From an optimization exercise on the open Yosys and OpenROAD flow, aimed at small area, a short achievable clock period and few clock cycles; shortcuts taken in it are not production practice. RTL that was checked went through simulation tests only; none was proved equivalent to the original. Not every run is shown, and edits may drop behaviour that the tests do not exercise. The RTL of run 2 was laid out without a check of its function. Power and IR drop assume default switching activity.

--- flow/config.mk ---
export PLATFORM = sky130hd
export DESIGN_NAME = DataPath
export DESIGN_NICKNAME = DataPath
export VERILOG_FILES = /design/flow/design.v
export SDC_FILE = /design/flow/constraint.sdc
export NUM_CORES = 4
export LEC_CHECK = 0
export CAP_MARGIN = 20
export CORE_MARGIN = 2
export CORE_UTILIZATION = 40
export PLACE_DENSITY = 0.6
export SLEW_MARGIN = 20
--- flow/constraint.sdc ---
create_clock -name core_clock -period 12.0 [get_ports {clk}]
set_input_delay 2.4000 -clock core_clock [delete_from_list [all_inputs] [get_ports {clk}]]
set_output_delay 2.4000 -clock core_clock [all_outputs]
set_load 0.01 [all_outputs]
--- flow/design.v ---
module ALU (output reg [31:0] Out, output reg N, Z, V, C,
            input [31:0] Ain, Bin, input [5:0] Op3, input Cin);
	reg [32:0] wide;
	always @(*) begin
		wide = 33'd0;
		Out = 32'd0;
		N = 1'b0; Z = 1'b0; V = 1'b0; C = 1'b0;
		case (Op3[3:0])
			4'b0000: begin wide = {1'b0, Ain} + {1'b0, Bin}; Out = wide[31:0]; end           
			4'b1000: begin wide = {1'b0, Ain} + {1'b0, Bin} + {32'd0, Cin}; Out = wide[31:0]; end  
			4'b0100: begin wide = {1'b0, Ain} - {1'b0, Bin}; Out = wide[31:0]; end           
			4'b1100: begin wide = {1'b0, Ain} - {1'b0, Bin} - {32'd0, Cin}; Out = wide[31:0]; end  
			4'b0001: Out = Ain & Bin;                                                        
			4'b0101: Out = Ain & ~Bin;                                                       
			4'b0010: Out = Ain | Bin;                                                        
			4'b0110: Out = Ain | ~Bin;                                                       
			4'b0011: Out = Ain ^ Bin;                                                        
			4'b0111: Out = Ain ^ ~Bin;                                                       
			default: Out = 32'd0;
		endcase
		if (Op3[5]) begin
			case (Op3[1:0])
				2'b01: Out = Ain << Bin[4:0];                                                
				2'b10: Out = Ain >> Bin[4:0];                                                
				2'b11: Out = $signed(Ain) >>> Bin[4:0];                                      
				default: Out = 32'd0;
			endcase
		end
		N = Out[31];
		Z = (Out == 32'd0);
		if (Op3[2:0] == 3'b000) begin                   
			C = wide[32];
			V = (Ain[31] == Bin[31]) && (Out[31] != Ain[31]);
		end else if (Op3[2:0] == 3'b100) begin          
			C = wide[32];
			V = (Ain[31] != Bin[31]) && (Out[31] != Ain[31]);
		end
	end
endmodule
module registerFile(output wire [31:0] PA, output wire [31:0] PB, input [4:0] InDecoder,
	input [31:0] InRegister, input [4:0] MuxA, input [4:0] MuxB, input RFLd, input clk);
	reg [31:0] R [1:31];
	always @(posedge clk) begin
		if (RFLd && InDecoder != 5'd0)
			R[InDecoder] <= InRegister;
	end
	assign PA = (MuxA == 5'd0) ? 32'd0 : R[MuxA];
	assign PB = (MuxB == 5'd0) ? 32'd0 : R[MuxB];
endmodule
module conditionChecker(output reg cond, output wire a, input [4:0] conditionCode,
	input N_flag, Z_flag, V_flag, C_flag);
	assign a = conditionCode[4];
	reg base;
	always @(*) begin
		case (conditionCode[2:0])
			3'b000: base = 1'b0;                           
			3'b001: base = Z_flag;                         
			3'b010: base = Z_flag | (N_flag ^ V_flag);     
			3'b011: base = N_flag ^ V_flag;                
			3'b100: base = C_flag | Z_flag;                
			3'b101: base = C_flag;                         
			3'b110: base = N_flag;                         
			default: base = V_flag;                        
		endcase
		cond = conditionCode[3] ^ base;
	end
endmodule
module controlUnit(
	output reg  [4:0] state,
	output wire       MOV,         
	output wire       RW,          
	output wire       MARld, MDRld, IRld, RFld, FRld, PCupd,
	output wire [1:0] MA,          
	output wire [1:0] RFsrc,       
	output wire       RFdst15,     
	output wire       portBrd,     
	output wire       aluAdd,      
	output wire       isWord,      
	input             MOC,         
	input      [31:0] instr,
	input             rst,
	input             clk);
	localparam S_RESET  = 5'd0,
	           S_FETCH1 = 5'd1,
	           S_FETCH3 = 5'd3,
	           S_DECODE = 5'd4,
	           S_ALU    = 5'd5,
	           S_SETHI  = 5'd9,
	           S_CALL   = 5'd10,
	           S_JMPL   = 5'd12,
	           S_NOP    = 5'd13,
	           S_LDADDR = 5'd16,
	           S_LDMEM  = 5'd17,
	           S_LDWB   = 5'd18,
	           S_STADDR = 5'd21,
	           S_STDATA = 5'd22,
	           S_STMEM  = 5'd23,
	           S_BRANCH = 5'd25;
	reg [4:0] encoded;
	always @(*) begin
		encoded = S_NOP;
		case (instr[31:30])
			2'b00: begin
				if (instr[24:22] == 3'b010)      encoded = S_BRANCH;
				else if (instr[24:22] == 3'b100) encoded = S_SETHI;
			end
			2'b01: encoded = S_CALL;
			2'b10: begin
				case (instr[24:19])
					6'b111000: encoded = S_JMPL;
					6'b100101, 6'b100110, 6'b100111,
					6'b000000, 6'b010000, 6'b001000, 6'b011000,
					6'b000100, 6'b010100, 6'b001100, 6'b011100,
					6'b000001, 6'b010001, 6'b000101, 6'b010101,
					6'b000010, 6'b010010, 6'b000110, 6'b010110,
					6'b000011, 6'b010011, 6'b000111, 6'b010111: encoded = S_ALU;
					default: encoded = S_NOP;
				endcase
			end
			2'b11: begin
				case (instr[24:19])
					6'b001001, 6'b001010, 6'b000001, 6'b000010, 6'b000000: encoded = S_LDADDR;
					6'b000101, 6'b000110, 6'b000100:                       encoded = S_STADDR;
					default: encoded = S_NOP;
				endcase
			end
		endcase
	end
	always @(posedge clk) begin
		if (rst)
			state <= S_RESET;
		else begin
			case (state)
				S_RESET:  state <= S_FETCH1;
				S_FETCH1: state <= S_FETCH3;
				S_FETCH3: if (MOC) state <= S_DECODE;
				S_DECODE: state <= encoded;
				S_LDADDR: state <= S_LDMEM;
				S_LDMEM:  if (MOC) state <= S_LDWB;
				S_STADDR: state <= S_STDATA;
				S_STDATA: state <= S_STMEM;
				S_STMEM:  if (MOC) state <= S_FETCH1;
				default:  state <= S_FETCH1;
			endcase
		end
	end
	wire memState = (state == S_FETCH3) || (state == S_LDMEM) || (state == S_STMEM);
	assign MOV     = memState;
	assign RW      = (state != S_STMEM);
	assign isWord  = (state == S_FETCH3);
	assign MARld   = (state == S_FETCH1) || (state == S_LDADDR) || (state == S_STADDR);
	assign MA      = (state == S_FETCH1) ? 2'd0 : 2'd1;
	assign MDRld   = ((state == S_LDMEM) && MOC) || (state == S_STDATA);
	assign IRld    = (state == S_FETCH3) && MOC;
	assign RFld    = (state == S_ALU) || (state == S_SETHI) || (state == S_CALL) ||
	                 (state == S_JMPL) || (state == S_LDWB);
	assign RFsrc   = (state == S_LDWB) ? 2'd1 :
	                 ((state == S_CALL) || (state == S_JMPL)) ? 2'd2 :
	                 (state == S_SETHI) ? 2'd3 : 2'd0;
	assign RFdst15 = (state == S_CALL);
	assign FRld    = (state == S_ALU) && instr[23];
	assign portBrd = (state == S_STDATA);
	assign aluAdd  = (state != S_ALU);
	assign PCupd   = (state == S_ALU) || (state == S_SETHI) || (state == S_CALL) ||
	                 (state == S_JMPL) || (state == S_NOP) || (state == S_LDWB) ||
	                 (state == S_BRANCH) || ((state == S_STMEM) && MOC);
endmodule
module DataPath(
	input         clk,
	input         rst,
	output        mem_req,
	output        mem_we,
	output [1:0]  mem_size,
	output [31:0] mem_addr,
	output [31:0] mem_wdata,
	input         mem_ready,
	input  [31:0] mem_rdata);
	reg  [31:0] pc_out, npc_out, ir_out, mar_out, mdr_out;
	reg  [3:0]  fr_out;                        
	wire [4:0]  present_state;
	wire        mov, rw, marld, mdrld, irld, rfld, frld, pcupd, rfdst15, portbrd, aluadd, isword;
	wire [1:0]  ma, rfsrc;
	controlUnit cu(present_state, mov, rw, marld, mdrld, irld, rfld, frld, pcupd, ma, rfsrc,
	               rfdst15, portbrd, aluadd, isword, mem_ready, ir_out, rst, clk);
	wire [4:0]  rd   = ir_out[29:25];
	wire [4:0]  rs1  = ir_out[18:14];
	wire [4:0]  rs2  = ir_out[4:0];
	wire [5:0]  op3  = ir_out[24:19];
	wire        imm  = ir_out[13];
	wire [1:0]  dsize = (op3[1:0] == 2'b00) ? 2'b10 : (op3[1:0] == 2'b01) ? 2'b00 : 2'b01;
	wire        dsign = op3[3];
	wire [31:0] AR_out, BR_out;
	wire [31:0] rf_in;
	wire [31:0] alu_out;
	wire [4:0]  rf_waddr = rfdst15 ? 5'd15 : rd;
	registerFile rf(AR_out, BR_out, rf_waddr, rf_in, rs1, portbrd ? rd : rs2, rfld, clk);
	wire [31:0] simm13 = {{19{ir_out[12]}}, ir_out[12:0]};
	wire [31:0] muxB_out = imm ? simm13 : BR_out;
	wire N_flag, Z_flag, V_flag, C_flag;
	ALU alu(alu_out, N_flag, Z_flag, V_flag, C_flag, AR_out, muxB_out,
	        aluadd ? 6'b000000 : op3, fr_out[0]);
	assign rf_in = (rfsrc == 2'd1) ? mdr_out :
	               (rfsrc == 2'd2) ? pc_out :
	               (rfsrc == 2'd3) ? {ir_out[21:0], 10'd0} : alu_out;
	wire cc_out, a_out;
	conditionChecker cc(cc_out, a_out, ir_out[29:25], fr_out[3], fr_out[2], fr_out[1], fr_out[0]);
	wire [31:0] br_target   = pc_out + {{8{ir_out[21]}}, ir_out[21:0], 2'b00};
	wire [31:0] call_target = pc_out + {ir_out[29:0], 2'b00};
	wire [31:0] npc_plus4   = npc_out + 32'd4;
	reg  [31:0] pc_next, npc_next;
	always @(*) begin
		pc_next  = npc_out;
		npc_next = npc_plus4;
		case (present_state)
			5'd10: npc_next = call_target;
			5'd12: npc_next = alu_out;
			5'd25: begin
				if (cc_out) begin
					if (a_out && ir_out[28:25] == 4'b1000) begin    
						pc_next  = br_target;
						npc_next = br_target + 32'd4;
					end else
						npc_next = br_target;
				end else if (a_out) begin                           
					pc_next  = npc_plus4;
					npc_next = npc_out + 32'd8;
				end
			end
			default: ;
		endcase
	end
	reg [31:0] load_ext;
	always @(*) begin
		case (dsize)
			2'b00:   load_ext = {{24{dsign & mem_rdata[7]}}, mem_rdata[7:0]};
			2'b01:   load_ext = {{16{dsign & mem_rdata[15]}}, mem_rdata[15:0]};
			default: load_ext = mem_rdata;
		endcase
	end
	always @(posedge clk) begin
		if (rst) begin
			pc_out  <= 32'd0;
			npc_out <= 32'd4;
			fr_out  <= 4'b0000;
		end else begin
			if (pcupd) begin
				pc_out  <= pc_next;
				npc_out <= npc_next;
			end
			if (frld)
				fr_out <= {N_flag, Z_flag, V_flag, C_flag};
		end
		if (irld)  ir_out  <= mem_rdata;
		if (marld) mar_out <= (ma == 2'd0) ? pc_out : alu_out;
		if (mdrld) mdr_out <= portbrd ? BR_out : load_ext;
	end
	assign mem_req   = mov;
	assign mem_we    = ~rw;
	assign mem_size  = isword ? 2'b10 : dsize;
	assign mem_addr  = mar_out;
	assign mem_wdata = mdr_out;
endmodule
--- flow/run.sh ---
#!/bin/bash
# synth_recipe.tcl (not shown) runs the flow's synth.tcl, then flattens the netlist and writes it again
# the make line also repeats each setting of config.mk as NAME=value (left out here)
make -C /OpenROAD-flow-scripts/flow DESIGN_CONFIG=/design/flow/config.mk WORK_HOME=/design/flow/orfs CLKGATE_MAP_FILE= SYNTH_SCRIPT=/design/flow/synth_recipe.tcl finish
Run 1, a small window of the routed layout:
Window x 89 to 129, y 306 to 346 µm. Cells in gray, sequential cells in the stronger gray; small squares are vias.
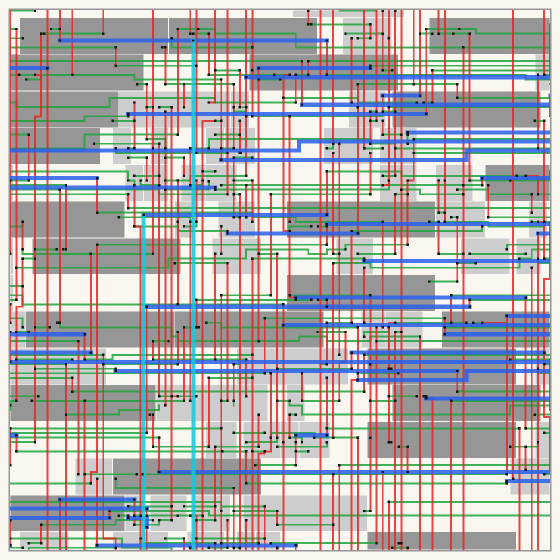
- M2: red
- M3: blue
- M1: green
- M4: cyan
- netlist names of flops here include: rf.R (22)
- most frequent: edfxtp_1 (22), nand2_1 (10), a211oi_1 (10)
- sequential cells in the window: 22
- cells with their middle in the window: 69

Run 1, clock wiring as the flow saved it:
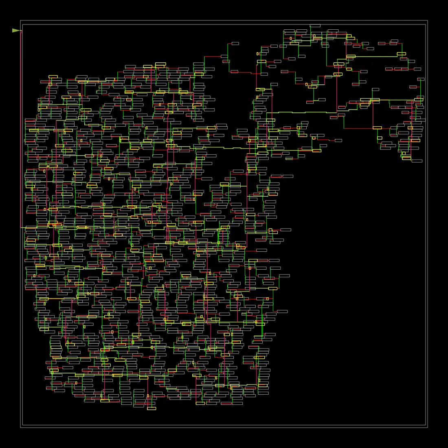
clk sinks: 1171
CTS Buf Count: 133
clkbuf count: 168
P_clk: 0.00405 W

Run 1, clock distribution:
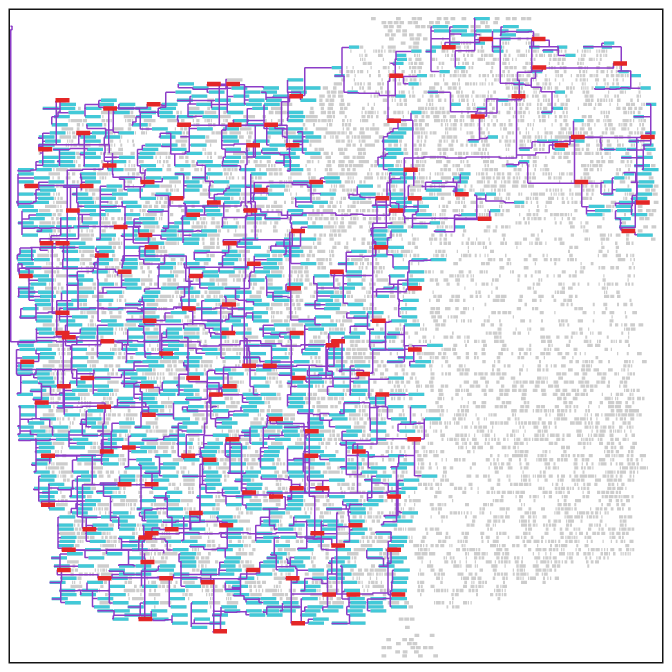
- clock wires: purple (length 15400 µm)
- flip-flops: cyan (count 1171)
- clock-net drivers: red (count 133)
- routed clock nets: 134
clock power share: 42.8%
Post-Route Skew: 0.0698 ns
Clock Latency Late Sink: 0.84 ns

==> flow_metrics.tcl, run 1 <==
set metrics [dict create \
    status "no timing/DRC/antenna violations" \
    crit_top_cell "buf_4" \
    clk_pin_slew_ns 0.06 \
    die_area_mm2 0.188 \
    placementRows 157 \
    wire_per_inst_um 36.6 \
    yosys-top-cells-count "edfxtp_1, nand2_1, nor2_1" \
    yosys.area.top_type "edfxtp_1" \
    post_cts_resized 0 \
    p_leak_nw 28.3 \
    hold_viol_final 0 \
    nets 7130 \
    vias 66769 \
    mostFrequentLayoutCells "edfxtp_1, nand2_1, nor2_1, a21oi_1, a211oi_1" \
    final_common_cell "edfxtp_1" \
    endpoint_kind "flip-flop" \
    fin_tns_setup_ns 0 \
    finalCoreUtilization_pct 45.4 \
    grt_start_max_net_pins 116 \
    antenna_found_initial 8 \
    synth_compound_area_share_pct 18.9 \
    setup.worst_path.start "cu.state[4]$_SDFFE_PP0P_" \
    synth_top_flop_cell "edfxtp_1" \
    cp.arrival_ns 11.87 \
    synth_most_common_cell "edfxtp_1" \
    period_share_pct 93.5 \
    grt_pass1_vias 61831 \
    slew_viol_final 0 \
    cts_setup_buffers 0 \
    design_area_mm2 0.0833 \
    crit_path_top_delay_cell "a221oi_1" \
    synthAdderAreaFrac_pct 1.98 \
    peakVddDrop_mv 0.128 \
    gp_congestion 1.05 \
    cts_htree_levels 4 \
    reg2reg_from "cu.state[4]$_SDFFE_PP0P_" \
    ys_ff_latch 1171 \
    synthSimpleGateAreaFrac_pct 13.4 \
    synth_top_family_by_area "compound AO/OA/AOI/OAI gates" \
    hp-start "npc_out[1]$_SDFFE_PP0P_" \
    max_freq_ghz 0.0891 \
    async_flop_share_pct 0 \
    drive_above_1_share_pct 14.4 \
    max_cap_viol_count 0 \
    port_buffers 102 \
    viasPerCell 6.99 \
    area.growth.synth_to_final_pct 12.5 \
    start_kind "flip-flop" \
    initial_core_util_pct 40.3 \
    cp.required_ns 12.65 \
    powerDensity_mw_per_mm2 114 \
    min_path_type "flip-flop to flip-flop" \
    wl_um 350000 \
    yosysSeqAreaShare_pct 46.4 \
    slew_headroom_pct 12.9 \
    fp.dieW_um 434 \
    synth_top_cell_area_share_pct 44.2 \
    critPathKind "flip-flop to flip-flop" \
    synth_xor_area_share_pct 2.81 \
    syn_area_mm2 0.0740 \
    cts_buffer_depth 3 \
    path_max_fanout 115 \
    grt_setup_unrepaired "no" \
    drtIter0Drc 10919 \
    max_stage_delay_ns 0.93 \
    synth_mux_area_share_pct 12.3 \
    yosys.cell_types.count 111 \
    grt_pass1_wl_um 483000 \
    avgSynthCellArea_um2 10.6 \
    ios 103 \
    cts_tree "done" \
    postPlaceCellArea_mm2 0.0789 \
    ant_nets 0 \
    core_area_mm2 0.183 \
    root_buffer "clkbuf_16" \
    drc 0 \
    synthTopCellsByArea "edfxtp_1, mux4_2, nand2_1" \
    fp.dieH_um 434 \
    grt_usage_pct 36.2 \
    synthCells 6984 \
    synth-edff-count 1088 \
    yosys_warnings 5 \
    first_pass_iters 9 \
]
Testbench counts for the RTL of run 1, summed over its fixed seeds: cycles 112,162.
-- run 1: metal layers --
metal | vias to the layer above | global-route usage (%) | wire length, µm
li1 | 27353 | - | -
met1 | 32932 | 45.1 | 125000
met2 | 5256 | 52.8 | 148000
met3 | 1218 | 11.5 | 45400
met4 | 10 | 26.0 | 30300
met5 | - | 0 | 172
-- run 1: cells by family (layout without fill, tap and decap cells) --
kind of cell / Yosys count / after routing
and+or+nand+nor: 2145 / 2145
AOI/OAI and AO/OA: 2016 / 2016
DFF: 1171 / 1171
buffers and inverters: 724 / 825
muxes: 576 / 576
xor gates and xnor gates: 237 / 237
adders and majority gates: 115 / 115
other: 0 / 8
-- run 1: power breakdown --
group | switching [W] | total [W] | internal (W)
logic | 0.000598 | 0.000856 | 0.000258
clock network | 0.00179 | 0.00405 | 0.00225
registers | 0.0000178 | 0.00456 | 0.00454
total | 0.00241 | 0.00946 | 0.00706
-- run 1: layout make-up --
class / count / area, µm²
antenna: 8 / 20.0
clock buffer: 168 / 3580
clock inverter: 72 / 721
fill: 17018 / 100000
inverter: 148 / 563
multi-input combinational: 5089 / 37200
sequential: 1171 / 34300
tap: 2464 / 3080
timing repair buffer: 437 / 3700
-- run 1: path summary, 6_finish.rpt --
kind / to / slack (ns) / depth (start not counted)
min: pc_out[1]$_SDFFE_PP0P_ / 0.47 / 2
min reg2reg: pc_out[1]$_SDFFE_PP0P_ / 0.47 / 2
max reg2reg: npc_out[24]$_SDFFE_PP0P_ / 0.78 / 29
max: npc_out[24]$_SDFFE_PP0P_ / 0.78 / 29
-- run 1: per-stage QoR --
stage          total power (W)  instances  hold slack (ns)  worst slack (ns)
6_report               0.00946       9557            0.465             0.781
3_5_place_dp           0.00546       9306            0.458              1.36
4_1_cts                0.00945       9546            0.463              1.32
2_1_floorplan          0.00508       6984            0.432              3.18
3_3_place_gp           0.00546       9304            0.449              1.49
5_1_grt                0.00968       9550            0.479             0.458
-- run 1: registers in the layout, indices dropped and copies added, names as in the netlist, named ones only --
signal,cells
npc_out,32
cu.state,5
mdr_out,32
rf.R,992
ir_out,32
fr_out,4
pc_out,32
mar_out,32
-- run 1: worst max-delay path: cells and delay by family (launching register included) --
family          cells  cell delay (ns)
xor+xnor            1             0.13
compound gates     15             6.00
fa+ha+maj           1             0.30
buf+inv             4             1.21
simple gates        6             1.94
mux                 2             0.65
flops               1             0.75
## Run 2: files that changed since run 1, shown whole
==> flow/design.v <==
module ALU (output wire [31:0] Out, output wire [31:0] Sum, output wire N, Z, V, C,
            input [31:0] Ain, Bin, input [5:0] Op3, input arith, input Cin,
            input selSum, input selLogic, input selShift, input selLink, input [31:0] link);
	wire        inv   = arith & Op3[2];                  
	wire [31:0] Bx    = Bin ^ {32{inv}};
	wire        cin   = inv ^ (arith & Op3[3] & Cin);     
	wire        cout;
	padd #(32) add(Ain, Bx, cin, Sum, cout);
	reg [31:0] logic_r;
	always @(*) begin
		case (Op3[1:0])
			2'b01:   logic_r = Ain & Bx;
			2'b10:   logic_r = Ain | Bx;
			default: logic_r = Ain ^ Bx;
		endcase
	end
	wire        left = ~Op3[1];                           
	wire        fill = Op3[1] & Op3[0] & Ain[31];
	wire [4:0]  sh   = Bin[4:0];
	reg  [31:0] s_in, s_out;
	integer k;
	always @(*) begin
		for (k = 0; k < 32; k = k + 1) s_in[k] = left ? Ain[31 - k] : Ain[k];
	end
	wire [31:0] s0 = sh[0] ? {fill, s_in[31:1]} : s_in;
	wire [31:0] s1 = sh[1] ? {{2{fill}}, s0[31:2]} : s0;
	wire [31:0] s2 = sh[2] ? {{4{fill}}, s1[31:4]} : s1;
	wire [31:0] s3 = sh[3] ? {{8{fill}}, s2[31:8]} : s2;
	wire [31:0] s4 = sh[4] ? {{16{fill}}, s3[31:16]} : s3;
	always @(*) begin
		for (k = 0; k < 32; k = k + 1) s_out[k] = left ? s4[31 - k] : s4[k];
	end
	assign Out = ({32{selSum}} & Sum) | ({32{selLogic}} & logic_r) |
	             ({32{selShift}} & s_out) | ({32{selLink}} & link);
	wire [31:0] cz    = {Ain[30:0] | Bx[30:0], cin};
	wire        zsum  = &(~(Ain ^ Bx ^ cz));
	wire        zlog  = (logic_r == 32'd0);
	assign N = selLogic ? logic_r[31] : Sum[31];
	assign Z = selLogic ? zlog : zsum;
	wire   addsub = (Op3[1:0] == 2'b00);
	assign C = addsub & (cout ^ inv);
	assign V = addsub & (Ain[31] == Bx[31]) & (Sum[31] != Ain[31]);
endmodule
module padd #(parameter W = 32) (input [W-1:0] a, input [W-1:0] b, input cin,
	output wire [W-1:0] s, output wire cout);
	reg [W-1:0] g, p;
	integer l, i, j;
	always @(*) begin
		g = a & b;
		p = a ^ b;
		g[0] = g[0] | (p[0] & cin);
		for (l = 0; (1 << l) < W; l = l + 1)
			for (i = 0; i < W; i = i + 1)
				if ((i >> l) & 1) begin
					j = ((i >> l) << l) - 1;
					g[i] = g[i] | (p[i] & g[j]);
					p[i] = p[i] & p[j];
				end
	end
	assign s    = (a ^ b) ^ {g[W-2:0], cin};
	assign cout = g[W-1];
endmodule
module rf_aoi222(output wire y, input a0, s0, a1, s1, a2, s2);
	assign y = ~((a0 & s0) | (a1 & s1) | (a2 & s2));
endmodule
module registerFile(output wire [31:0] PA, output wire [31:0] PB, input [4:0] InDecoder,
	input [31:0] InRegister, input [31:1] SelA, input [31:1] SelB, input RFLd, input clk);
	reg [31:0] R [1:31];
	always @(posedge clk) begin
		if (RFLd && InDecoder != 5'd0)
			R[InDecoder] <= InRegister;
	end
	genvar b, g;
	generate for (b = 0; b < 32; b = b + 1) begin : gb
		wire [10:0] na, nb;
		for (g = 0; g < 11; g = g + 1) begin : grp
			if (g < 10) begin : full
				rf_aoi222 ua(na[g], R[3*g+1][b], SelA[3*g+1], R[3*g+2][b], SelA[3*g+2], R[3*g+3][b], SelA[3*g+3]);
				rf_aoi222 ub(nb[g], R[3*g+1][b], SelB[3*g+1], R[3*g+2][b], SelB[3*g+2], R[3*g+3][b], SelB[3*g+3]);
			end else begin : last
				assign na[g] = ~(R[31][b] & SelA[31]);
				assign nb[g] = ~(R[31][b] & SelB[31]);
			end
		end
		assign PA[b] = ~&na;
		assign PB[b] = ~&nb;
	end endgenerate
endmodule
module conditionChecker(output reg cond, output wire a, input [4:0] conditionCode,
	input N_flag, Z_flag, V_flag, C_flag);
	assign a = conditionCode[4];
	reg base;
	always @(*) begin
		case (conditionCode[2:0])
			3'b000: base = 1'b0;                           
			3'b001: base = Z_flag;                         
			3'b010: base = Z_flag | (N_flag ^ V_flag);     
			3'b011: base = N_flag ^ V_flag;                
			3'b100: base = C_flag | Z_flag;                
			3'b101: base = C_flag;                         
			3'b110: base = N_flag;                         
			default: base = V_flag;                        
		endcase
		cond = conditionCode[3] ^ base;
	end
endmodule
module controlUnit(
	input  [31:0] instr,
	output wire   isArith,     
	output wire   isJmpl,
	output wire   isCall,
	output wire   isSethi,
	output wire   isBranch,
	output wire   isLoad,
	output wire   isStore,
	output wire   setsCC,
	output wire   writesRd,    
	output wire [4:0] ra,      
	output wire [4:0] rb,      
	output wire [4:0] dest);   
	wire [1:0] op  = instr[31:30];
	wire [2:0] op2 = instr[24:22];
	wire [5:0] op3 = instr[24:19];
	wire       imm = instr[13];
	assign isJmpl   = (op == 2'b10) & (op3 == 6'b111000);
	assign isArith  = (op == 2'b10) & ~isJmpl;
	assign isCall   = (op == 2'b01);
	assign isSethi  = (op == 2'b00) & (op2 == 3'b100);
	assign isBranch = (op == 2'b00) & (op2 == 3'b010);
	assign isLoad   = (op == 2'b11) & ~op3[2];
	assign isStore  = (op == 2'b11) & op3[2];
	assign setsCC   = (op == 2'b10) & op3[4] & ~op3[5];
	assign writesRd = (op == 2'b10) | isCall | isSethi;
	assign ra   = op[1] ? instr[18:14] : 5'd0;
	assign rb   = ~op[1] ? 5'd0 : ~imm ? instr[4:0] : isStore ? instr[29:25] : 5'd0;
	assign dest = isCall ? 5'd15 : instr[29:25];
endmodule
module DataPath(
	input         clk,
	input         rst,
	output        mem_req,
	output        mem_we,
	output [1:0]  mem_size,
	output [31:0] mem_addr,
	output [31:0] mem_wdata,
	input         mem_ready,
	input  [31:0] mem_rdata);
	reg  [31:0] fpc;                   
	reg  [31:0] ir, dpc;               
	reg         dv;
	reg  [31:0] eA, eB, epc;           
	reg  [12:0] eImm;
	reg         eUseImm;
	reg  [5:0]  eOp3;
	reg         eArith, eSum, eLogic, eShift, eLink;
	reg         eWe, eSetCC, eLd, eSt, eSt0, eJmpl;
	reg  [4:0]  eRd, eRa, eRb;
	reg  [3:0]  icc;                   
	reg         m, s;                  
	reg  [31:0] mar, mdr;
	reg  [4:0]  lrd;
	reg  [1:0]  lsz;
	reg         lsgn, lst, refA, refB;
	wire isArith, isJmpl, isCall, isSethi, isBranch, isLoad, isStore, setsCC, writesRd;
	wire [4:0] ra, rb, dest;
	controlUnit cu(ir, isArith, isJmpl, isCall, isSethi, isBranch, isLoad, isStore, setsCC,
	               writesRd, ra, rb, dest);
	wire [5:0] op3 = ir[24:19];
	wire [31:0] rfA, rfB;
	wire [4:0]  rbSel = s ? lrd : rb;
	reg  [31:1] selA, selB;
	integer j;
	always @(*) begin
		for (j = 1; j < 32; j = j + 1) begin
			selA[j] = (ra == j);
			selB[j] = (rbSel == j);
		end
	end
	wire [31:0] result;
	wire [31:0] load_ext;
	wire [31:0] rf_in    = m ? load_ext : result;
	wire [4:0]  rf_waddr = m ? lrd : eRd;
	wire        rf_we    = m ? ~lst : (eWe & ~s);
	registerFile rf(rfA, rfB, rf_waddr, rf_in, selA, selB, rf_we, clk);
	wire [31:0] opB = eUseImm ? {{19{eImm[12]}}, eImm} : eB;
	wire [31:0] sum;
	wire nF, zF, vF, cF;
	ALU alu(result, sum, nF, zF, vF, cF, eA, opB, eOp3, eArith, icc[0],
	        eSum, eLogic, eShift, eLink, epc);
	wire [31:0] vA = (eWe && eRd == ra) ? result : rfA;
	wire [31:0] vB = (eWe && eRd == rb) ? result : rfB;
	wire [3:0] fl = eSetCC ? {nF, zF, vF, cF} : icc;
	wire cc_out, a_out;
	conditionChecker cc(cc_out, a_out, ir[29:25], fl[3], fl[2], fl[1], fl[0]);
	wire [31:0] disp   = isCall ? {ir[29:0], 2'b00} : {{8{ir[21]}}, ir[21:0], 2'b00};
	wire [29:0] target30;
	wire        tc;
	padd #(30) tadd(dpc[31:2], disp[31:2], 1'b0, target30, tc);
	wire [31:0] target = {target30, dpc[1:0]};
	reg  [31:0] fpc4;
	reg  [31:2] lowmask;
	integer q;
	always @(*) begin
		fpc4[1:0] = fpc[1:0];
		for (q = 2; q < 32; q = q + 1) begin
			lowmask = ~(30'h3FFFFFFF << (q - 2));
			fpc4[q] = fpc[q] ^ (&(fpc[31:2] | ~lowmask));
		end
	end
	wire        taken  = dv & (isCall | (isBranch & cc_out));
	wire        annul  = dv & isBranch & a_out & (~cc_out | (ir[28:25] == 4'b1000));
	reg [31:0] lx;
	always @(*) begin
		case (lsz)
			2'b00:   lx = {{24{lsgn & mem_rdata[7]}}, mem_rdata[7:0]};
			2'b01:   lx = {{16{lsgn & mem_rdata[15]}}, mem_rdata[15:0]};
			default: lx = mem_rdata;
		endcase
	end
	assign load_ext = lx;
	wire ready = mem_ready;
	wire dgo   = ready & dv;           
	always @(posedge clk) begin
		if (rst) begin
			fpc    <= 32'd0;
			dv     <= 1'b0;
			eWe    <= 1'b0;
			eSetCC <= 1'b0;
			eLd    <= 1'b0;
			eSt    <= 1'b0;
			eJmpl  <= 1'b0;
			m      <= 1'b0;
			s      <= 1'b0;
			icc    <= 4'b0000;
		end else if (m) begin
			if (refA) eA <= load_ext;
			if (refB) eB <= load_ext;
			if (ready) m <= 1'b0;
		end else if (s) begin
			mdr <= rfB;
			s   <= 1'b0;
			m   <= 1'b1;
		end else begin
			if (eSetCC) icc <= {nF, zF, vF, cF};
			if (eLd | eSt) begin
				if (eSt & eSt0) s <= 1'b1;
				else            m <= 1'b1;
			end
			if (eJmpl)      fpc <= sum;
			else if (ready) fpc <= taken ? target : fpc4;
			if (ready) begin
				ir  <= mem_rdata;
				dv  <= ~(annul | eJmpl);
				dpc <= fpc;
			end
			eWe    <= dgo & writesRd & (dest != 5'd0);
			eSetCC <= dgo & setsCC;
			eLd    <= dgo & isLoad;
			eSt    <= dgo & isStore;
			eJmpl  <= dgo & isJmpl;
		end
		if (~m & ~s) begin
			eA      <= vA;
			eB      <= isSethi ? {ir[21:0], 10'd0} : vB;
			eImm    <= ir[12:0];
			eUseImm <= ir[31] & ir[13];
			eOp3    <= op3;
			eArith  <= isArith;
			eLink   <= isCall | isJmpl;
			eShift  <= isArith & op3[5];
			eLogic  <= isArith & ~op3[5] & (op3[1:0] != 2'b00);
			eSum    <= ~(isCall | isJmpl) & ~(isArith & (op3[5] | (op3[1:0] != 2'b00)));
			eRd     <= dest;
			eRa     <= ra;
			eRb     <= rb;
			eSt0    <= ~ir[13];
			epc     <= dpc;
			mar  <= sum;
			mdr  <= eB;
			lrd  <= eRd;
			lsz  <= (eOp3[1:0] == 2'b00) ? 2'b10 : (eOp3[1:0] == 2'b01) ? 2'b00 : 2'b01;
			lsgn <= eOp3[3];
			lst  <= eSt;
			refA <= eLd & (ra == eRd) & (eRd != 5'd0);
			refB <= eLd & (rb == eRd) & (eRd != 5'd0);
		end
	end
	assign mem_req   = ~s;
	assign mem_we    = m & lst;
	assign mem_size  = m ? lsz : 2'b10;
	assign mem_addr  = m ? mar : fpc;
	assign mem_wdata = mdr;
endmodule
==> flow/config.mk <==
export PLATFORM = sky130hd
export DESIGN_NAME = DataPath
export DESIGN_NICKNAME = DataPath
export VERILOG_FILES = /design/flow/design.v
export SDC_FILE = /design/flow/constraint.sdc
export NUM_CORES = 4
export LEC_CHECK = 0
export CAP_MARGIN = 20
export CORE_MARGIN = 2
export CORE_UTILIZATION = 40
export PLACE_DENSITY = 0.6
export SLEW_MARGIN = 20
export SYNTH_HIERARCHICAL = 1
Run 2, a small window of the routed layout:
Window x 80 to 120, y 279 to 319 µm. Cells in gray, sequential cells in the stronger gray; small squares are vias.
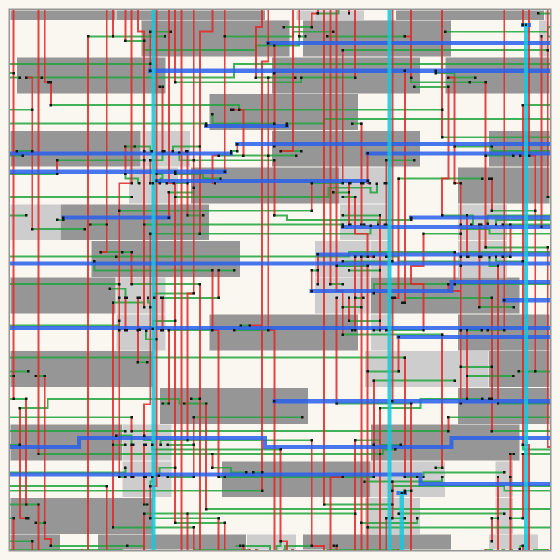
- M1: green
- M3: blue
- M2: red
- M4: cyan
- sequential cells in the window: 23
- netlist names of flops here include: rf.R (23)
- cells with their middle in the window: 43
- most frequent: edfxtp_1 (23), a222oi_1 (10)

Run 2, drive-strength map:
Scale bar: 100 µm.
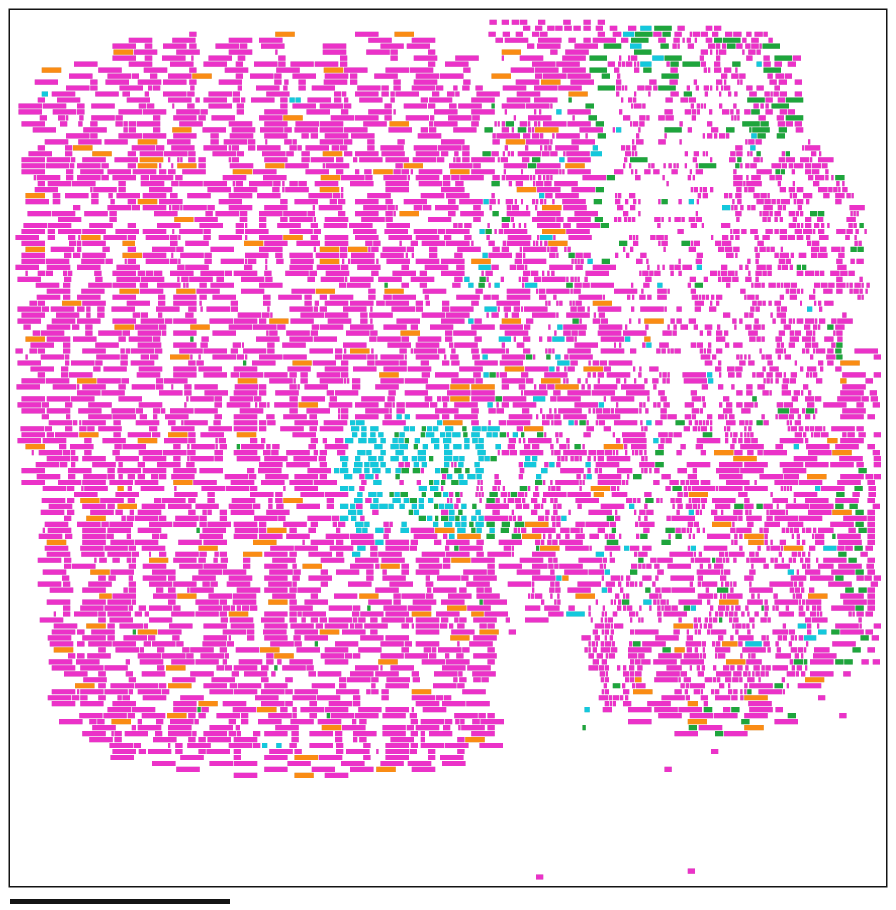
- x3 and x4: cyan (cells 239; share 5.0%)
- x6 and larger: orange (cells 165; share 3.4%)
- x2: green (cells 223; share 4.6%)
- x1 and smaller: magenta (cells 4180; share 87%)
Signal buffers: 252
worst setup margin: 4.15 ns
Area Overhead vs Synth: 14.5%
post-route cell area: 0.0713 mm²

==> flow_metrics.tcl, run 2 <==
set metrics [dict create \
    drtIter0Drc 10863 \
    hold_depth 0 \
    synthCells 4487 \
    hold_viol_final 0 \
    antenna_found_initial 10 \
    post_cts_resized 0 \
    setup_violations 0 \
    whs_ns 0.456 \
    die_area_mm2 0.159 \
    cts_htree_levels 4 \
    cp.arrival_ns 8.49 \
    start_kind "flip-flop" \
    cts_sinks 1300 \
    initial_core_util_pct 40.3 \
    final_common_cell "edfxtp_1" \
    fp.dieW_um 399 \
    cts_tree "done" \
    ios 103 \
    fin_skew_ns 0.0612 \
    fp.dieH_um 399 \
    grt_usage_pct 31.5 \
    yosys_warnings 12 \
    ant_nets 0 \
    setup.worst_path.start "eUseImm$_DFFE_PP_" \
    r2r_cells 23 \
    syn_area_mm2 0.0623 \
    max_cap_viol_count 0 \
    grt_setup_unrepaired "no" \
    grt_start_max_net_pins 70 \
    finalCoreUtilization_pct 46.2 \
    cp.required_ns 12.64 \
    gp_congestion 1.01 \
    largest_register_ffs 992 \
    max_freq_ghz 0.127 \
    dp_hpwl_um 162000 \
    holdBufCountCts 0 \
    peakVddDrop_mv 0.147 \
    endpoint_kind "flip-flop" \
    placementRows 144 \
    root_buffer "clkbuf_16" \
    viasPerCell 7.18 \
    avgSynthCellArea_um2 13.9 \
    vias 49248 \
    fin_cells 6855 \
    critPathKind "flip-flop to flip-flop" \
    drive_above_1_share_pct 13.0 \
    period_share_pct 65.4 \
    fin_crit_ns 7.85 \
    path_max_fanout 33 \
    mostFrequentLayoutCells "edfxtp_1, a222oi_1, nand2_1, nor2_1, nand4_1" \
    dp_cells 6609 \
    core_area_mm2 0.154 \
    grt_pass1_wl_um 354000 \
    hp-start "eOp3[3]$_DFFE_PP_" \
    cts_setup_buffers 0 \
    port_buffers 102 \
    powerDensity_mw_per_mm2 172 \
    status "no timing/DRC/antenna violations" \
    nets 4853 \
    max_slew.worst_pin.slew_ns 1.24 \
    wire_per_inst_um 37.7 \
    fin_tns_setup_ns 0 \
    grt_overflow 0 \
    first_pass_iters 14 \
    min_path_type "flip-flop to flip-flop" \
    largest-register "rf.R" \
    slew_headroom_pct 17.1 \
    reg2reg_from "eUseImm$_DFFE_PP_" \
    grt_pass1_vias 45751 \
    cts_buffer_depth 3 \
    p_leak_nw 24.5 \
    slew_viol_final 0 \
    clk-insertion-delay-late_ns 0.81 \
    cts_made_buffers 136 \
    drc 0 \
    clk_pin_slew_ns 0.06 \
    wl_um 258000 \
]
==> run 2: cell type report <==
type	count	area, µm²
repair buffers	252	2140
clock inverters	73	719
fillers	13576	83100
flip-flops and latches	1300	38600
well taps	2044	2560
multi-input cells	2925	23300
diodes	4	10.0
inverters	88	335
clock buffers	169	3630
==> run 2: final timing paths <==
| path | to | slack, ns |
|---|---|---|
| hold / removal | lsgn$_DFFE_PP_ | 0.46 |
| setup reg to reg | fpc[0]$_SDFFE_PP0P_ | 4.15 |
| setup / recovery | fpc[0]$_SDFFE_PP0P_ | 4.15 |
| hold reg to reg | lsgn$_DFFE_PP_ | 0.46 |
==> run 2: critical path, cell delays in order (launching register included) <==
cell and delay [ns]:
edfxtp_1 0.32, buf_4 0.37, mux2_2 0.61, clkinv_1 0.66, xnor2_1 0.56, ha_1 0.19
o211a_1 0.15, nand3_1 0.10, a31oi_2 0.32, o21ai_2 0.18, a211oi_1 0.69, o41a_1 0.43
xnor2_1 0.17, nor3b_1 0.07, mux2_2 0.30, xnor2_1 0.13, o21ai_0 0.17, o21ai_1 0.11
xnor2_1 0.31, a21o_1 0.50, nand2_1 0.61, or3_1 0.53, o21ai_0 0.08, a211oi_1 0.09
==> run 2: metal layers <==
| layer | wire length, µm | part of all wire, % | up-vias | global-route usage, % |
|---|---|---|---|---|
| met5 | 59 | 0.023 | - | 0 |
| met2 | 111000 | 43 | 3858 | 46.6 |
| met1 | 93200 | 36 | 24663 | 40.5 |
| met4 | 19000 | 7.4 | 8 | 19.5 |
| li1 | - | - | 20012 | - |
| met3 | 35200 | 14 | 707 | 9.78 |
==> run 2: power breakdown <==
| part | internal, W | switching [W] | total (W) | leakage [nW] |
|---|---|---|---|---|
| logic | 0.000668 | 0.00175 | 0.00242 | 10.2 |
| registers | 0.00554 | 0.000165 | 0.00570 | 12.1 |
| clock network | 0.00230 | 0.00184 | 0.00415 | 2.12 |
| total | 0.00851 | 0.00376 | 0.0123 | 24.5 |
==> run 2: stage by stage <==
step,worst slack [ns],total power [W],cell area (µm²)
finish,4.15,0.0123,71300
detailed placement,4.31,0.00811,67000
global placement,4.47,0.00810,67000
floorplan,5.63,0.00695,62300
global route,3.56,0.0126,71300
CTS,4.26,0.0122,71300
==> inputs of run 3 (changes only) <==
--- a/flow/design.v
+++ b/flow/design.v
@@ -1,8 +1,5 @@
 module ALU (output wire [31:0] Out, output wire [31:0] Sum, output wire N, Z, V, C,
-            input [31:0] Ain, Bin, input [5:0] Op3, input arith, input Cin,
+            input [31:0] Ain, Bx, input [4:0] Sh, input [5:0] Op3, input inv, input cin,
             input selSum, input selLogic, input selShift, input selLink, input [31:0] link);
-	wire        inv   = arith & Op3[2];                  
-	wire [31:0] Bx    = Bin ^ {32{inv}};
-	wire        cin   = inv ^ (arith & Op3[3] & Cin);     
 	wire        cout;
 	padd #(32) add(Ain, Bx, cin, Sum, cout);
@@ -17,5 +14,4 @@
 	wire        left = ~Op3[1];                           
 	wire        fill = Op3[1] & Op3[0] & Ain[31];
-	wire [4:0]  sh   = Bin[4:0];
 	reg  [31:0] s_in, s_out;
 	integer k;
@@ -23,9 +19,9 @@
 		for (k = 0; k < 32; k = k + 1) s_in[k] = left ? Ain[31 - k] : Ain[k];
 	end
-	wire [31:0] s0 = sh[0] ? {fill, s_in[31:1]} : s_in;
-	wire [31:0] s1 = sh[1] ? {{2{fill}}, s0[31:2]} : s0;
-	wire [31:0] s2 = sh[2] ? {{4{fill}}, s1[31:4]} : s1;
-	wire [31:0] s3 = sh[3] ? {{8{fill}}, s2[31:8]} : s2;
-	wire [31:0] s4 = sh[4] ? {{16{fill}}, s3[31:16]} : s3;
+	wire [31:0] s0 = Sh[0] ? {fill, s_in[31:1]} : s_in;
+	wire [31:0] s1 = Sh[1] ? {{2{fill}}, s0[31:2]} : s0;
+	wire [31:0] s2 = Sh[2] ? {{4{fill}}, s1[31:4]} : s1;
+	wire [31:0] s3 = Sh[3] ? {{8{fill}}, s2[31:8]} : s2;
+	wire [31:0] s4 = Sh[4] ? {{16{fill}}, s3[31:16]} : s3;
 	always @(*) begin
 		for (k = 0; k < 32; k = k + 1) s_out[k] = left ? s4[31 - k] : s4[k];
@@ -149,17 +145,18 @@
 	reg  [31:0] ir, dpc;               
 	reg         dv;
-	reg  [31:0] eA, eB, epc;           
-	reg  [12:0] eImm;
-	reg         eUseImm;
+	reg  [31:0] eA, eB, eS, epc;       
+	reg  [4:0]  eSh;
 	reg  [5:0]  eOp3;
-	reg         eArith, eSum, eLogic, eShift, eLink;
+	reg         eArith, eInv, eSum, eLogic, eShift, eLink;
 	reg         eWe, eSetCC, eLd, eSt, eSt0, eJmpl;
-	reg  [4:0]  eRd, eRa, eRb;
+	reg  [4:0]  eRd;
 	reg  [3:0]  icc;                   
 	reg         m, s;                  
-	reg  [31:0] mar, mdr;
+	reg  [31:0] ma, mdr;               
+	reg         mreq, mwe;
+	reg  [1:0]  msize;
 	reg  [4:0]  lrd;
 	reg  [1:0]  lsz;
-	reg         lsgn, lst, refA, refB;
+	reg         lsgn, lst, refA, refB, refS;
 	wire isArith, isJmpl, isCall, isSethi, isBranch, isLoad, isStore, setsCC, writesRd;
 	wire [4:0] ra, rb, dest;
@@ -183,11 +180,14 @@
 	wire        rf_we    = m ? ~lst : (eWe & ~s);
 	registerFile rf(rfA, rfB, rf_waddr, rf_in, selA, selB, rf_we, clk);
-	wire [31:0] opB = eUseImm ? {{19{eImm[12]}}, eImm} : eB;
 	wire [31:0] sum;
 	wire nF, zF, vF, cF;
-	ALU alu(result, sum, nF, zF, vF, cF, eA, opB, eOp3, eArith, icc[0],
+	wire cin = eInv ^ (eArith & eOp3[3] & icc[0]);       
+	ALU alu(result, sum, nF, zF, vF, cF, eA, eB, eSh, eOp3, eInv, cin,
 	        eSum, eLogic, eShift, eLink, epc);
 	wire [31:0] vA = (eWe && eRd == ra) ? result : rfA;
 	wire [31:0] vB = (eWe && eRd == rb) ? result : rfB;
+	wire        useImm = ir[31] & ir[13];
+	wire        inv    = isArith & op3[2] & ~op3[5];
+	wire [31:0] bsel   = useImm ? {{19{ir[12]}}, ir[12:0]} : isSethi ? {ir[21:0], 10'd0} : vB;
 	wire [3:0] fl = eSetCC ? {nF, zF, vF, cF} : icc;
 	wire cc_out, a_out;
@@ -221,7 +221,13 @@
 	wire ready = mem_ready;
 	wire dgo   = ready & dv;           
+	wire eMem  = eLd | eSt;
+	wire [31:0] fpc_n = eJmpl ? sum : ~ready ? fpc : taken ? target : fpc4;
 	always @(posedge clk) begin
 		if (rst) begin
 			fpc    <= 32'd0;
+			ma     <= 32'd0;
+			mreq   <= 1'b1;
+			mwe    <= 1'b0;
+			msize  <= 2'b10;
 			dv     <= 1'b0;
 			eWe    <= 1'b0;
@@ -235,18 +241,34 @@
 		end else if (m) begin
 			if (refA) eA <= load_ext;
-			if (refB) eB <= load_ext;
-			if (ready) m <= 1'b0;
+			if (refB) eB <= load_ext ^ {32{eInv}};
+			if (refB) eSh <= load_ext[4:0];
+			if (refS) eS <= load_ext;
+			if (ready) begin
+				m     <= 1'b0;
+				ma    <= fpc;
+				mwe   <= 1'b0;
+				msize <= 2'b10;
+			end
 		end else if (s) begin
-			mdr <= rfB;
-			s   <= 1'b0;
-			m   <= 1'b1;
+			mdr  <= rfB;
+			s    <= 1'b0;
+			m    <= 1'b1;
+			mreq <= 1'b1;
+			mwe  <= 1'b1;
 		end else begin
 			if (eSetCC) icc <= {nF, zF, vF, cF};
-			if (eLd | eSt) begin
-				if (eSt & eSt0) s <= 1'b1;
-				else            m <= 1'b1;
-			end
-			if (eJmpl)      fpc <= sum;
-			else if (ready) fpc <= taken ? target : fpc4;
+			fpc <= fpc_n;
+			if (eMem) begin
+				ma    <= sum;
+				msize <= (eOp3[1:0] == 2'b00) ? 2'b10 : (eOp3[1:0] == 2'b01) ? 2'b00 : 2'b01;
+				if (eSt & eSt0) begin
+					s    <= 1'b1;
+					mreq <= 1'b0;
+				end else begin
+					m    <= 1'b1;
+					mwe  <= eSt;
+				end
+			end else
+				ma <= fpc_n;
 			if (ready) begin
 				ir  <= mem_rdata;
@@ -262,9 +284,10 @@
 		if (~m & ~s) begin
 			eA      <= vA;
-			eB      <= isSethi ? {ir[21:0], 10'd0} : vB;
-			eImm    <= ir[12:0];
-			eUseImm <= ir[31] & ir[13];
+			eB      <= bsel ^ {32{inv}};
+			eSh     <= bsel[4:0];
+			eS      <= vB;
 			eOp3    <= op3;
 			eArith  <= isArith;
+			eInv    <= inv;
 			eLink   <= isCall | isJmpl;
 			eShift  <= isArith & op3[5];
@@ -272,10 +295,7 @@
 			eSum    <= ~(isCall | isJmpl) & ~(isArith & (op3[5] | (op3[1:0] != 2'b00)));
 			eRd     <= dest;
-			eRa     <= ra;
-			eRb     <= rb;
 			eSt0    <= ~ir[13];
 			epc     <= dpc;
-			mar  <= sum;
-			mdr  <= eB;
+			mdr  <= eS;
 			lrd  <= eRd;
 			lsz  <= (eOp3[1:0] == 2'b00) ? 2'b10 : (eOp3[1:0] == 2'b01) ? 2'b00 : 2'b01;
@@ -283,11 +303,12 @@
 			lst  <= eSt;
 			refA <= eLd & (ra == eRd) & (eRd != 5'd0);
-			refB <= eLd & (rb == eRd) & (eRd != 5'd0);
+			refB <= eLd & ~useImm & (rb == eRd) & (eRd != 5'd0);
+			refS <= eLd & useImm & isStore & (rb == eRd) & (eRd != 5'd0);
 		end
 	end
-	assign mem_req   = ~s;
-	assign mem_we    = m & lst;
-	assign mem_size  = m ? lsz : 2'b10;
-	assign mem_addr  = m ? mar : fpc;
+	assign mem_req   = mreq;
+	assign mem_we    = mwe;
+	assign mem_size  = msize;
+	assign mem_addr  = ma;
 	assign mem_wdata = mdr;
 endmodule
--- a/flow/config.mk
+++ b/flow/config.mk
@@ -8,6 +8,7 @@
 export CAP_MARGIN = 20
 export CORE_MARGIN = 2
-export CORE_UTILIZATION = 40
-export PLACE_DENSITY = 0.6
+export CORE_UTILIZATION = 60
+export PLACE_DENSITY = 0.7
+export SETUP_SLACK_MARGIN = 5
 export SLEW_MARGIN = 20
 export SYNTH_HIERARCHICAL = 1
Run 3, clock wiring as the flow saved it:
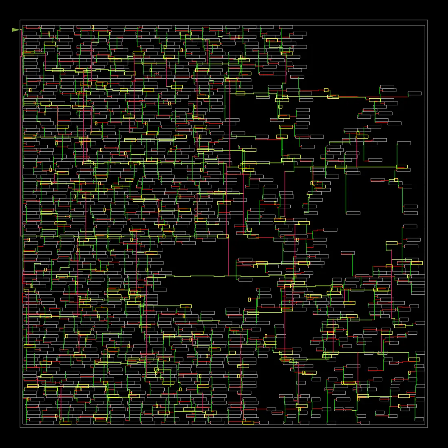
P_clk: 0.00422 W
clk sinks: 1328
CTS Buf Count: 136
Post-Route Skew: 0.0460 ns
sequential cell count: 1328

Run 3, a small window of the routed layout:
Window x 63 to 103, y 230 to 270 µm. Cells in gray, sequential cells in the stronger gray; small squares are vias.
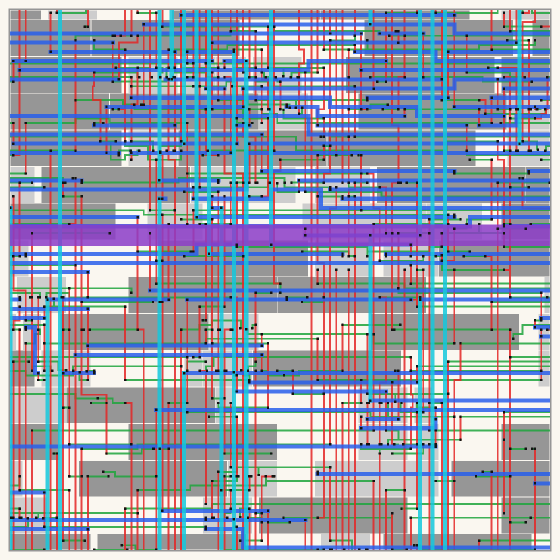
- M5: purple
- M2: red
- M1: green
- M3: blue
- M4: cyan
- sequential cells in the window: 26
- netlist names of flops here include: rf.R (26)
- most frequent: edfxtp_1 (26), a222oi_1 (16), a2111o_1 (6)
- cells with their middle in the window: 57

==> flow_metrics.tcl, run 3 <==
set metrics [dict create \
    clk-insertion-delay-late_ns 0.80 \
    endpoint_kind "flip-flop" \
    syn_area_mm2 0.0651 \
    area.growth.synth_to_final_pct 12.8 \
    start_kind "flip-flop" \
    wl_um 268000 \
    grt_pass1_wl_um 370000 \
    finalPower_w 0.0124 \
    setup_violations 0 \
    final_common_cell "edfxtp_1" \
    first_pass_iters 14 \
    crit_top_cell "xnor2_1" \
    status "no timing/DRC/antenna violations" \
    fin_tns_setup_ns 0 \
    cts_tree "done" \
    hold_end "lsgn$_DFFE_PP_" \
    port_buffers 102 \
    drc 0 \
    dp_cells 6415 \
    p_leak_nw 25.3 \
    ff2ff_setup_slack_ns 5.46 \
    root_buffer "clkbuf_16" \
    cts_htree_levels 4 \
    grt_usage_pct 47.0 \
    fin_ws_ns 5.46 \
    synthCells 4962 \
    peakVddDrop_mv 0.183 \
    drive_above_1_share_pct 12.3 \
    gp_congestion 1.05 \
    path_max_fanout 14 \
    hp-start "eOp3[3]$_DFFE_PP_" \
    nets 5336 \
    design_area_mm2 0.0735 \
    grt_overflow 0 \
    max_freq_ghz 0.153 \
    clk_pin_slew_ns 0.06 \
    yosys_warnings 12 \
    rr_endpoint "ma[27]$_SDFFE_PP0P_" \
    dp_hpwl_um 169000 \
    finalCoreUtilization_pct 68.4 \
    postPlaceCellArea_mm2 0.0690 \
    core_area_mm2 0.107 \
    cp.arrival_ns 7.19 \
    hold_viol_final 0 \
    cts_buffer_depth 3 \
    wire_per_inst_um 40.2 \
    placementRows 120 \
    whs_ns 0.454 \
    antenna_found_initial 15 \
    vias 54026 \
    grt_start_max_net_pins 127 \
    period_share_pct 54.5 \
    grt_pass1_vias 49982 \
    drtIter0Drc 13521 \
    powerDensity_mw_per_mm2 168 \
    cp.required_ns 12.65 \
    max_slew.worst_pin.slew_ns 1.28 \
    fin_crit_ns 6.54 \
    slew_headroom_pct 13.5 \
    max_cap_viol_count 0 \
    slew_viol_final 0 \
    ios 103 \
    ant_nets 0 \
]
Testbench counts for the RTL of run 3, summed over its fixed seeds: cycles 32,563.
==> run 3: what timing repair did <==
item                                    CTS  global route
resized for setup                         0             9
endpoints found under the setup margin    0            52
hold buffers                              0             0
buffers inserted                          0             2
==> run 3: worst max-delay path by stage <==
stage / start / endpoint / slack [ns] / cells after the start
final: eOp3[3]$_DFFE_PP_ / ma[27]$_SDFFE_PP0P_ / 5.46 / 29
after detailed placement: eOp3[3]$_DFFE_PP_ / ma[27]$_SDFFE_PP0P_ / 5.03 / 28
after global placement: eOp3[3]$_DFFE_PP_ / ma[27]$_SDFFE_PP0P_ / 5.13 / 28
after CTS: eOp3[3]$_DFFE_PP_ / ma[27]$_SDFFE_PP0P_ / 5.01 / 28
after floorplan: mem_ready / dpc[0]$_DFFE_PP_ / 5.46 / 5
after global routing: eOp3[3]$_DFFE_PP_ / ma[18]$_SDFFE_PP0P_ / 5.00 / 29
==> run 3: area by class of cell <==
type | count | area (µm²)
fill | 7650 | 33900
multi-input combinational | 3262 | 25400
clock buffer | 175 | 3640
antenna | 5 | 12.5
sequential | 1328 | 39100
inverter | 158 | 601
clock inverter | 68 | 758
tap | 1403 | 1760
timing repair buffer | 268 | 2270
==> run 3: critical path, delay by kind of cell (launching register included) <==
family / cells / cell delay (ns)
xor gates and xnor gates: 5 / 1.07
adders and majority gates: 2 / 0.62
and+or+nand+nor: 4 / 0.46
buffers and inverters: 4 / 0.61
AOI/OAI and AO/OA: 13 / 3.01
DFF: 1 / 0.34
muxes: 1 / 0.30
==> run 3: where the power goes <==
| part | switching [W] | internal, W | total (W) |
|---|---|---|---|
| logic | 0.00173 | 0.000686 | 0.00242 |
| registers | 0.000172 | 0.00555 | 0.00572 |
| clock network | 0.00187 | 0.00235 | 0.00422 |
| total | 0.00378 | 0.00858 | 0.0124 |
==> run 3: metal layers <==
metal  track usage (%)  vias up  share of wire, %
li1                  -    21550                 -
met1              57.7    26084                32
met2              69.3     5238                43
met3              13.9     1144                15
met4              37.8       10                10
met5              1.17        -             0.086
--- run 4 (changed files replaced; the others as in run 3) ---
removed: flow/run.sh
==> flow/design.v <==
module ALU (output wire [31:0] Out, output wire [31:0] Sum, output wire N, Z, V, C,
            input [31:0] Ain, Bx, input [4:0] Sh, input [5:0] Op3, input inv, input cin,
            input selSum, input selLogic, input selShift, input selLink, input [31:0] link);
	wire        cout;
	padd #(32) add(Ain, Bx, cin, Sum, cout);
	reg [31:0] logic_r;
	always @(*) begin
		case (Op3[1:0])
			2'b01:   logic_r = Ain & Bx;
			2'b10:   logic_r = Ain | Bx;
			default: logic_r = Ain ^ Bx;
		endcase
	end
	wire        left = ~Op3[1];                           
	wire        fill = Op3[1] & Op3[0] & Ain[31];
	reg  [31:0] s_in, s_out;
	integer k;
	always @(*) begin
		for (k = 0; k < 32; k = k + 1) s_in[k] = left ? Ain[31 - k] : Ain[k];
	end
	wire [31:0] s0 = Sh[0] ? {fill, s_in[31:1]} : s_in;
	wire [31:0] s1 = Sh[1] ? {{2{fill}}, s0[31:2]} : s0;
	wire [31:0] s2 = Sh[2] ? {{4{fill}}, s1[31:4]} : s1;
	wire [31:0] s3 = Sh[3] ? {{8{fill}}, s2[31:8]} : s2;
	wire [31:0] s4 = Sh[4] ? {{16{fill}}, s3[31:16]} : s3;
	always @(*) begin
		for (k = 0; k < 32; k = k + 1) s_out[k] = left ? s4[31 - k] : s4[k];
	end
	wire [31:0] other = ({32{selLogic}} & logic_r) | ({32{selShift}} & s_out) |
	                    ({32{selLink}} & link);
	genvar gi;
	generate for (gi = 0; gi < 32; gi = gi + 1) begin : omux
		ao21 uo(Out[gi], selSum, Sum[gi], other[gi]);
	end endgenerate
	wire [31:0] cz    = {Ain[30:0] | Bx[30:0], cin};
	wire        zsum  = &(~(Ain ^ Bx ^ cz));
	wire        zlog  = (logic_r == 32'd0);
	assign N = selLogic ? logic_r[31] : Sum[31];
	assign Z = selLogic ? zlog : zsum;
	wire   addsub = (Op3[1:0] == 2'b00);
	assign C = addsub & (cout ^ inv);
	assign V = addsub & (Ain[31] == Bx[31]) & (Sum[31] != Ain[31]);
endmodule
module pfx_gp(input g1, input p1, input g0, input p0, output wire g, output wire p);
	assign g = g1 | (p1 & g0);
	assign p = p1 & p0;
endmodule
module padd #(parameter W = 32, parameter L = 5) (input [W-1:0] a, input [W-1:0] b, input cin,
	output wire [W-1:0] s, output wire cout);
	wire [W-1:0] g [0:L];
	wire [W-1:0] p [0:L];
	wire [W-1:0] x = a ^ b;
	assign p[0] = x;
	assign g[0] = (a & b) | {{(W-1){1'b0}}, x[0] & cin};
	genvar l, i;
	generate for (l = 0; l < L; l = l + 1) begin : lv
		for (i = 0; i < W; i = i + 1) begin : bt
			if (i >= (1 << l)) begin : c
				pfx_gp u(g[l][i], p[l][i], g[l][i - (1 << l)], p[l][i - (1 << l)], g[l+1][i], p[l+1][i]);
			end else begin : w
				assign g[l+1][i] = g[l][i];
				assign p[l+1][i] = p[l][i];
			end
		end
	end endgenerate
	assign s    = x ^ {g[L][W-2:0], cin};
	assign cout = g[L][W-1];
endmodule
module sadd #(parameter W = 32, parameter L = 5) (input [W-1:0] a, input [W-1:0] b, input cin,
	output wire [W-1:0] s, output wire cout);
	wire [W-1:0] g [0:L];
	wire [W-1:0] p [0:L];
	wire [W-1:0] x = a ^ b;
	assign p[0] = x;
	assign g[0] = (a & b) | {{(W-1){1'b0}}, x[0] & cin};
	genvar l, i;
	generate for (l = 0; l < L; l = l + 1) begin : lv
		for (i = 0; i < W; i = i + 1) begin : bt
			if ((i >> l) & 1) begin : c
				pfx_gp u(g[l][i], p[l][i], g[l][((i >> l) << l) - 1], p[l][((i >> l) << l) - 1],
				         g[l+1][i], p[l+1][i]);
			end else begin : w
				assign g[l+1][i] = g[l][i];
				assign p[l+1][i] = p[l][i];
			end
		end
	end endgenerate
	assign s    = x ^ {g[L][W-2:0], cin};
	assign cout = g[L][W-1];
endmodule
module ao21(output wire y, input a, input b, input c);
	assign y = (a & b) | c;
endmodule
module rf_aoi222(output wire y, input a0, s0, a1, s1, a2, s2);
	assign y = ~((a0 & s0) | (a1 & s1) | (a2 & s2));
endmodule
module registerFile(output wire [31:0] PA, output wire [31:0] PB, input [4:0] InDecoder,
	input [31:0] InRegister, input [31:1] SelA, input [31:1] SelB, input RFLd, input clk);
	reg [31:0] R [1:31];
	always @(posedge clk) begin
		if (RFLd && InDecoder != 5'd0)
			R[InDecoder] <= InRegister;
	end
	genvar b, g;
	generate for (b = 0; b < 32; b = b + 1) begin : gb
		wire [10:0] na, nb;
		for (g = 0; g < 11; g = g + 1) begin : grp
			if (g < 10) begin : full
				rf_aoi222 ua(na[g], R[3*g+1][b], SelA[3*g+1], R[3*g+2][b], SelA[3*g+2], R[3*g+3][b], SelA[3*g+3]);
				rf_aoi222 ub(nb[g], R[3*g+1][b], SelB[3*g+1], R[3*g+2][b], SelB[3*g+2], R[3*g+3][b], SelB[3*g+3]);
			end else begin : last
				assign na[g] = ~(R[31][b] & SelA[31]);
				assign nb[g] = ~(R[31][b] & SelB[31]);
			end
		end
		assign PA[b] = ~&na;
		assign PB[b] = ~&nb;
	end endgenerate
endmodule
module conditionChecker(output reg cond, output wire a, input [4:0] conditionCode,
	input N_flag, Z_flag, V_flag, C_flag);
	assign a = conditionCode[4];
	reg base;
	always @(*) begin
		case (conditionCode[2:0])
			3'b000: base = 1'b0;                           
			3'b001: base = Z_flag;                         
			3'b010: base = Z_flag | (N_flag ^ V_flag);     
			3'b011: base = N_flag ^ V_flag;                
			3'b100: base = C_flag | Z_flag;                
			3'b101: base = C_flag;                         
			3'b110: base = N_flag;                         
			default: base = V_flag;                        
		endcase
		cond = conditionCode[3] ^ base;
	end
endmodule
module controlUnit(
	input  [31:0] instr,
	output wire   isArith,     
	output wire   isJmpl,
	output wire   isCall,
	output wire   isSethi,
	output wire   isBranch,
	output wire   isLoad,
	output wire   isStore,
	output wire   setsCC,
	output wire   writesRd,    
	output wire [4:0] ra,      
	output wire [4:0] rb,      
	output wire [4:0] dest);   
	wire [1:0] op  = instr[31:30];
	wire [2:0] op2 = instr[24:22];
	wire [5:0] op3 = instr[24:19];
	wire       imm = instr[13];
	assign isJmpl   = (op == 2'b10) & (op3 == 6'b111000);
	assign isArith  = (op == 2'b10) & ~isJmpl;
	assign isCall   = (op == 2'b01);
	assign isSethi  = (op == 2'b00) & (op2 == 3'b100);
	assign isBranch = (op == 2'b00) & (op2 == 3'b010);
	assign isLoad   = (op == 2'b11) & ~op3[2];
	assign isStore  = (op == 2'b11) & op3[2];
	assign setsCC   = (op == 2'b10) & op3[4] & ~op3[5];
	assign writesRd = (op == 2'b10) | isCall | isSethi;
	assign ra   = op[1] ? instr[18:14] : 5'd0;
	assign rb   = ~op[1] ? 5'd0 : ~imm ? instr[4:0] : isStore ? instr[29:25] : 5'd0;
	assign dest = isCall ? 5'd15 : instr[29:25];
endmodule
module DataPath(
	input         clk,
	input         rst,
	output        mem_req,
	output        mem_we,
	output [1:0]  mem_size,
	output [31:0] mem_addr,
	output [31:0] mem_wdata,
	input         mem_ready,
	input  [31:0] mem_rdata);
	reg  [31:0] fpc;                   
	reg  [31:0] ir, dpc;               
	reg         dv;
	reg  [31:0] eA, eB, eS;            
	reg  [4:0]  eSh;
	reg  [5:0]  eOp3;
	reg         eArith, eInv, eCin, eSum, eLogic, eShift, eLink;
	reg         eWe, eSetCC, eLd, eSt, eSt0, eJmpl, eBr;
	reg  [4:0]  eCond;                 
	reg  [4:0]  eRd;
	reg  [3:0]  icc;                   
	reg         m, s;                  
	reg  [31:0] ma, mdr;               
	reg         mreq, mwe;
	reg  [1:0]  msize;
	reg  [4:0]  lrd;
	reg  [1:0]  lsz;
	reg         lsgn, lst;
	wire isArith, isJmpl, isCall, isSethi, isBranch, isLoad, isStore, setsCC, writesRd;
	wire [4:0] ra, rb, dest;
	controlUnit cu(ir, isArith, isJmpl, isCall, isSethi, isBranch, isLoad, isStore, setsCC,
	               writesRd, ra, rb, dest);
	wire [5:0] op3 = ir[24:19];
	wire [31:0] rfA, rfB;
	reg  [31:1] selA_r, selB_r;
	wire [4:0]  raF = mem_rdata[31] ? mem_rdata[18:14] : 5'd0;
	wire [4:0]  rbF = ~mem_rdata[31] ? 5'd0 : ~mem_rdata[13] ? mem_rdata[4:0] :
	                  (mem_rdata[30] & mem_rdata[21]) ? mem_rdata[29:25] : 5'd0;
	reg  [31:1] selAF, selBF, selS, selB;
	integer j;
	always @(*) begin
		for (j = 1; j < 32; j = j + 1) begin
			selAF[j] = (raF == j);
			selBF[j] = (rbF == j);
			selS[j]  = (lrd == j);
		end
		selB = s ? selS : selB_r;
	end
	wire [31:1] selA = selA_r;
	wire [31:0] result;
	wire [31:0] load_ext;
	wire [31:0] rf_in    = m ? load_ext : result;
	wire [4:0]  rf_waddr = m ? lrd : eRd;
	wire        rf_we    = m ? ~lst : (eWe & ~s);
	registerFile rf(rfA, rfB, rf_waddr, rf_in, selA, selB, rf_we, clk);
	wire [31:0] sum;
	wire nF, zF, vF, cF;
	ALU alu(result, sum, nF, zF, vF, cF, eA, eB, eSh, eOp3, eInv, eCin,
	        eSum, eLogic, eShift, eLink, eS);
	wire        bypA = eWe && eRd == ra;
	wire        bypB = eWe && eRd == rb;
	wire [31:0] vA = ({32{bypA}} & result) | ({32{~bypA}} & rfA);
	wire        useImm = ir[31] & ir[13];
	wire        inv    = isArith & op3[2] & ~op3[5];
	wire        useK   = useImm | isSethi;
	wire [31:0] kval   = isSethi ? {ir[21:0], 10'd0} : {{19{ir[12]}}, ir[12:0]};
	wire        bypBe  = bypB & ~useK;
	wire [31:0] bnb    = useK ? kval : rfB;
	wire [31:0] eB_n, eS_n;
	wire        bypS   = bypB & ~isBranch & ~(isCall | isJmpl);
	wire [31:0] snb    = isBranch ? fpc4 : (isCall | isJmpl) ? dpc : rfB;
	genvar gi;
	generate for (gi = 0; gi < 32; gi = gi + 1) begin : bmux
		xmux ub(eB_n[gi], bypBe, result[gi], bnb[gi], inv);
		xmux us(eS_n[gi], bypS, result[gi], snb[gi], 1'b0);
	end endgenerate
	wire [3:0] fl = eSetCC ? {nF, zF, vF, cF} : icc;
	wire cc_out, a_out;
	conditionChecker cc(cc_out, a_out, ir[29:25], icc[3], icc[2], icc[1], icc[0]);
	wire        defer  = isBranch & eSetCC & (ir[27:25] != 3'b000);
	wire        condE, aE;
	conditionChecker ccE(condE, aE, eCond, icc[3], icc[2], icc[1], icc[0]);
	wire        misE   = eBr & ~condE;            
	wire        killD  = eBr & aE & ~condE;       
	wire [31:0] disp   = isCall ? {ir[29:0], 2'b00} : {{8{ir[21]}}, ir[21:0], 2'b00};
	wire [29:0] target30;
	wire        tc;
	sadd #(30) tadd(dpc[31:2], disp[31:2], 1'b0, target30, tc);
	wire [31:0] target = {target30, dpc[1:0]};
	reg  [31:0] fpc4;
	reg  [31:2] lowmask;
	integer q;
	always @(*) begin
		fpc4[1:0] = fpc[1:0];
		for (q = 2; q < 32; q = q + 1) begin
			lowmask = ~(30'h3FFFFFFF << (q - 2));
			fpc4[q] = fpc[q] ^ (&(fpc[31:2] | ~lowmask));
		end
	end
	wire        annul  = dv & isBranch & ~defer & a_out & (~cc_out | (ir[28:25] == 4'b1000));
	reg [31:0] lx;
	always @(*) begin
		case (lsz)
			2'b00:   lx = {{24{lsgn & mem_rdata[7]}}, mem_rdata[7:0]};
			2'b01:   lx = {{16{lsgn & mem_rdata[15]}}, mem_rdata[15:0]};
			default: lx = mem_rdata;
		endcase
	end
	assign load_ext = lx;
	wire luse  = eLd & dv & (eRd != 5'd0) & ((ra == eRd) | (rb == eRd));
	wire ready = mem_ready & ~luse;
	wire dgo   = ready & dv & ~killD;  
	wire eMem  = eLd | eSt;
	wire        jAbs  = isJmpl & (ir[18:14] == 5'd0) & ir[13];
	wire        tkD   = dv & (isCall | jAbs | (isBranch & (defer | cc_out)));
	wire [31:0] tgtD  = isJmpl ? {{19{ir[12]}}, ir[12:0]} : target;
	wire [31:0] nxt   = misE ? eS : ~ready ? fpc : tkD ? tgtD : fpc4;
	wire [31:0] fpc_n = eJmpl ? sum : nxt;
	wire [31:0] ma_n  = (eMem | eJmpl) ? sum : nxt;
	always @(posedge clk) begin
		if (rst) begin
			fpc    <= 32'd0;
			ma     <= 32'd0;
			mreq   <= 1'b1;
			mwe    <= 1'b0;
			msize  <= 2'b10;
			dv     <= 1'b0;
			eWe    <= 1'b0;
			eSetCC <= 1'b0;
			eLd    <= 1'b0;
			eSt    <= 1'b0;
			eJmpl  <= 1'b0;
			eBr    <= 1'b0;
			m      <= 1'b0;
			s      <= 1'b0;
			icc    <= 4'b0000;
		end else if (m) begin
			if (mem_ready) begin
				m     <= 1'b0;
				ma    <= fpc;
				mwe   <= 1'b0;
				msize <= 2'b10;
			end
		end else if (s) begin
			mdr  <= rfB;
			s    <= 1'b0;
			m    <= 1'b1;
			mreq <= 1'b1;
			mwe  <= 1'b1;
		end else begin
			if (eSetCC) icc <= {nF, zF, vF, cF};
			fpc <= fpc_n;
			ma <= ma_n;
			if (eMem) begin
				msize <= (eOp3[1:0] == 2'b00) ? 2'b10 : (eOp3[1:0] == 2'b01) ? 2'b00 : 2'b01;
				if (eSt & eSt0) begin
					s    <= 1'b1;
					mreq <= 1'b0;
				end else begin
					m    <= 1'b1;
					mwe  <= eSt;
				end
			end
			if (ready) begin
				ir  <= mem_rdata;
				selA_r <= selAF;
				selB_r <= selBF;
				dv  <= ~(annul | eJmpl | misE);
				dpc <= fpc;
			end else if (killD)
				dv  <= 1'b0;
			eWe    <= dgo & writesRd & (dest != 5'd0);
			eSetCC <= dgo & setsCC;
			eLd    <= dgo & isLoad;
			eSt    <= dgo & isStore;
			eJmpl  <= dgo & isJmpl & ~jAbs;
			eBr    <= dgo & defer;
		end
		if (~m & ~s) begin
			eA      <= vA;
			eB      <= eB_n;
			eSh     <= eB_n[4:0];
			eS      <= eS_n;
			eCond   <= ir[29:25];
			eOp3    <= op3;
			eArith  <= isArith;
			eInv    <= inv;
			eCin    <= inv ^ (isArith & op3[3] & fl[0]);    
			eLink   <= isCall | isJmpl;
			eShift  <= isArith & op3[5];
			eLogic  <= isArith & ~op3[5] & (op3[1:0] != 2'b00);
			eSum    <= ~(isCall | isJmpl) & ~(isArith & (op3[5] | (op3[1:0] != 2'b00)));
			eRd     <= dest;
			eSt0    <= ~ir[13];
			mdr  <= eS;
			lrd  <= eRd;
			lsz  <= (eOp3[1:0] == 2'b00) ? 2'b10 : (eOp3[1:0] == 2'b01) ? 2'b00 : 2'b01;
			lsgn <= eOp3[3];
			lst  <= eSt;
		end
	end
	assign mem_req   = mreq;
	assign mem_we    = mwe;
	assign mem_size  = msize;
	assign mem_addr  = ma;
	assign mem_wdata = mdr;
endmodule
module xmux(output wire y, input s, input r, input n, input i);
	assign y = (s ? r : n) ^ i;
endmodule
==> flow/flow/run.sh <==
#!/bin/bash
# Layout flow: the standard layout (standard synthesis, floorplan, placement,
# CTS, routing) at the design's clock period and constraints, with two changes to
# how timing repair works: repair_timing aims for a larger setup margin, and
# sizing may swap a cell for one of another footprint. The full output of the
# standard flow goes to standard_flow.log here; ORFS's own per-step logs stay
# under orfs/logs/.
set -euo pipefail
bash standard.sh SETUP_SLACK_MARGIN=8.0 MATCH_CELL_FOOTPRINT=0 finish > standard_flow.log 2>&1
==> flow/standard.sh <==
#!/bin/bash
# synth_recipe.tcl (not shown) runs the flow's synth.tcl, then flattens the netlist and writes it again
# the make line also repeats each setting of config.mk as NAME=value (left out here)
make -C /OpenROAD-flow-scripts/flow DESIGN_CONFIG=/design/flow/config.mk WORK_HOME=/design/flow/orfs CLKGATE_MAP_FILE= SYNTH_SCRIPT=/design/flow/synth_recipe.tcl "${@:-finish}"
==> flow/config.mk <==
export PLATFORM = sky130hd
export DESIGN_NAME = DataPath
export DESIGN_NICKNAME = DataPath
export VERILOG_FILES = /design/flow/design.v
export SDC_FILE = /design/flow/constraint.sdc
export NUM_CORES = 4
export LEC_CHECK = 0
export CAP_MARGIN = 20
export CORE_MARGIN = 2
export CORE_UTILIZATION = 50
export PLACE_DENSITY = 0.65
export SLEW_MARGIN = 20
export SYNTH_HIERARCHICAL = 1
Run 4, nets reached from selected ports:
Scale bar: 100 µm.
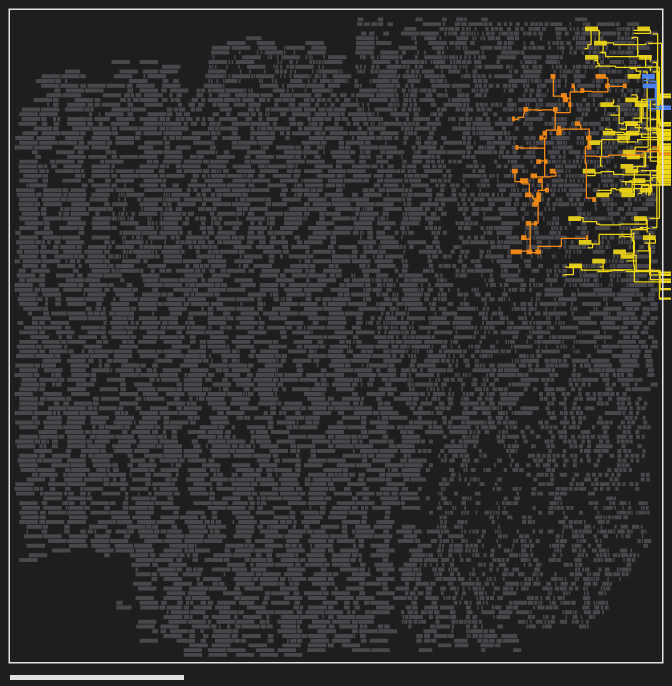
- mem_addr: yellow (bits 32; direction output; edge right; end cells 32; buffers 32; wire 1730 µm)
- mem_size: blue (bits 2; direction output; edge right; end cells 2; buffers 2; wire 51.5 µm)
- mem_ready: orange (bits 1; direction input; edge right; end cells 42; buffers 2; wire 488 µm)
Buffers on Ports: 102
I/O Pins: 103

Run 4, a small window of the routed layout:
Window x 73 to 113, y 260 to 300 µm. Cells in gray, sequential cells in the stronger gray; small squares are vias.
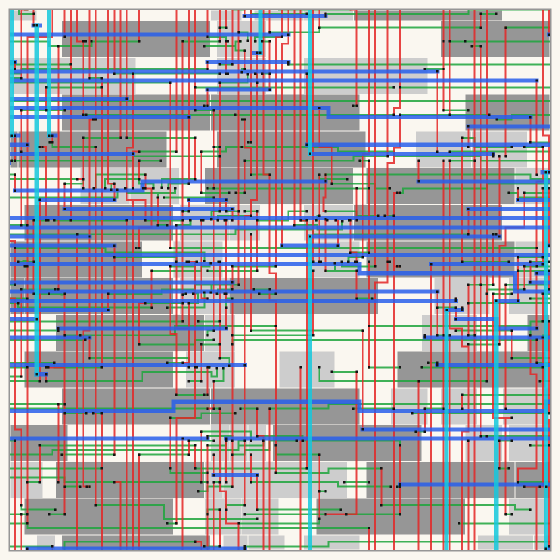
- M1: green
- M2: red
- M4: cyan
- M3: blue
- sequential cells in the window: 25
- cells with their middle in the window: 61
- netlist names of flops here include: rf.R (21), selA_r (4)
- most frequent: edfxtp_1 (25), a222oi_1 (10), buf_4 (9)

==> flow_metrics.tcl, run 4 <==
set metrics [dict create \
    dp_hpwl_um 190000 \
    first_pass_iters 19 \
    drtIter0Drc 13752 \
    status "no timing/DRC/antenna violations" \
    largest_register_ffs 992 \
    slew_headroom_pct 22.0 \
    final_common_cell "edfxtp_1" \
    max_slew.worst_pin.slew_ns 1.17 \
    cp.arrival_ns 4.70 \
    cts_buffer_depth 3 \
    hold_viol_final 0 \
    core_area_mm2 0.136 \
    ant_nets 0 \
    synthCells 5326 \
    powerDensity_mw_per_mm2 145 \
    setup_violations 0 \
    cts_sinks 1356 \
    peakVddDrop_mv 0.153 \
    largest-register "rf.R" \
    avgSynthCellArea_um2 12.8 \
    dp_cells 7193 \
    viasPerCell 7.62 \
    yosys_warnings 12 \
    design_area_mm2 0.0792 \
    cp.required_ns 12.55 \
    die_area_mm2 0.140 \
    critPathKind "flip-flop to flip-flop" \
    period_share_pct 34.6 \
    grt_pass1_wl_um 408000 \
    clk-insertion-delay-late_ns 0.82 \
    initial_core_util_pct 50.4 \
    grt_start_max_net_pins 88 \
    fin_skew_ns 0.0712 \
    area.growth.synth_to_final_pct 15.7 \
    path_max_fanout 31 \
    min_path_type "flip-flop to flip-flop" \
    gp_congestion 1.06 \
    cts_tree "done" \
    fp.dieW_um 374 \
    vias 57404 \
    finalPower_w 0.0115 \
    postPlaceCellArea_mm2 0.0730 \
    fp.dieH_um 374 \
    cts_htree_levels 4 \
    nets 5812 \
    syn_area_mm2 0.0684 \
    wl_um 299000 \
    fin_tns_setup_ns 0 \
    slew_viol_final 0 \
    dp_slack_ns 6.26 \
    mostFrequentLayoutCells "edfxtp_1, a222oi_1, nand2_1, nor2_1, a21o_1" \
    finalCoreUtilization_pct 58.4 \
    fin_crit_ns 4.15 \
    start_kind "flip-flop" \
    drive_above_1_share_pct 13.4 \
    grt_overflow 0 \
    fin_ws_ns 7.85 \
    p_leak_nw 27.8 \
    drc 0 \
    clk_pin_slew_ns 0.06 \
    fin_cells 7537 \
    grt_setup_unrepaired "yes" \
    max_cap_viol_count 0 \
    wire_per_inst_um 39.7 \
    root_buffer "clkbuf_16" \
    antenna_found_initial 14 \
    whs_ns 0.443 \
    max_freq_ghz 0.241 \
    placementRows 135 \
    cts_made_buffers 144 \
    endpoint_kind "flip-flop" \
    grt_pass1_vias 52475 \
    grt_usage_pct 41.3 \
]
Testbench counts for the RTL of run 4, summed over its fixed seeds: cycles 33,002.
## run 4: cell types whose count changed in the layout (fill, tap and decap cells not counted), moves of 27 or more
cell / delta
dlymetal6s2s_1: +69
buf_4: +36
and2_1: +122
a21o_1: +211
nor2_4: -33
o22ai_4: +27
mux2i_1: +66
xor2_1: +34
conb_1: +32
clkdlybuf4s50_1: -68
edfxtp_1: +27
## run 4: worst max-delay path: stages, from the launching register on
cell,delay [ns]
edfxtp_1,0.63
ha_1,0.46
a21o_1,0.20
a21o_1,0.20
a21o_1,0.20
a21o_1,0.17
a21o_1,0.15
xor2_1,0.58
a21o_1,0.52
nor2_1,0.13
a21oi_2,0.23
buf_4,0.40
## run 4: per-layer routing
metal	track usage (%)	vias to the layer above	share of wire, %
met1	52.5	28031	34
li1	-	23009	-
met4	27.8	10	8.4
met5	0	-	0.025
met3	12.8	1062	15
met2	60.8	5292	43
## run 4: final cells by class
class | instances | area, µm²
timing repair inverter | 2 | 12.5
timing repair buffer | 347 | 3390
clock inverter | 73 | 748
sequential | 1356 | 39900
multi-input combinational | 3645 | 28500
tap | 1781 | 2230
clock buffer | 180 | 3820
inverter | 142 | 552
antenna | 11 | 27.5
fill | 10822 | 56400
## run 4: what timing repair did
item                                    in CTS  in global routing
gates cloned                                 9                  1
hold buffers                                 0                  0
endpoints found under the setup margin    1342                944
buffers inserted                            44                 25
gates resized for setup                    164                 49
pin swaps                                    8                  7
## run 4: power by group
part / total [W] / leakage (nW) / switching [W] / internal, W
clock: 0.00439 / 2.22 / 0.00198 / 0.00242
combinational: 0.00154 / 13.3 / 0.00111 / 0.000439
sequential: 0.00556 / 12.3 / 0.000140 / 0.00542
## run 4: path summary, 6_finish.rpt
check / start / end / slack [ns] / depth (start not counted)
min: eOp3[3]$_DFFE_PP_ / lsgn$_DFFE_PP_ / 0.44 / 0
min reg2reg: eOp3[3]$_DFFE_PP_ / lsgn$_DFFE_PP_ / 0.44 / 0
max reg2reg: eA[4]$_DFFE_PP_ / rf.R[12][19]$_DFFE_PP_ / 7.85 / 11
max: eA[4]$_DFFE_PP_ / rf.R[12][19]$_DFFE_PP_ / 7.85 / 11
==> inputs of run 5 (changes only) <==
--- a/flow/flow/run.sh
+++ b/flow/flow/run.sh
@@ -7,3 +7,3 @@
 # under orfs/logs/.
 set -euo pipefail
-bash standard.sh SETUP_SLACK_MARGIN=8.0 MATCH_CELL_FOOTPRINT=0 finish > standard_flow.log 2>&1
+bash standard.sh SETUP_SLACK_MARGIN=8.3 MATCH_CELL_FOOTPRINT=0 finish > standard_flow.log 2>&1
Run 5, nets reached from selected ports:
Scale bar: 100 µm.
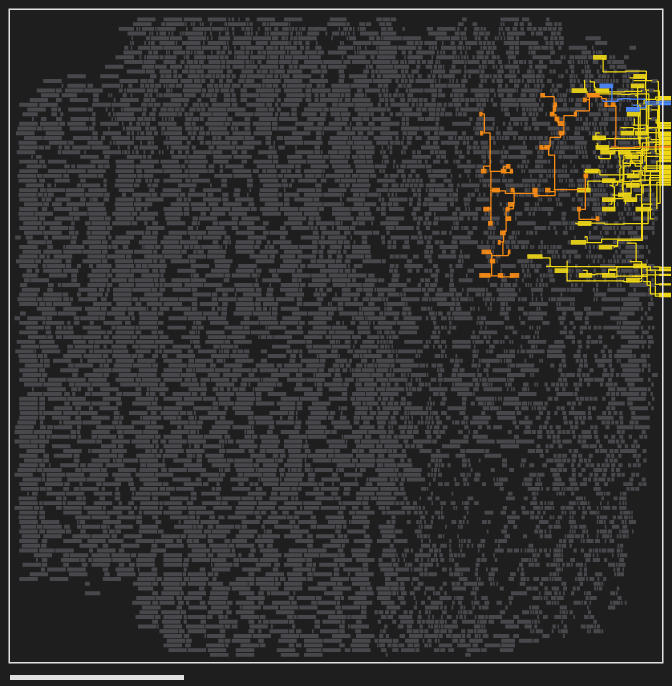
- mem_ready: orange (bits 1; direction input; edge right; end cells 42; buffers 1; wire 500 µm)
- mem_size: blue (bits 2; direction output; edge right; end cells 2; buffers 2; wire 65.8 µm)
- mem_addr: yellow (bits 32; direction output; edge right; end cells 32; buffers 32; wire 1660 µm)

Run 5, a small window of the routed layout:
Window x 73 to 113, y 260 to 300 µm. Cells in gray, sequential cells in the stronger gray; small squares are vias.
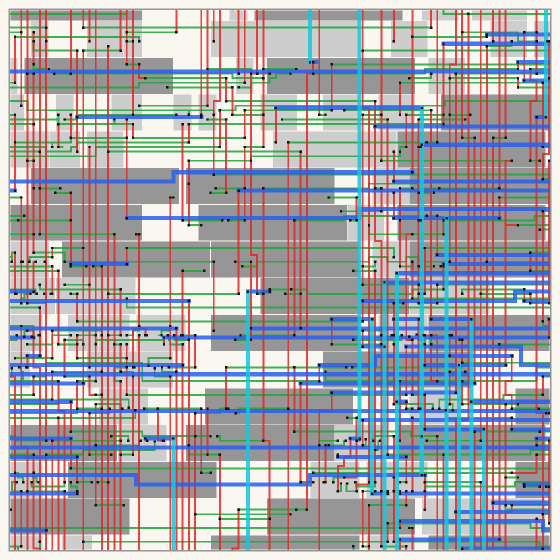
- M1: green
- M3: blue
- M2: red
- M4: cyan
- sequential cells in the window: 24
- most frequent: edfxtp_1 (24), a222oi_1 (12), buf_4 (12)
- netlist names of flops here include: rf.R (20), selA_r (4)
- cells with their middle in the window: 65

==> flow_metrics.tcl, run 5 <==
set metrics [dict create \
    status "finished with violations" \
    so_faults "antenna rules" \
    fp.dieH_um 374 \
    mostFrequentLayoutCells "edfxtp_1, a222oi_1, nand2_1, buf_4, nor2_1" \
    hold_viol_final 0 \
    cp.arrival_ns 4.35 \
    slew_headroom_pct 21.9 \
    crit_path_top_delay_cell "a2111o_2" \
    cts_tree "done" \
    fin_tns_setup_ns 0 \
    critPathKind "flip-flop to flip-flop" \
    setup_violations 0 \
    n_fill_cell 10602 \
    fp.dieW_um 374 \
    drc 0 \
    grt_setup_unrepaired "yes" \
    use_met2_pct 63.0 \
    finalPower_w 0.0120 \
    min_path_type "flip-flop to flip-flop" \
    use_met1_pct 54.9 \
    busiest_layer "met2" \
    wl_um 315000 \
    cts_made_buffers 146 \
    cts_sinks 1356 \
    path_max_fanout 32 \
    drive_above_1_share_pct 19.2 \
    period_share_pct 32.0 \
    cp.required_ns 12.51 \
    powerDensity_mw_per_mm2 146 \
    crit_family "compound AO/OA/AOI/OAI gates" \
    final_common_cell "edfxtp_1" \
    max_freq_ghz 0.261 \
    largest_register_ffs 992 \
    gp_congestion 1.07 \
    viasPerCell 7.67 \
    grt_pass1_vias 54314 \
    multi_input_area_mm2 0.0295 \
    core_area_mm2 0.136 \
    max_stage_delay_ns 0.71 \
    wire_per_inst_um 40.7 \
    yosys_warnings 12 \
    path_buf_inv 1 \
    drtIter0Drc 14261 \
    port_buffers 102 \
    peakVddDrop_mv 0.137 \
    holdBufCountCts 0 \
    dp_hpwl_um 189000 \
    cts_buffer_depth 3 \
    largest-register "rf.R" \
    die_area_mm2 0.140 \
    initial_core_util_pct 50.4 \
    gr-usage-met3_pct 14.9 \
    fin_crit_ns 3.84 \
    vias 59280 \
    endpoint_kind "flip-flop" \
    placementRows 135 \
    max_slew.worst_pin.slew_ns 1.16 \
    grt_start_max_net_pins 133 \
    worstPathCellList "nand3b_1 -> o22ai_4 -> buf_6 -> a222oi_1 -> nand4_1 -> a2111o_2 -> a211oi_1 -> a21oi_1 -> mux2i_1 -> xnor2_1" \
    synthCells 5326 \
    max_cap_viol_count 0 \
    nets 5994 \
    area.sequential_mm2 0.0400 \
    grt_pass1_wl_um 424000 \
    cts_htree_levels 4 \
    ios 103 \
    p_leak_nw 28.4 \
    ant_nets 1 \
    clk_pin_slew_ns 0.07 \
    avgSynthCellArea_um2 12.8 \
    fin_skew_ns 0.0610 \
    root_buffer "clkbuf_16" \
    grt_overflow 0 \
    grt_usage_pct 42.9 \
    start_kind "flip-flop" \
    clk-insertion-delay-late_ns 0.82 \
    antenna_found_initial 17 \
    first_pass_iters 11 \
    area.growth.synth_to_final_pct 19.9 \
    slew_viol_final 0 \
    syn_area_mm2 0.0684 \
]
-- run 5: layout make-up --
type                            instances  area share (%)
Clock inverter                         85            1.25
Timing Repair Buffer                  506            5.97
Timing Repair inverter                  2          0.0152
Tap cell                             1781            2.72
Clock buffer                          179            4.69
Multi-Input combinational cell       3666            35.9
Inverter                              142           0.703
Sequential cell                      1356            48.7
Antenna cell                           13          0.0396
-- run 5: what timing repair did --
| item | CTS | global route |
|---|---|---|
| cloned | 27 | 10 |
| buffers inserted | 165 | 82 |
| pin swaps | 30 | 48 |
| setup endpoints to repair | 2020 | 1152 |
| resized for setup | 440 | 152 |
| endpoints found under the hold margin | 0 | 0 |
-- run 5: worst paths after layout --
kind,end,start,cells past startpoint,slack (ns)
max,eS[16]$_DFFE_PP_,lrd[3]$_DFFE_PP_,10,8.16
max reg2reg,eS[16]$_DFFE_PP_,lrd[3]$_DFFE_PP_,10,8.16
min,lsgn$_DFFE_PP_,eOp3[3]$_DFFE_PP_,0,0.43
min reg2reg,lsgn$_DFFE_PP_,eOp3[3]$_DFFE_PP_,0,0.43
-- run 5: per-stage QoR --
stage / std cells / area [µm²] / setup slack, ns / hold WS (ns) / utilization, %
6_report: 7730 / 82100 / 8.16 / 0.431 / 60.5
2_1_floorplan: 5358 / 69000 / 7.16 / 0.400 / -
4_1_cts: 7623 / 80600 / 8.24 / 0.436 / 59.4
3_5_place_dp: 7167 / 72900 / 6.03 / 0.419 / 53.8
3_3_place_gp: 7167 / 72900 / 6.09 / 0.418 / 53.8
5_1_grt: 7717 / 82000 / 8.10 / 0.442 / 60.5
-- run 5: layer usage --
layer | vias to the layer above | wire (µm)
li1 | 23438 | -
met1 | 29007 | 108000
met2 | 5666 | 133000
met3 | 1153 | 48700
met4 | 16 | 24500
met5 | - | 292
-- run 5: power breakdown --
group          internal (W)  switching, W
Combinational      0.000548       0.00120
Clock               0.00267       0.00199
Sequential          0.00542      0.000143
==> inputs of run 6 (changes only) <==
--- a/flow/flow/run.sh
+++ b/flow/flow/run.sh
@@ -7,3 +7,3 @@
 # under orfs/logs/.
 set -euo pipefail
-bash standard.sh SETUP_SLACK_MARGIN=8.3 MATCH_CELL_FOOTPRINT=0 finish > standard_flow.log 2>&1
+bash standard.sh SETUP_SLACK_MARGIN=8.6 MATCH_CELL_FOOTPRINT=0 finish > standard_flow.log 2>&1
Run 6, a small window of the routed layout:
Window x 73 to 113, y 260 to 300 µm. Cells in gray, sequential cells in the stronger gray; small squares are vias.
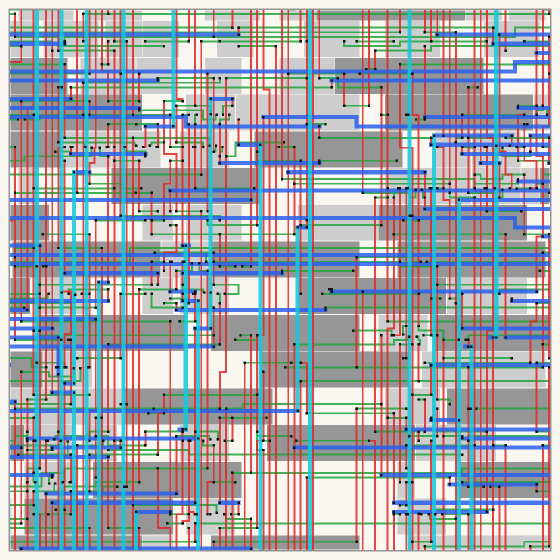
- M4: cyan
- M1: green
- M2: red
- M3: blue
- netlist names of flops here include: rf.R (20)
- cells with their middle in the window: 66
- most frequent: edfxtp_1 (20), a222oi_1 (17), buf_4 (8)
- sequential cells in the window: 20

Run 6, nets reached from selected ports:
Scale bar: 100 µm.
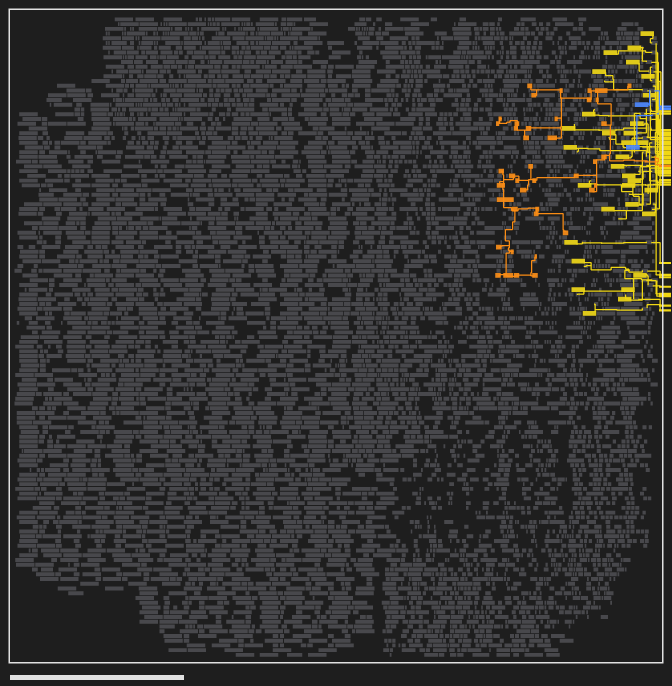
- mem_size: blue (bits 2; direction output; edge right; end cells 2; buffers 2; wire 56.6 µm)
- mem_addr: yellow (bits 32; direction output; edge right; end cells 32; buffers 32; wire 1520 µm)
- mem_ready: orange (bits 1; direction input; edge right; end cells 42; buffers 2; wire 545 µm)

==> flow_metrics.tcl, run 6 <==
set metrics [dict create \
    clk-insertion-delay-late_ns 0.83 \
    cts_tree "done" \
    root_buffer "clkbuf_16" \
    cp.arrival_ns 4.57 \
    slew_viol_final 0 \
    fp.dieW_um 374 \
    nets 6335 \
    fp.dieH_um 374 \
    dp_hpwl_um 194000 \
    fin_tns_setup_ns 0 \
    core_area_mm2 0.136 \
    postPlaceCellArea_mm2 0.0731 \
    endpoint_kind "flip-flop" \
    r2r_cells 14 \
    placementRows 135 \
    grt_overflow 0 \
    area.growth.synth_to_final_pct 28.4 \
    finalCoreUtilization_pct 64.8 \
    crit_top_cell "buf_12" \
    crit_path_top_delay_cell "a2111o_2" \
    powerDensity_mw_per_mm2 139 \
    setup_violations 0 \
    first_pass_iters 20 \
    ios 103 \
    fin_crit_ns 4.03 \
    p_leak_nw 30.8 \
    gp_congestion 1.04 \
    crit_cells 14 \
    path_max_fanout 6 \
    grt_usage_pct 47.0 \
    fin_skew_ns 0.0657 \
    min_path_type "flip-flop to flip-flop" \
    viasPerCell 7.88 \
    peakVddDrop_mv 0.144 \
    cts_buffer_depth 3 \
    vias 63679 \
    drtIter0Drc 17651 \
    status "no timing/DRC/antenna violations" \
    start_kind "flip-flop" \
    crit_family "compound AO/OA/AOI/OAI gates" \
    syn_area_mm2 0.0684 \
    largest_register_ffs 992 \
    whs_ns 0.434 \
    drc 0 \
    holdBufCountCts 0 \
    fin_ws_ns 7.97 \
    wire_per_inst_um 43.4 \
    port_buffers 102 \
    slew_headroom_pct 15.1 \
    max_freq_ghz 0.248 \
    wl_um 351000 \
    period_share_pct 33.6 \
    yosys_warnings 12 \
    cts_made_buffers 145 \
    synthCells 5326 \
    largest-register "rf.R" \
    path_buf_inv 5 \
    grt_pass1_vias 56892 \
    grt_start_max_net_pins 104 \
    avgSynthCellArea_um2 12.8 \
    cts_htree_levels 4 \
]
-- run 6: per-layer routing --
metal / up-vias / GRT usage (%) / wire [µm]
li1: 24182 / - / -
met1: 30665 / 57.3 / 112000
met2: 7012 / 67.9 / 143000
met3: 1796 / 17.8 / 58100
met4: 24 / 35.0 / 36800
met5: - / 0.0686 / 364
-- run 6: final timing paths --
path                          start         endpoint
setup / recovery   lrd[0]$_DFFE_PP_  eS[5]$_DFFE_PP_
hold / removal    eOp3[3]$_DFFE_PP_   lsgn$_DFFE_PP_
setup reg to reg   lrd[0]$_DFFE_PP_  eS[5]$_DFFE_PP_
hold reg to reg   eOp3[3]$_DFFE_PP_   lsgn$_DFFE_PP_
-- run 6: metrics by stage --
step / instances / total power, W
6_report: 8080 / 0.0122
5_1_grt: 8058 / 0.0123
3_3_place_gp: 7178 / 0.00701
3_5_place_dp: 7178 / 0.00702
2_1_floorplan: 5358 / 0.00634
4_1_cts: 7872 / 0.0118
-- run 6: area by class of cell --
class                   instances  area, µm²
inverters                     142        589
fillers                      9883      47800
repair buffers                824       9180
well taps                    1781       2230
diodes                         28       70.1
repair inverters                3       23.8
clock inverters                74        721
clock buffers                 183       3820
flip-flops and latches       1356      40000
multi-input cells            3689      31300
-- run 6: timing repair --
action	CTS	global route
buffers inserted	368	148
gates resized for setup	861	293
hold endpoints to repair	0	0
pin swaps	159	170
gates cloned	69	32
setup endpoints to repair	2420	1337
-- run 6: where the power goes --
group,switching [W],internal [W],total [W]
Combinational,0.00142,0.000787,0.00221
Sequential,0.000139,0.00542,0.00556
Clock,0.00202,0.00239,0.00441
Total,0.00357,0.00860,0.0122

==> gallery <==
Drive-strength map.
Scale bar: 100 µm.
Plate I
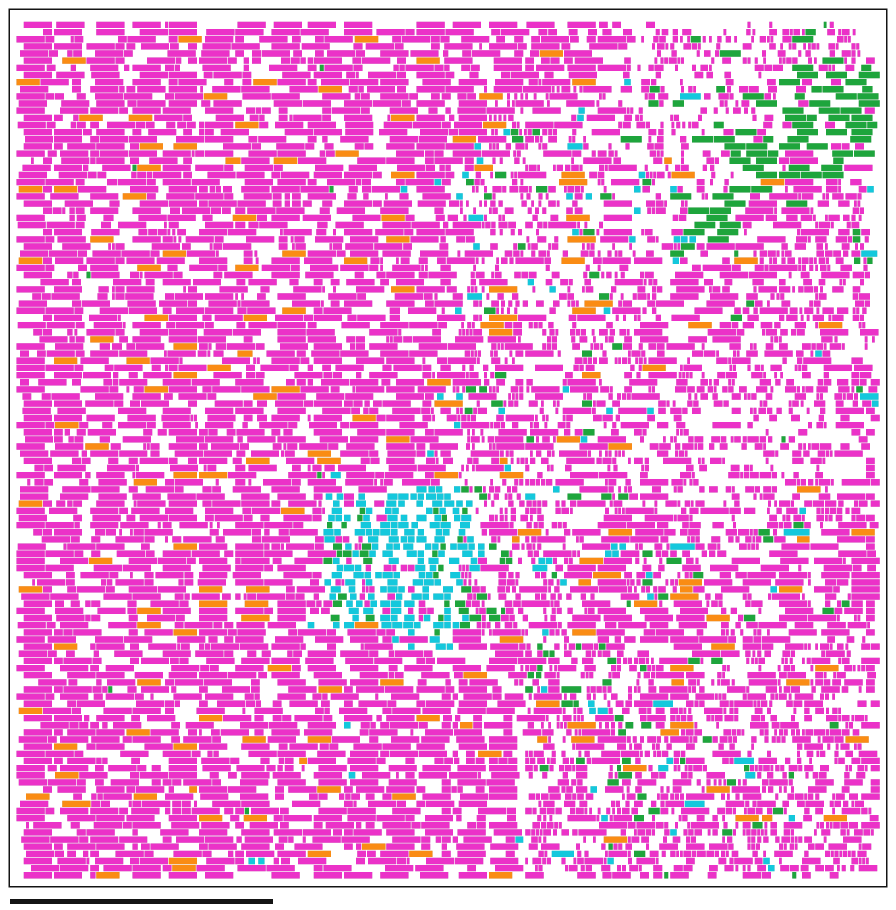
Plate II
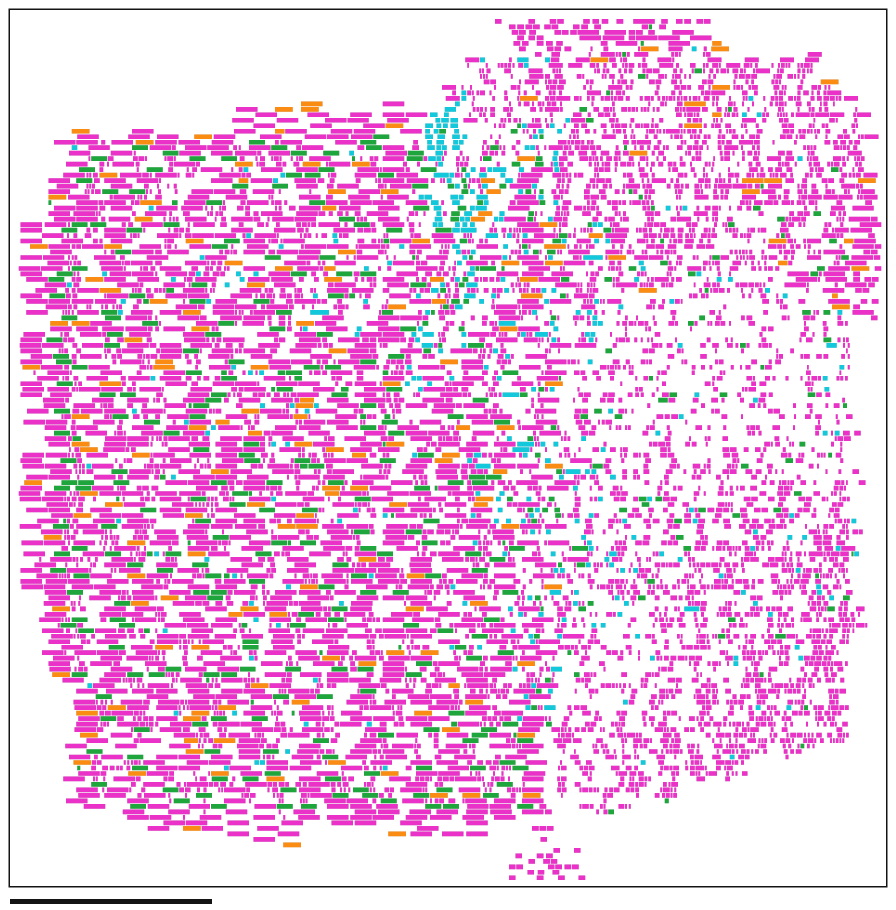
Plate III
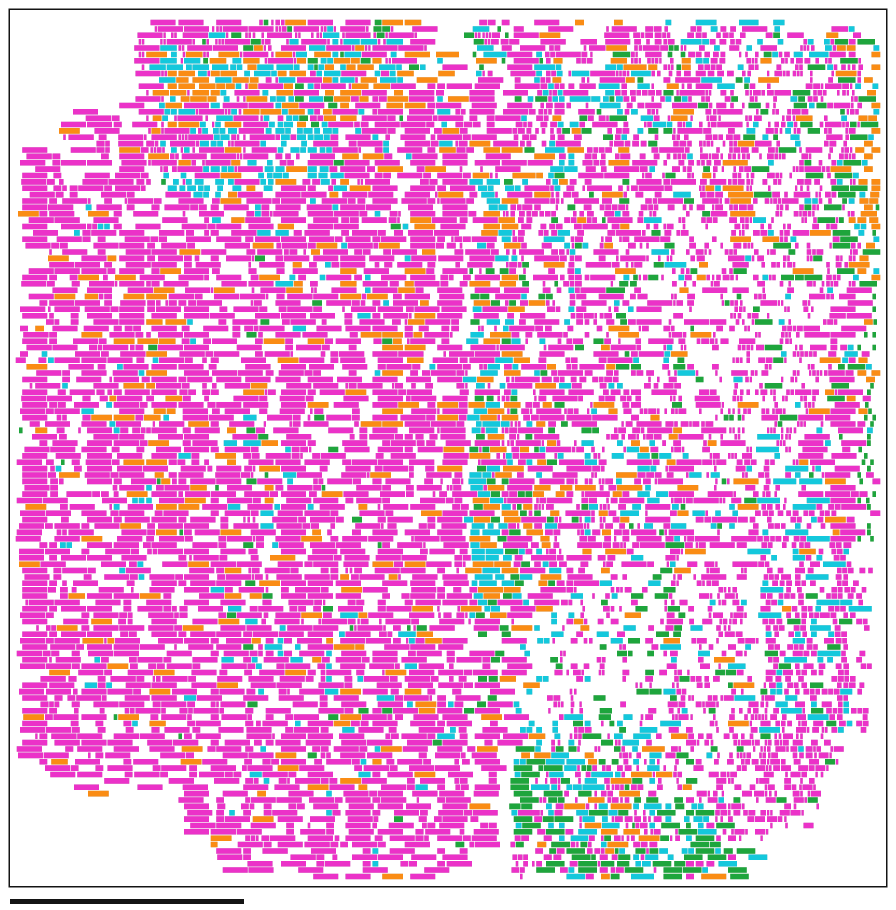
For run 3, see Plate I.
For run 1, see Plate II.
For run 6, see Plate III.


==> gallery <==
Nets reached from selected ports.
Scale bar: 100 µm.
panel A
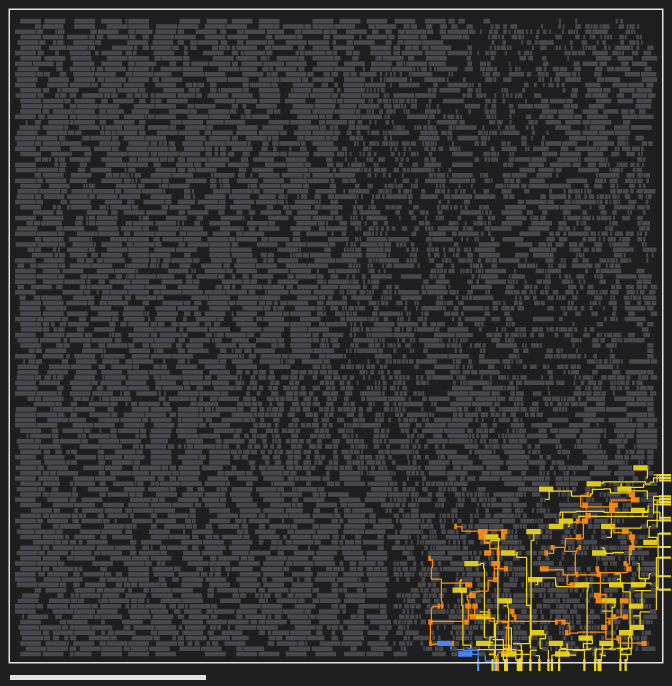
panel B
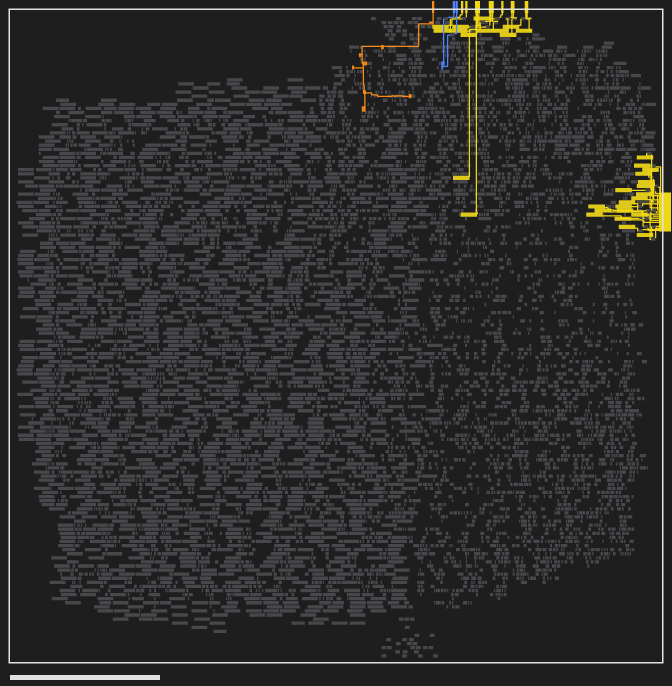
panel C
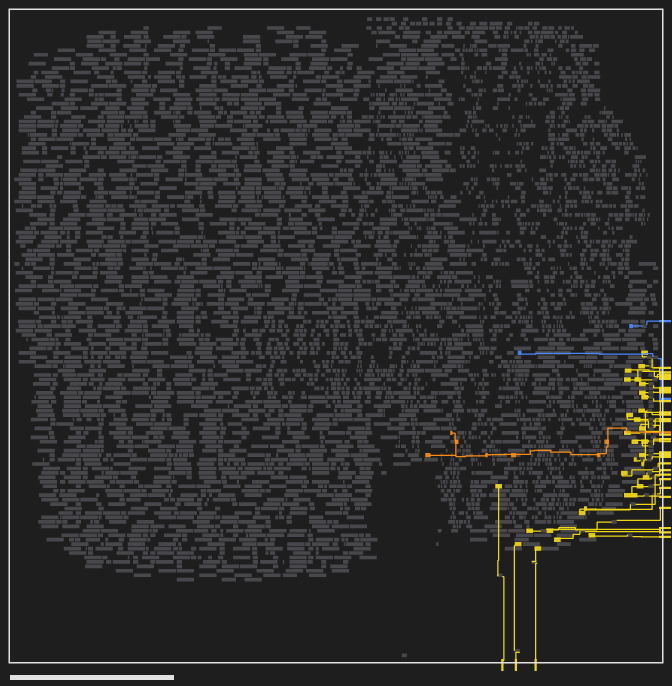
panel B -> run 1
panel C -> run 2
panel A -> run 3
Of these, largest die: panel B
Of these, smallest die: panel A

Key to panel C:
- mem_addr: yellow (bits 32; direction output; edge 29 right, 3 bottom; end cells 32; buffers 32; wire 1100 µm)
- mem_ready: orange (bits 1; direction input; edge right; end cells 7; buffers 1; wire 189 µm)
- mem_size: blue (bits 2; direction output; edge right; end cells 2; buffers 2; wire 129 µm)

[static timing again, ports no longer ideal]
Ports are ideal in the flow. The routed layouts listed here were re-timed in OpenROAD. Step 1, drivers: a clkbuf_16 drives clk and a buf_2 each remaining input, both assumed. Step 2 moves the port delays by t, midway between the first and last clock arrival at a register: inputs arrive t later, outputs are due t later. That takes back most of the time a late clock gives input paths. a / b / c = ideal / step 1 / step 2; a / b = the first two.
| run | shift t [ns] | setup WS [ns] | worst setup path after step 2 | latest minus earliest clock arrival (ns) |
|---|---|---|---|---|
| run 1 | 0.895 | 0.781 / 0.781 / 0.781 | register to register | 0.070 / 0.070 |
| run 2 | 0.861 | 4.154 / 4.154 / 4.154 | register to register | 0.061 / 0.062 |
| run 3 | 0.857 | 5.460 / 5.460 / 5.460 | register to register | 0.046 / 0.046 |
| run 4 | 0.865 | 7.848 / 7.848 / 7.131 | input to register | 0.071 / 0.071 |
| run 5 | 0.871 | 8.162 / 8.162 / 7.377 | input to register | 0.063 / 0.063 |
| run 6 | 0.875 | 7.972 / 7.972 / 7.600 | input to register | 0.066 / 0.066 |
The setup slack of run 5, which loses most, moves by 0.000 ns with the drivers and by -0.785 ns with both steps.
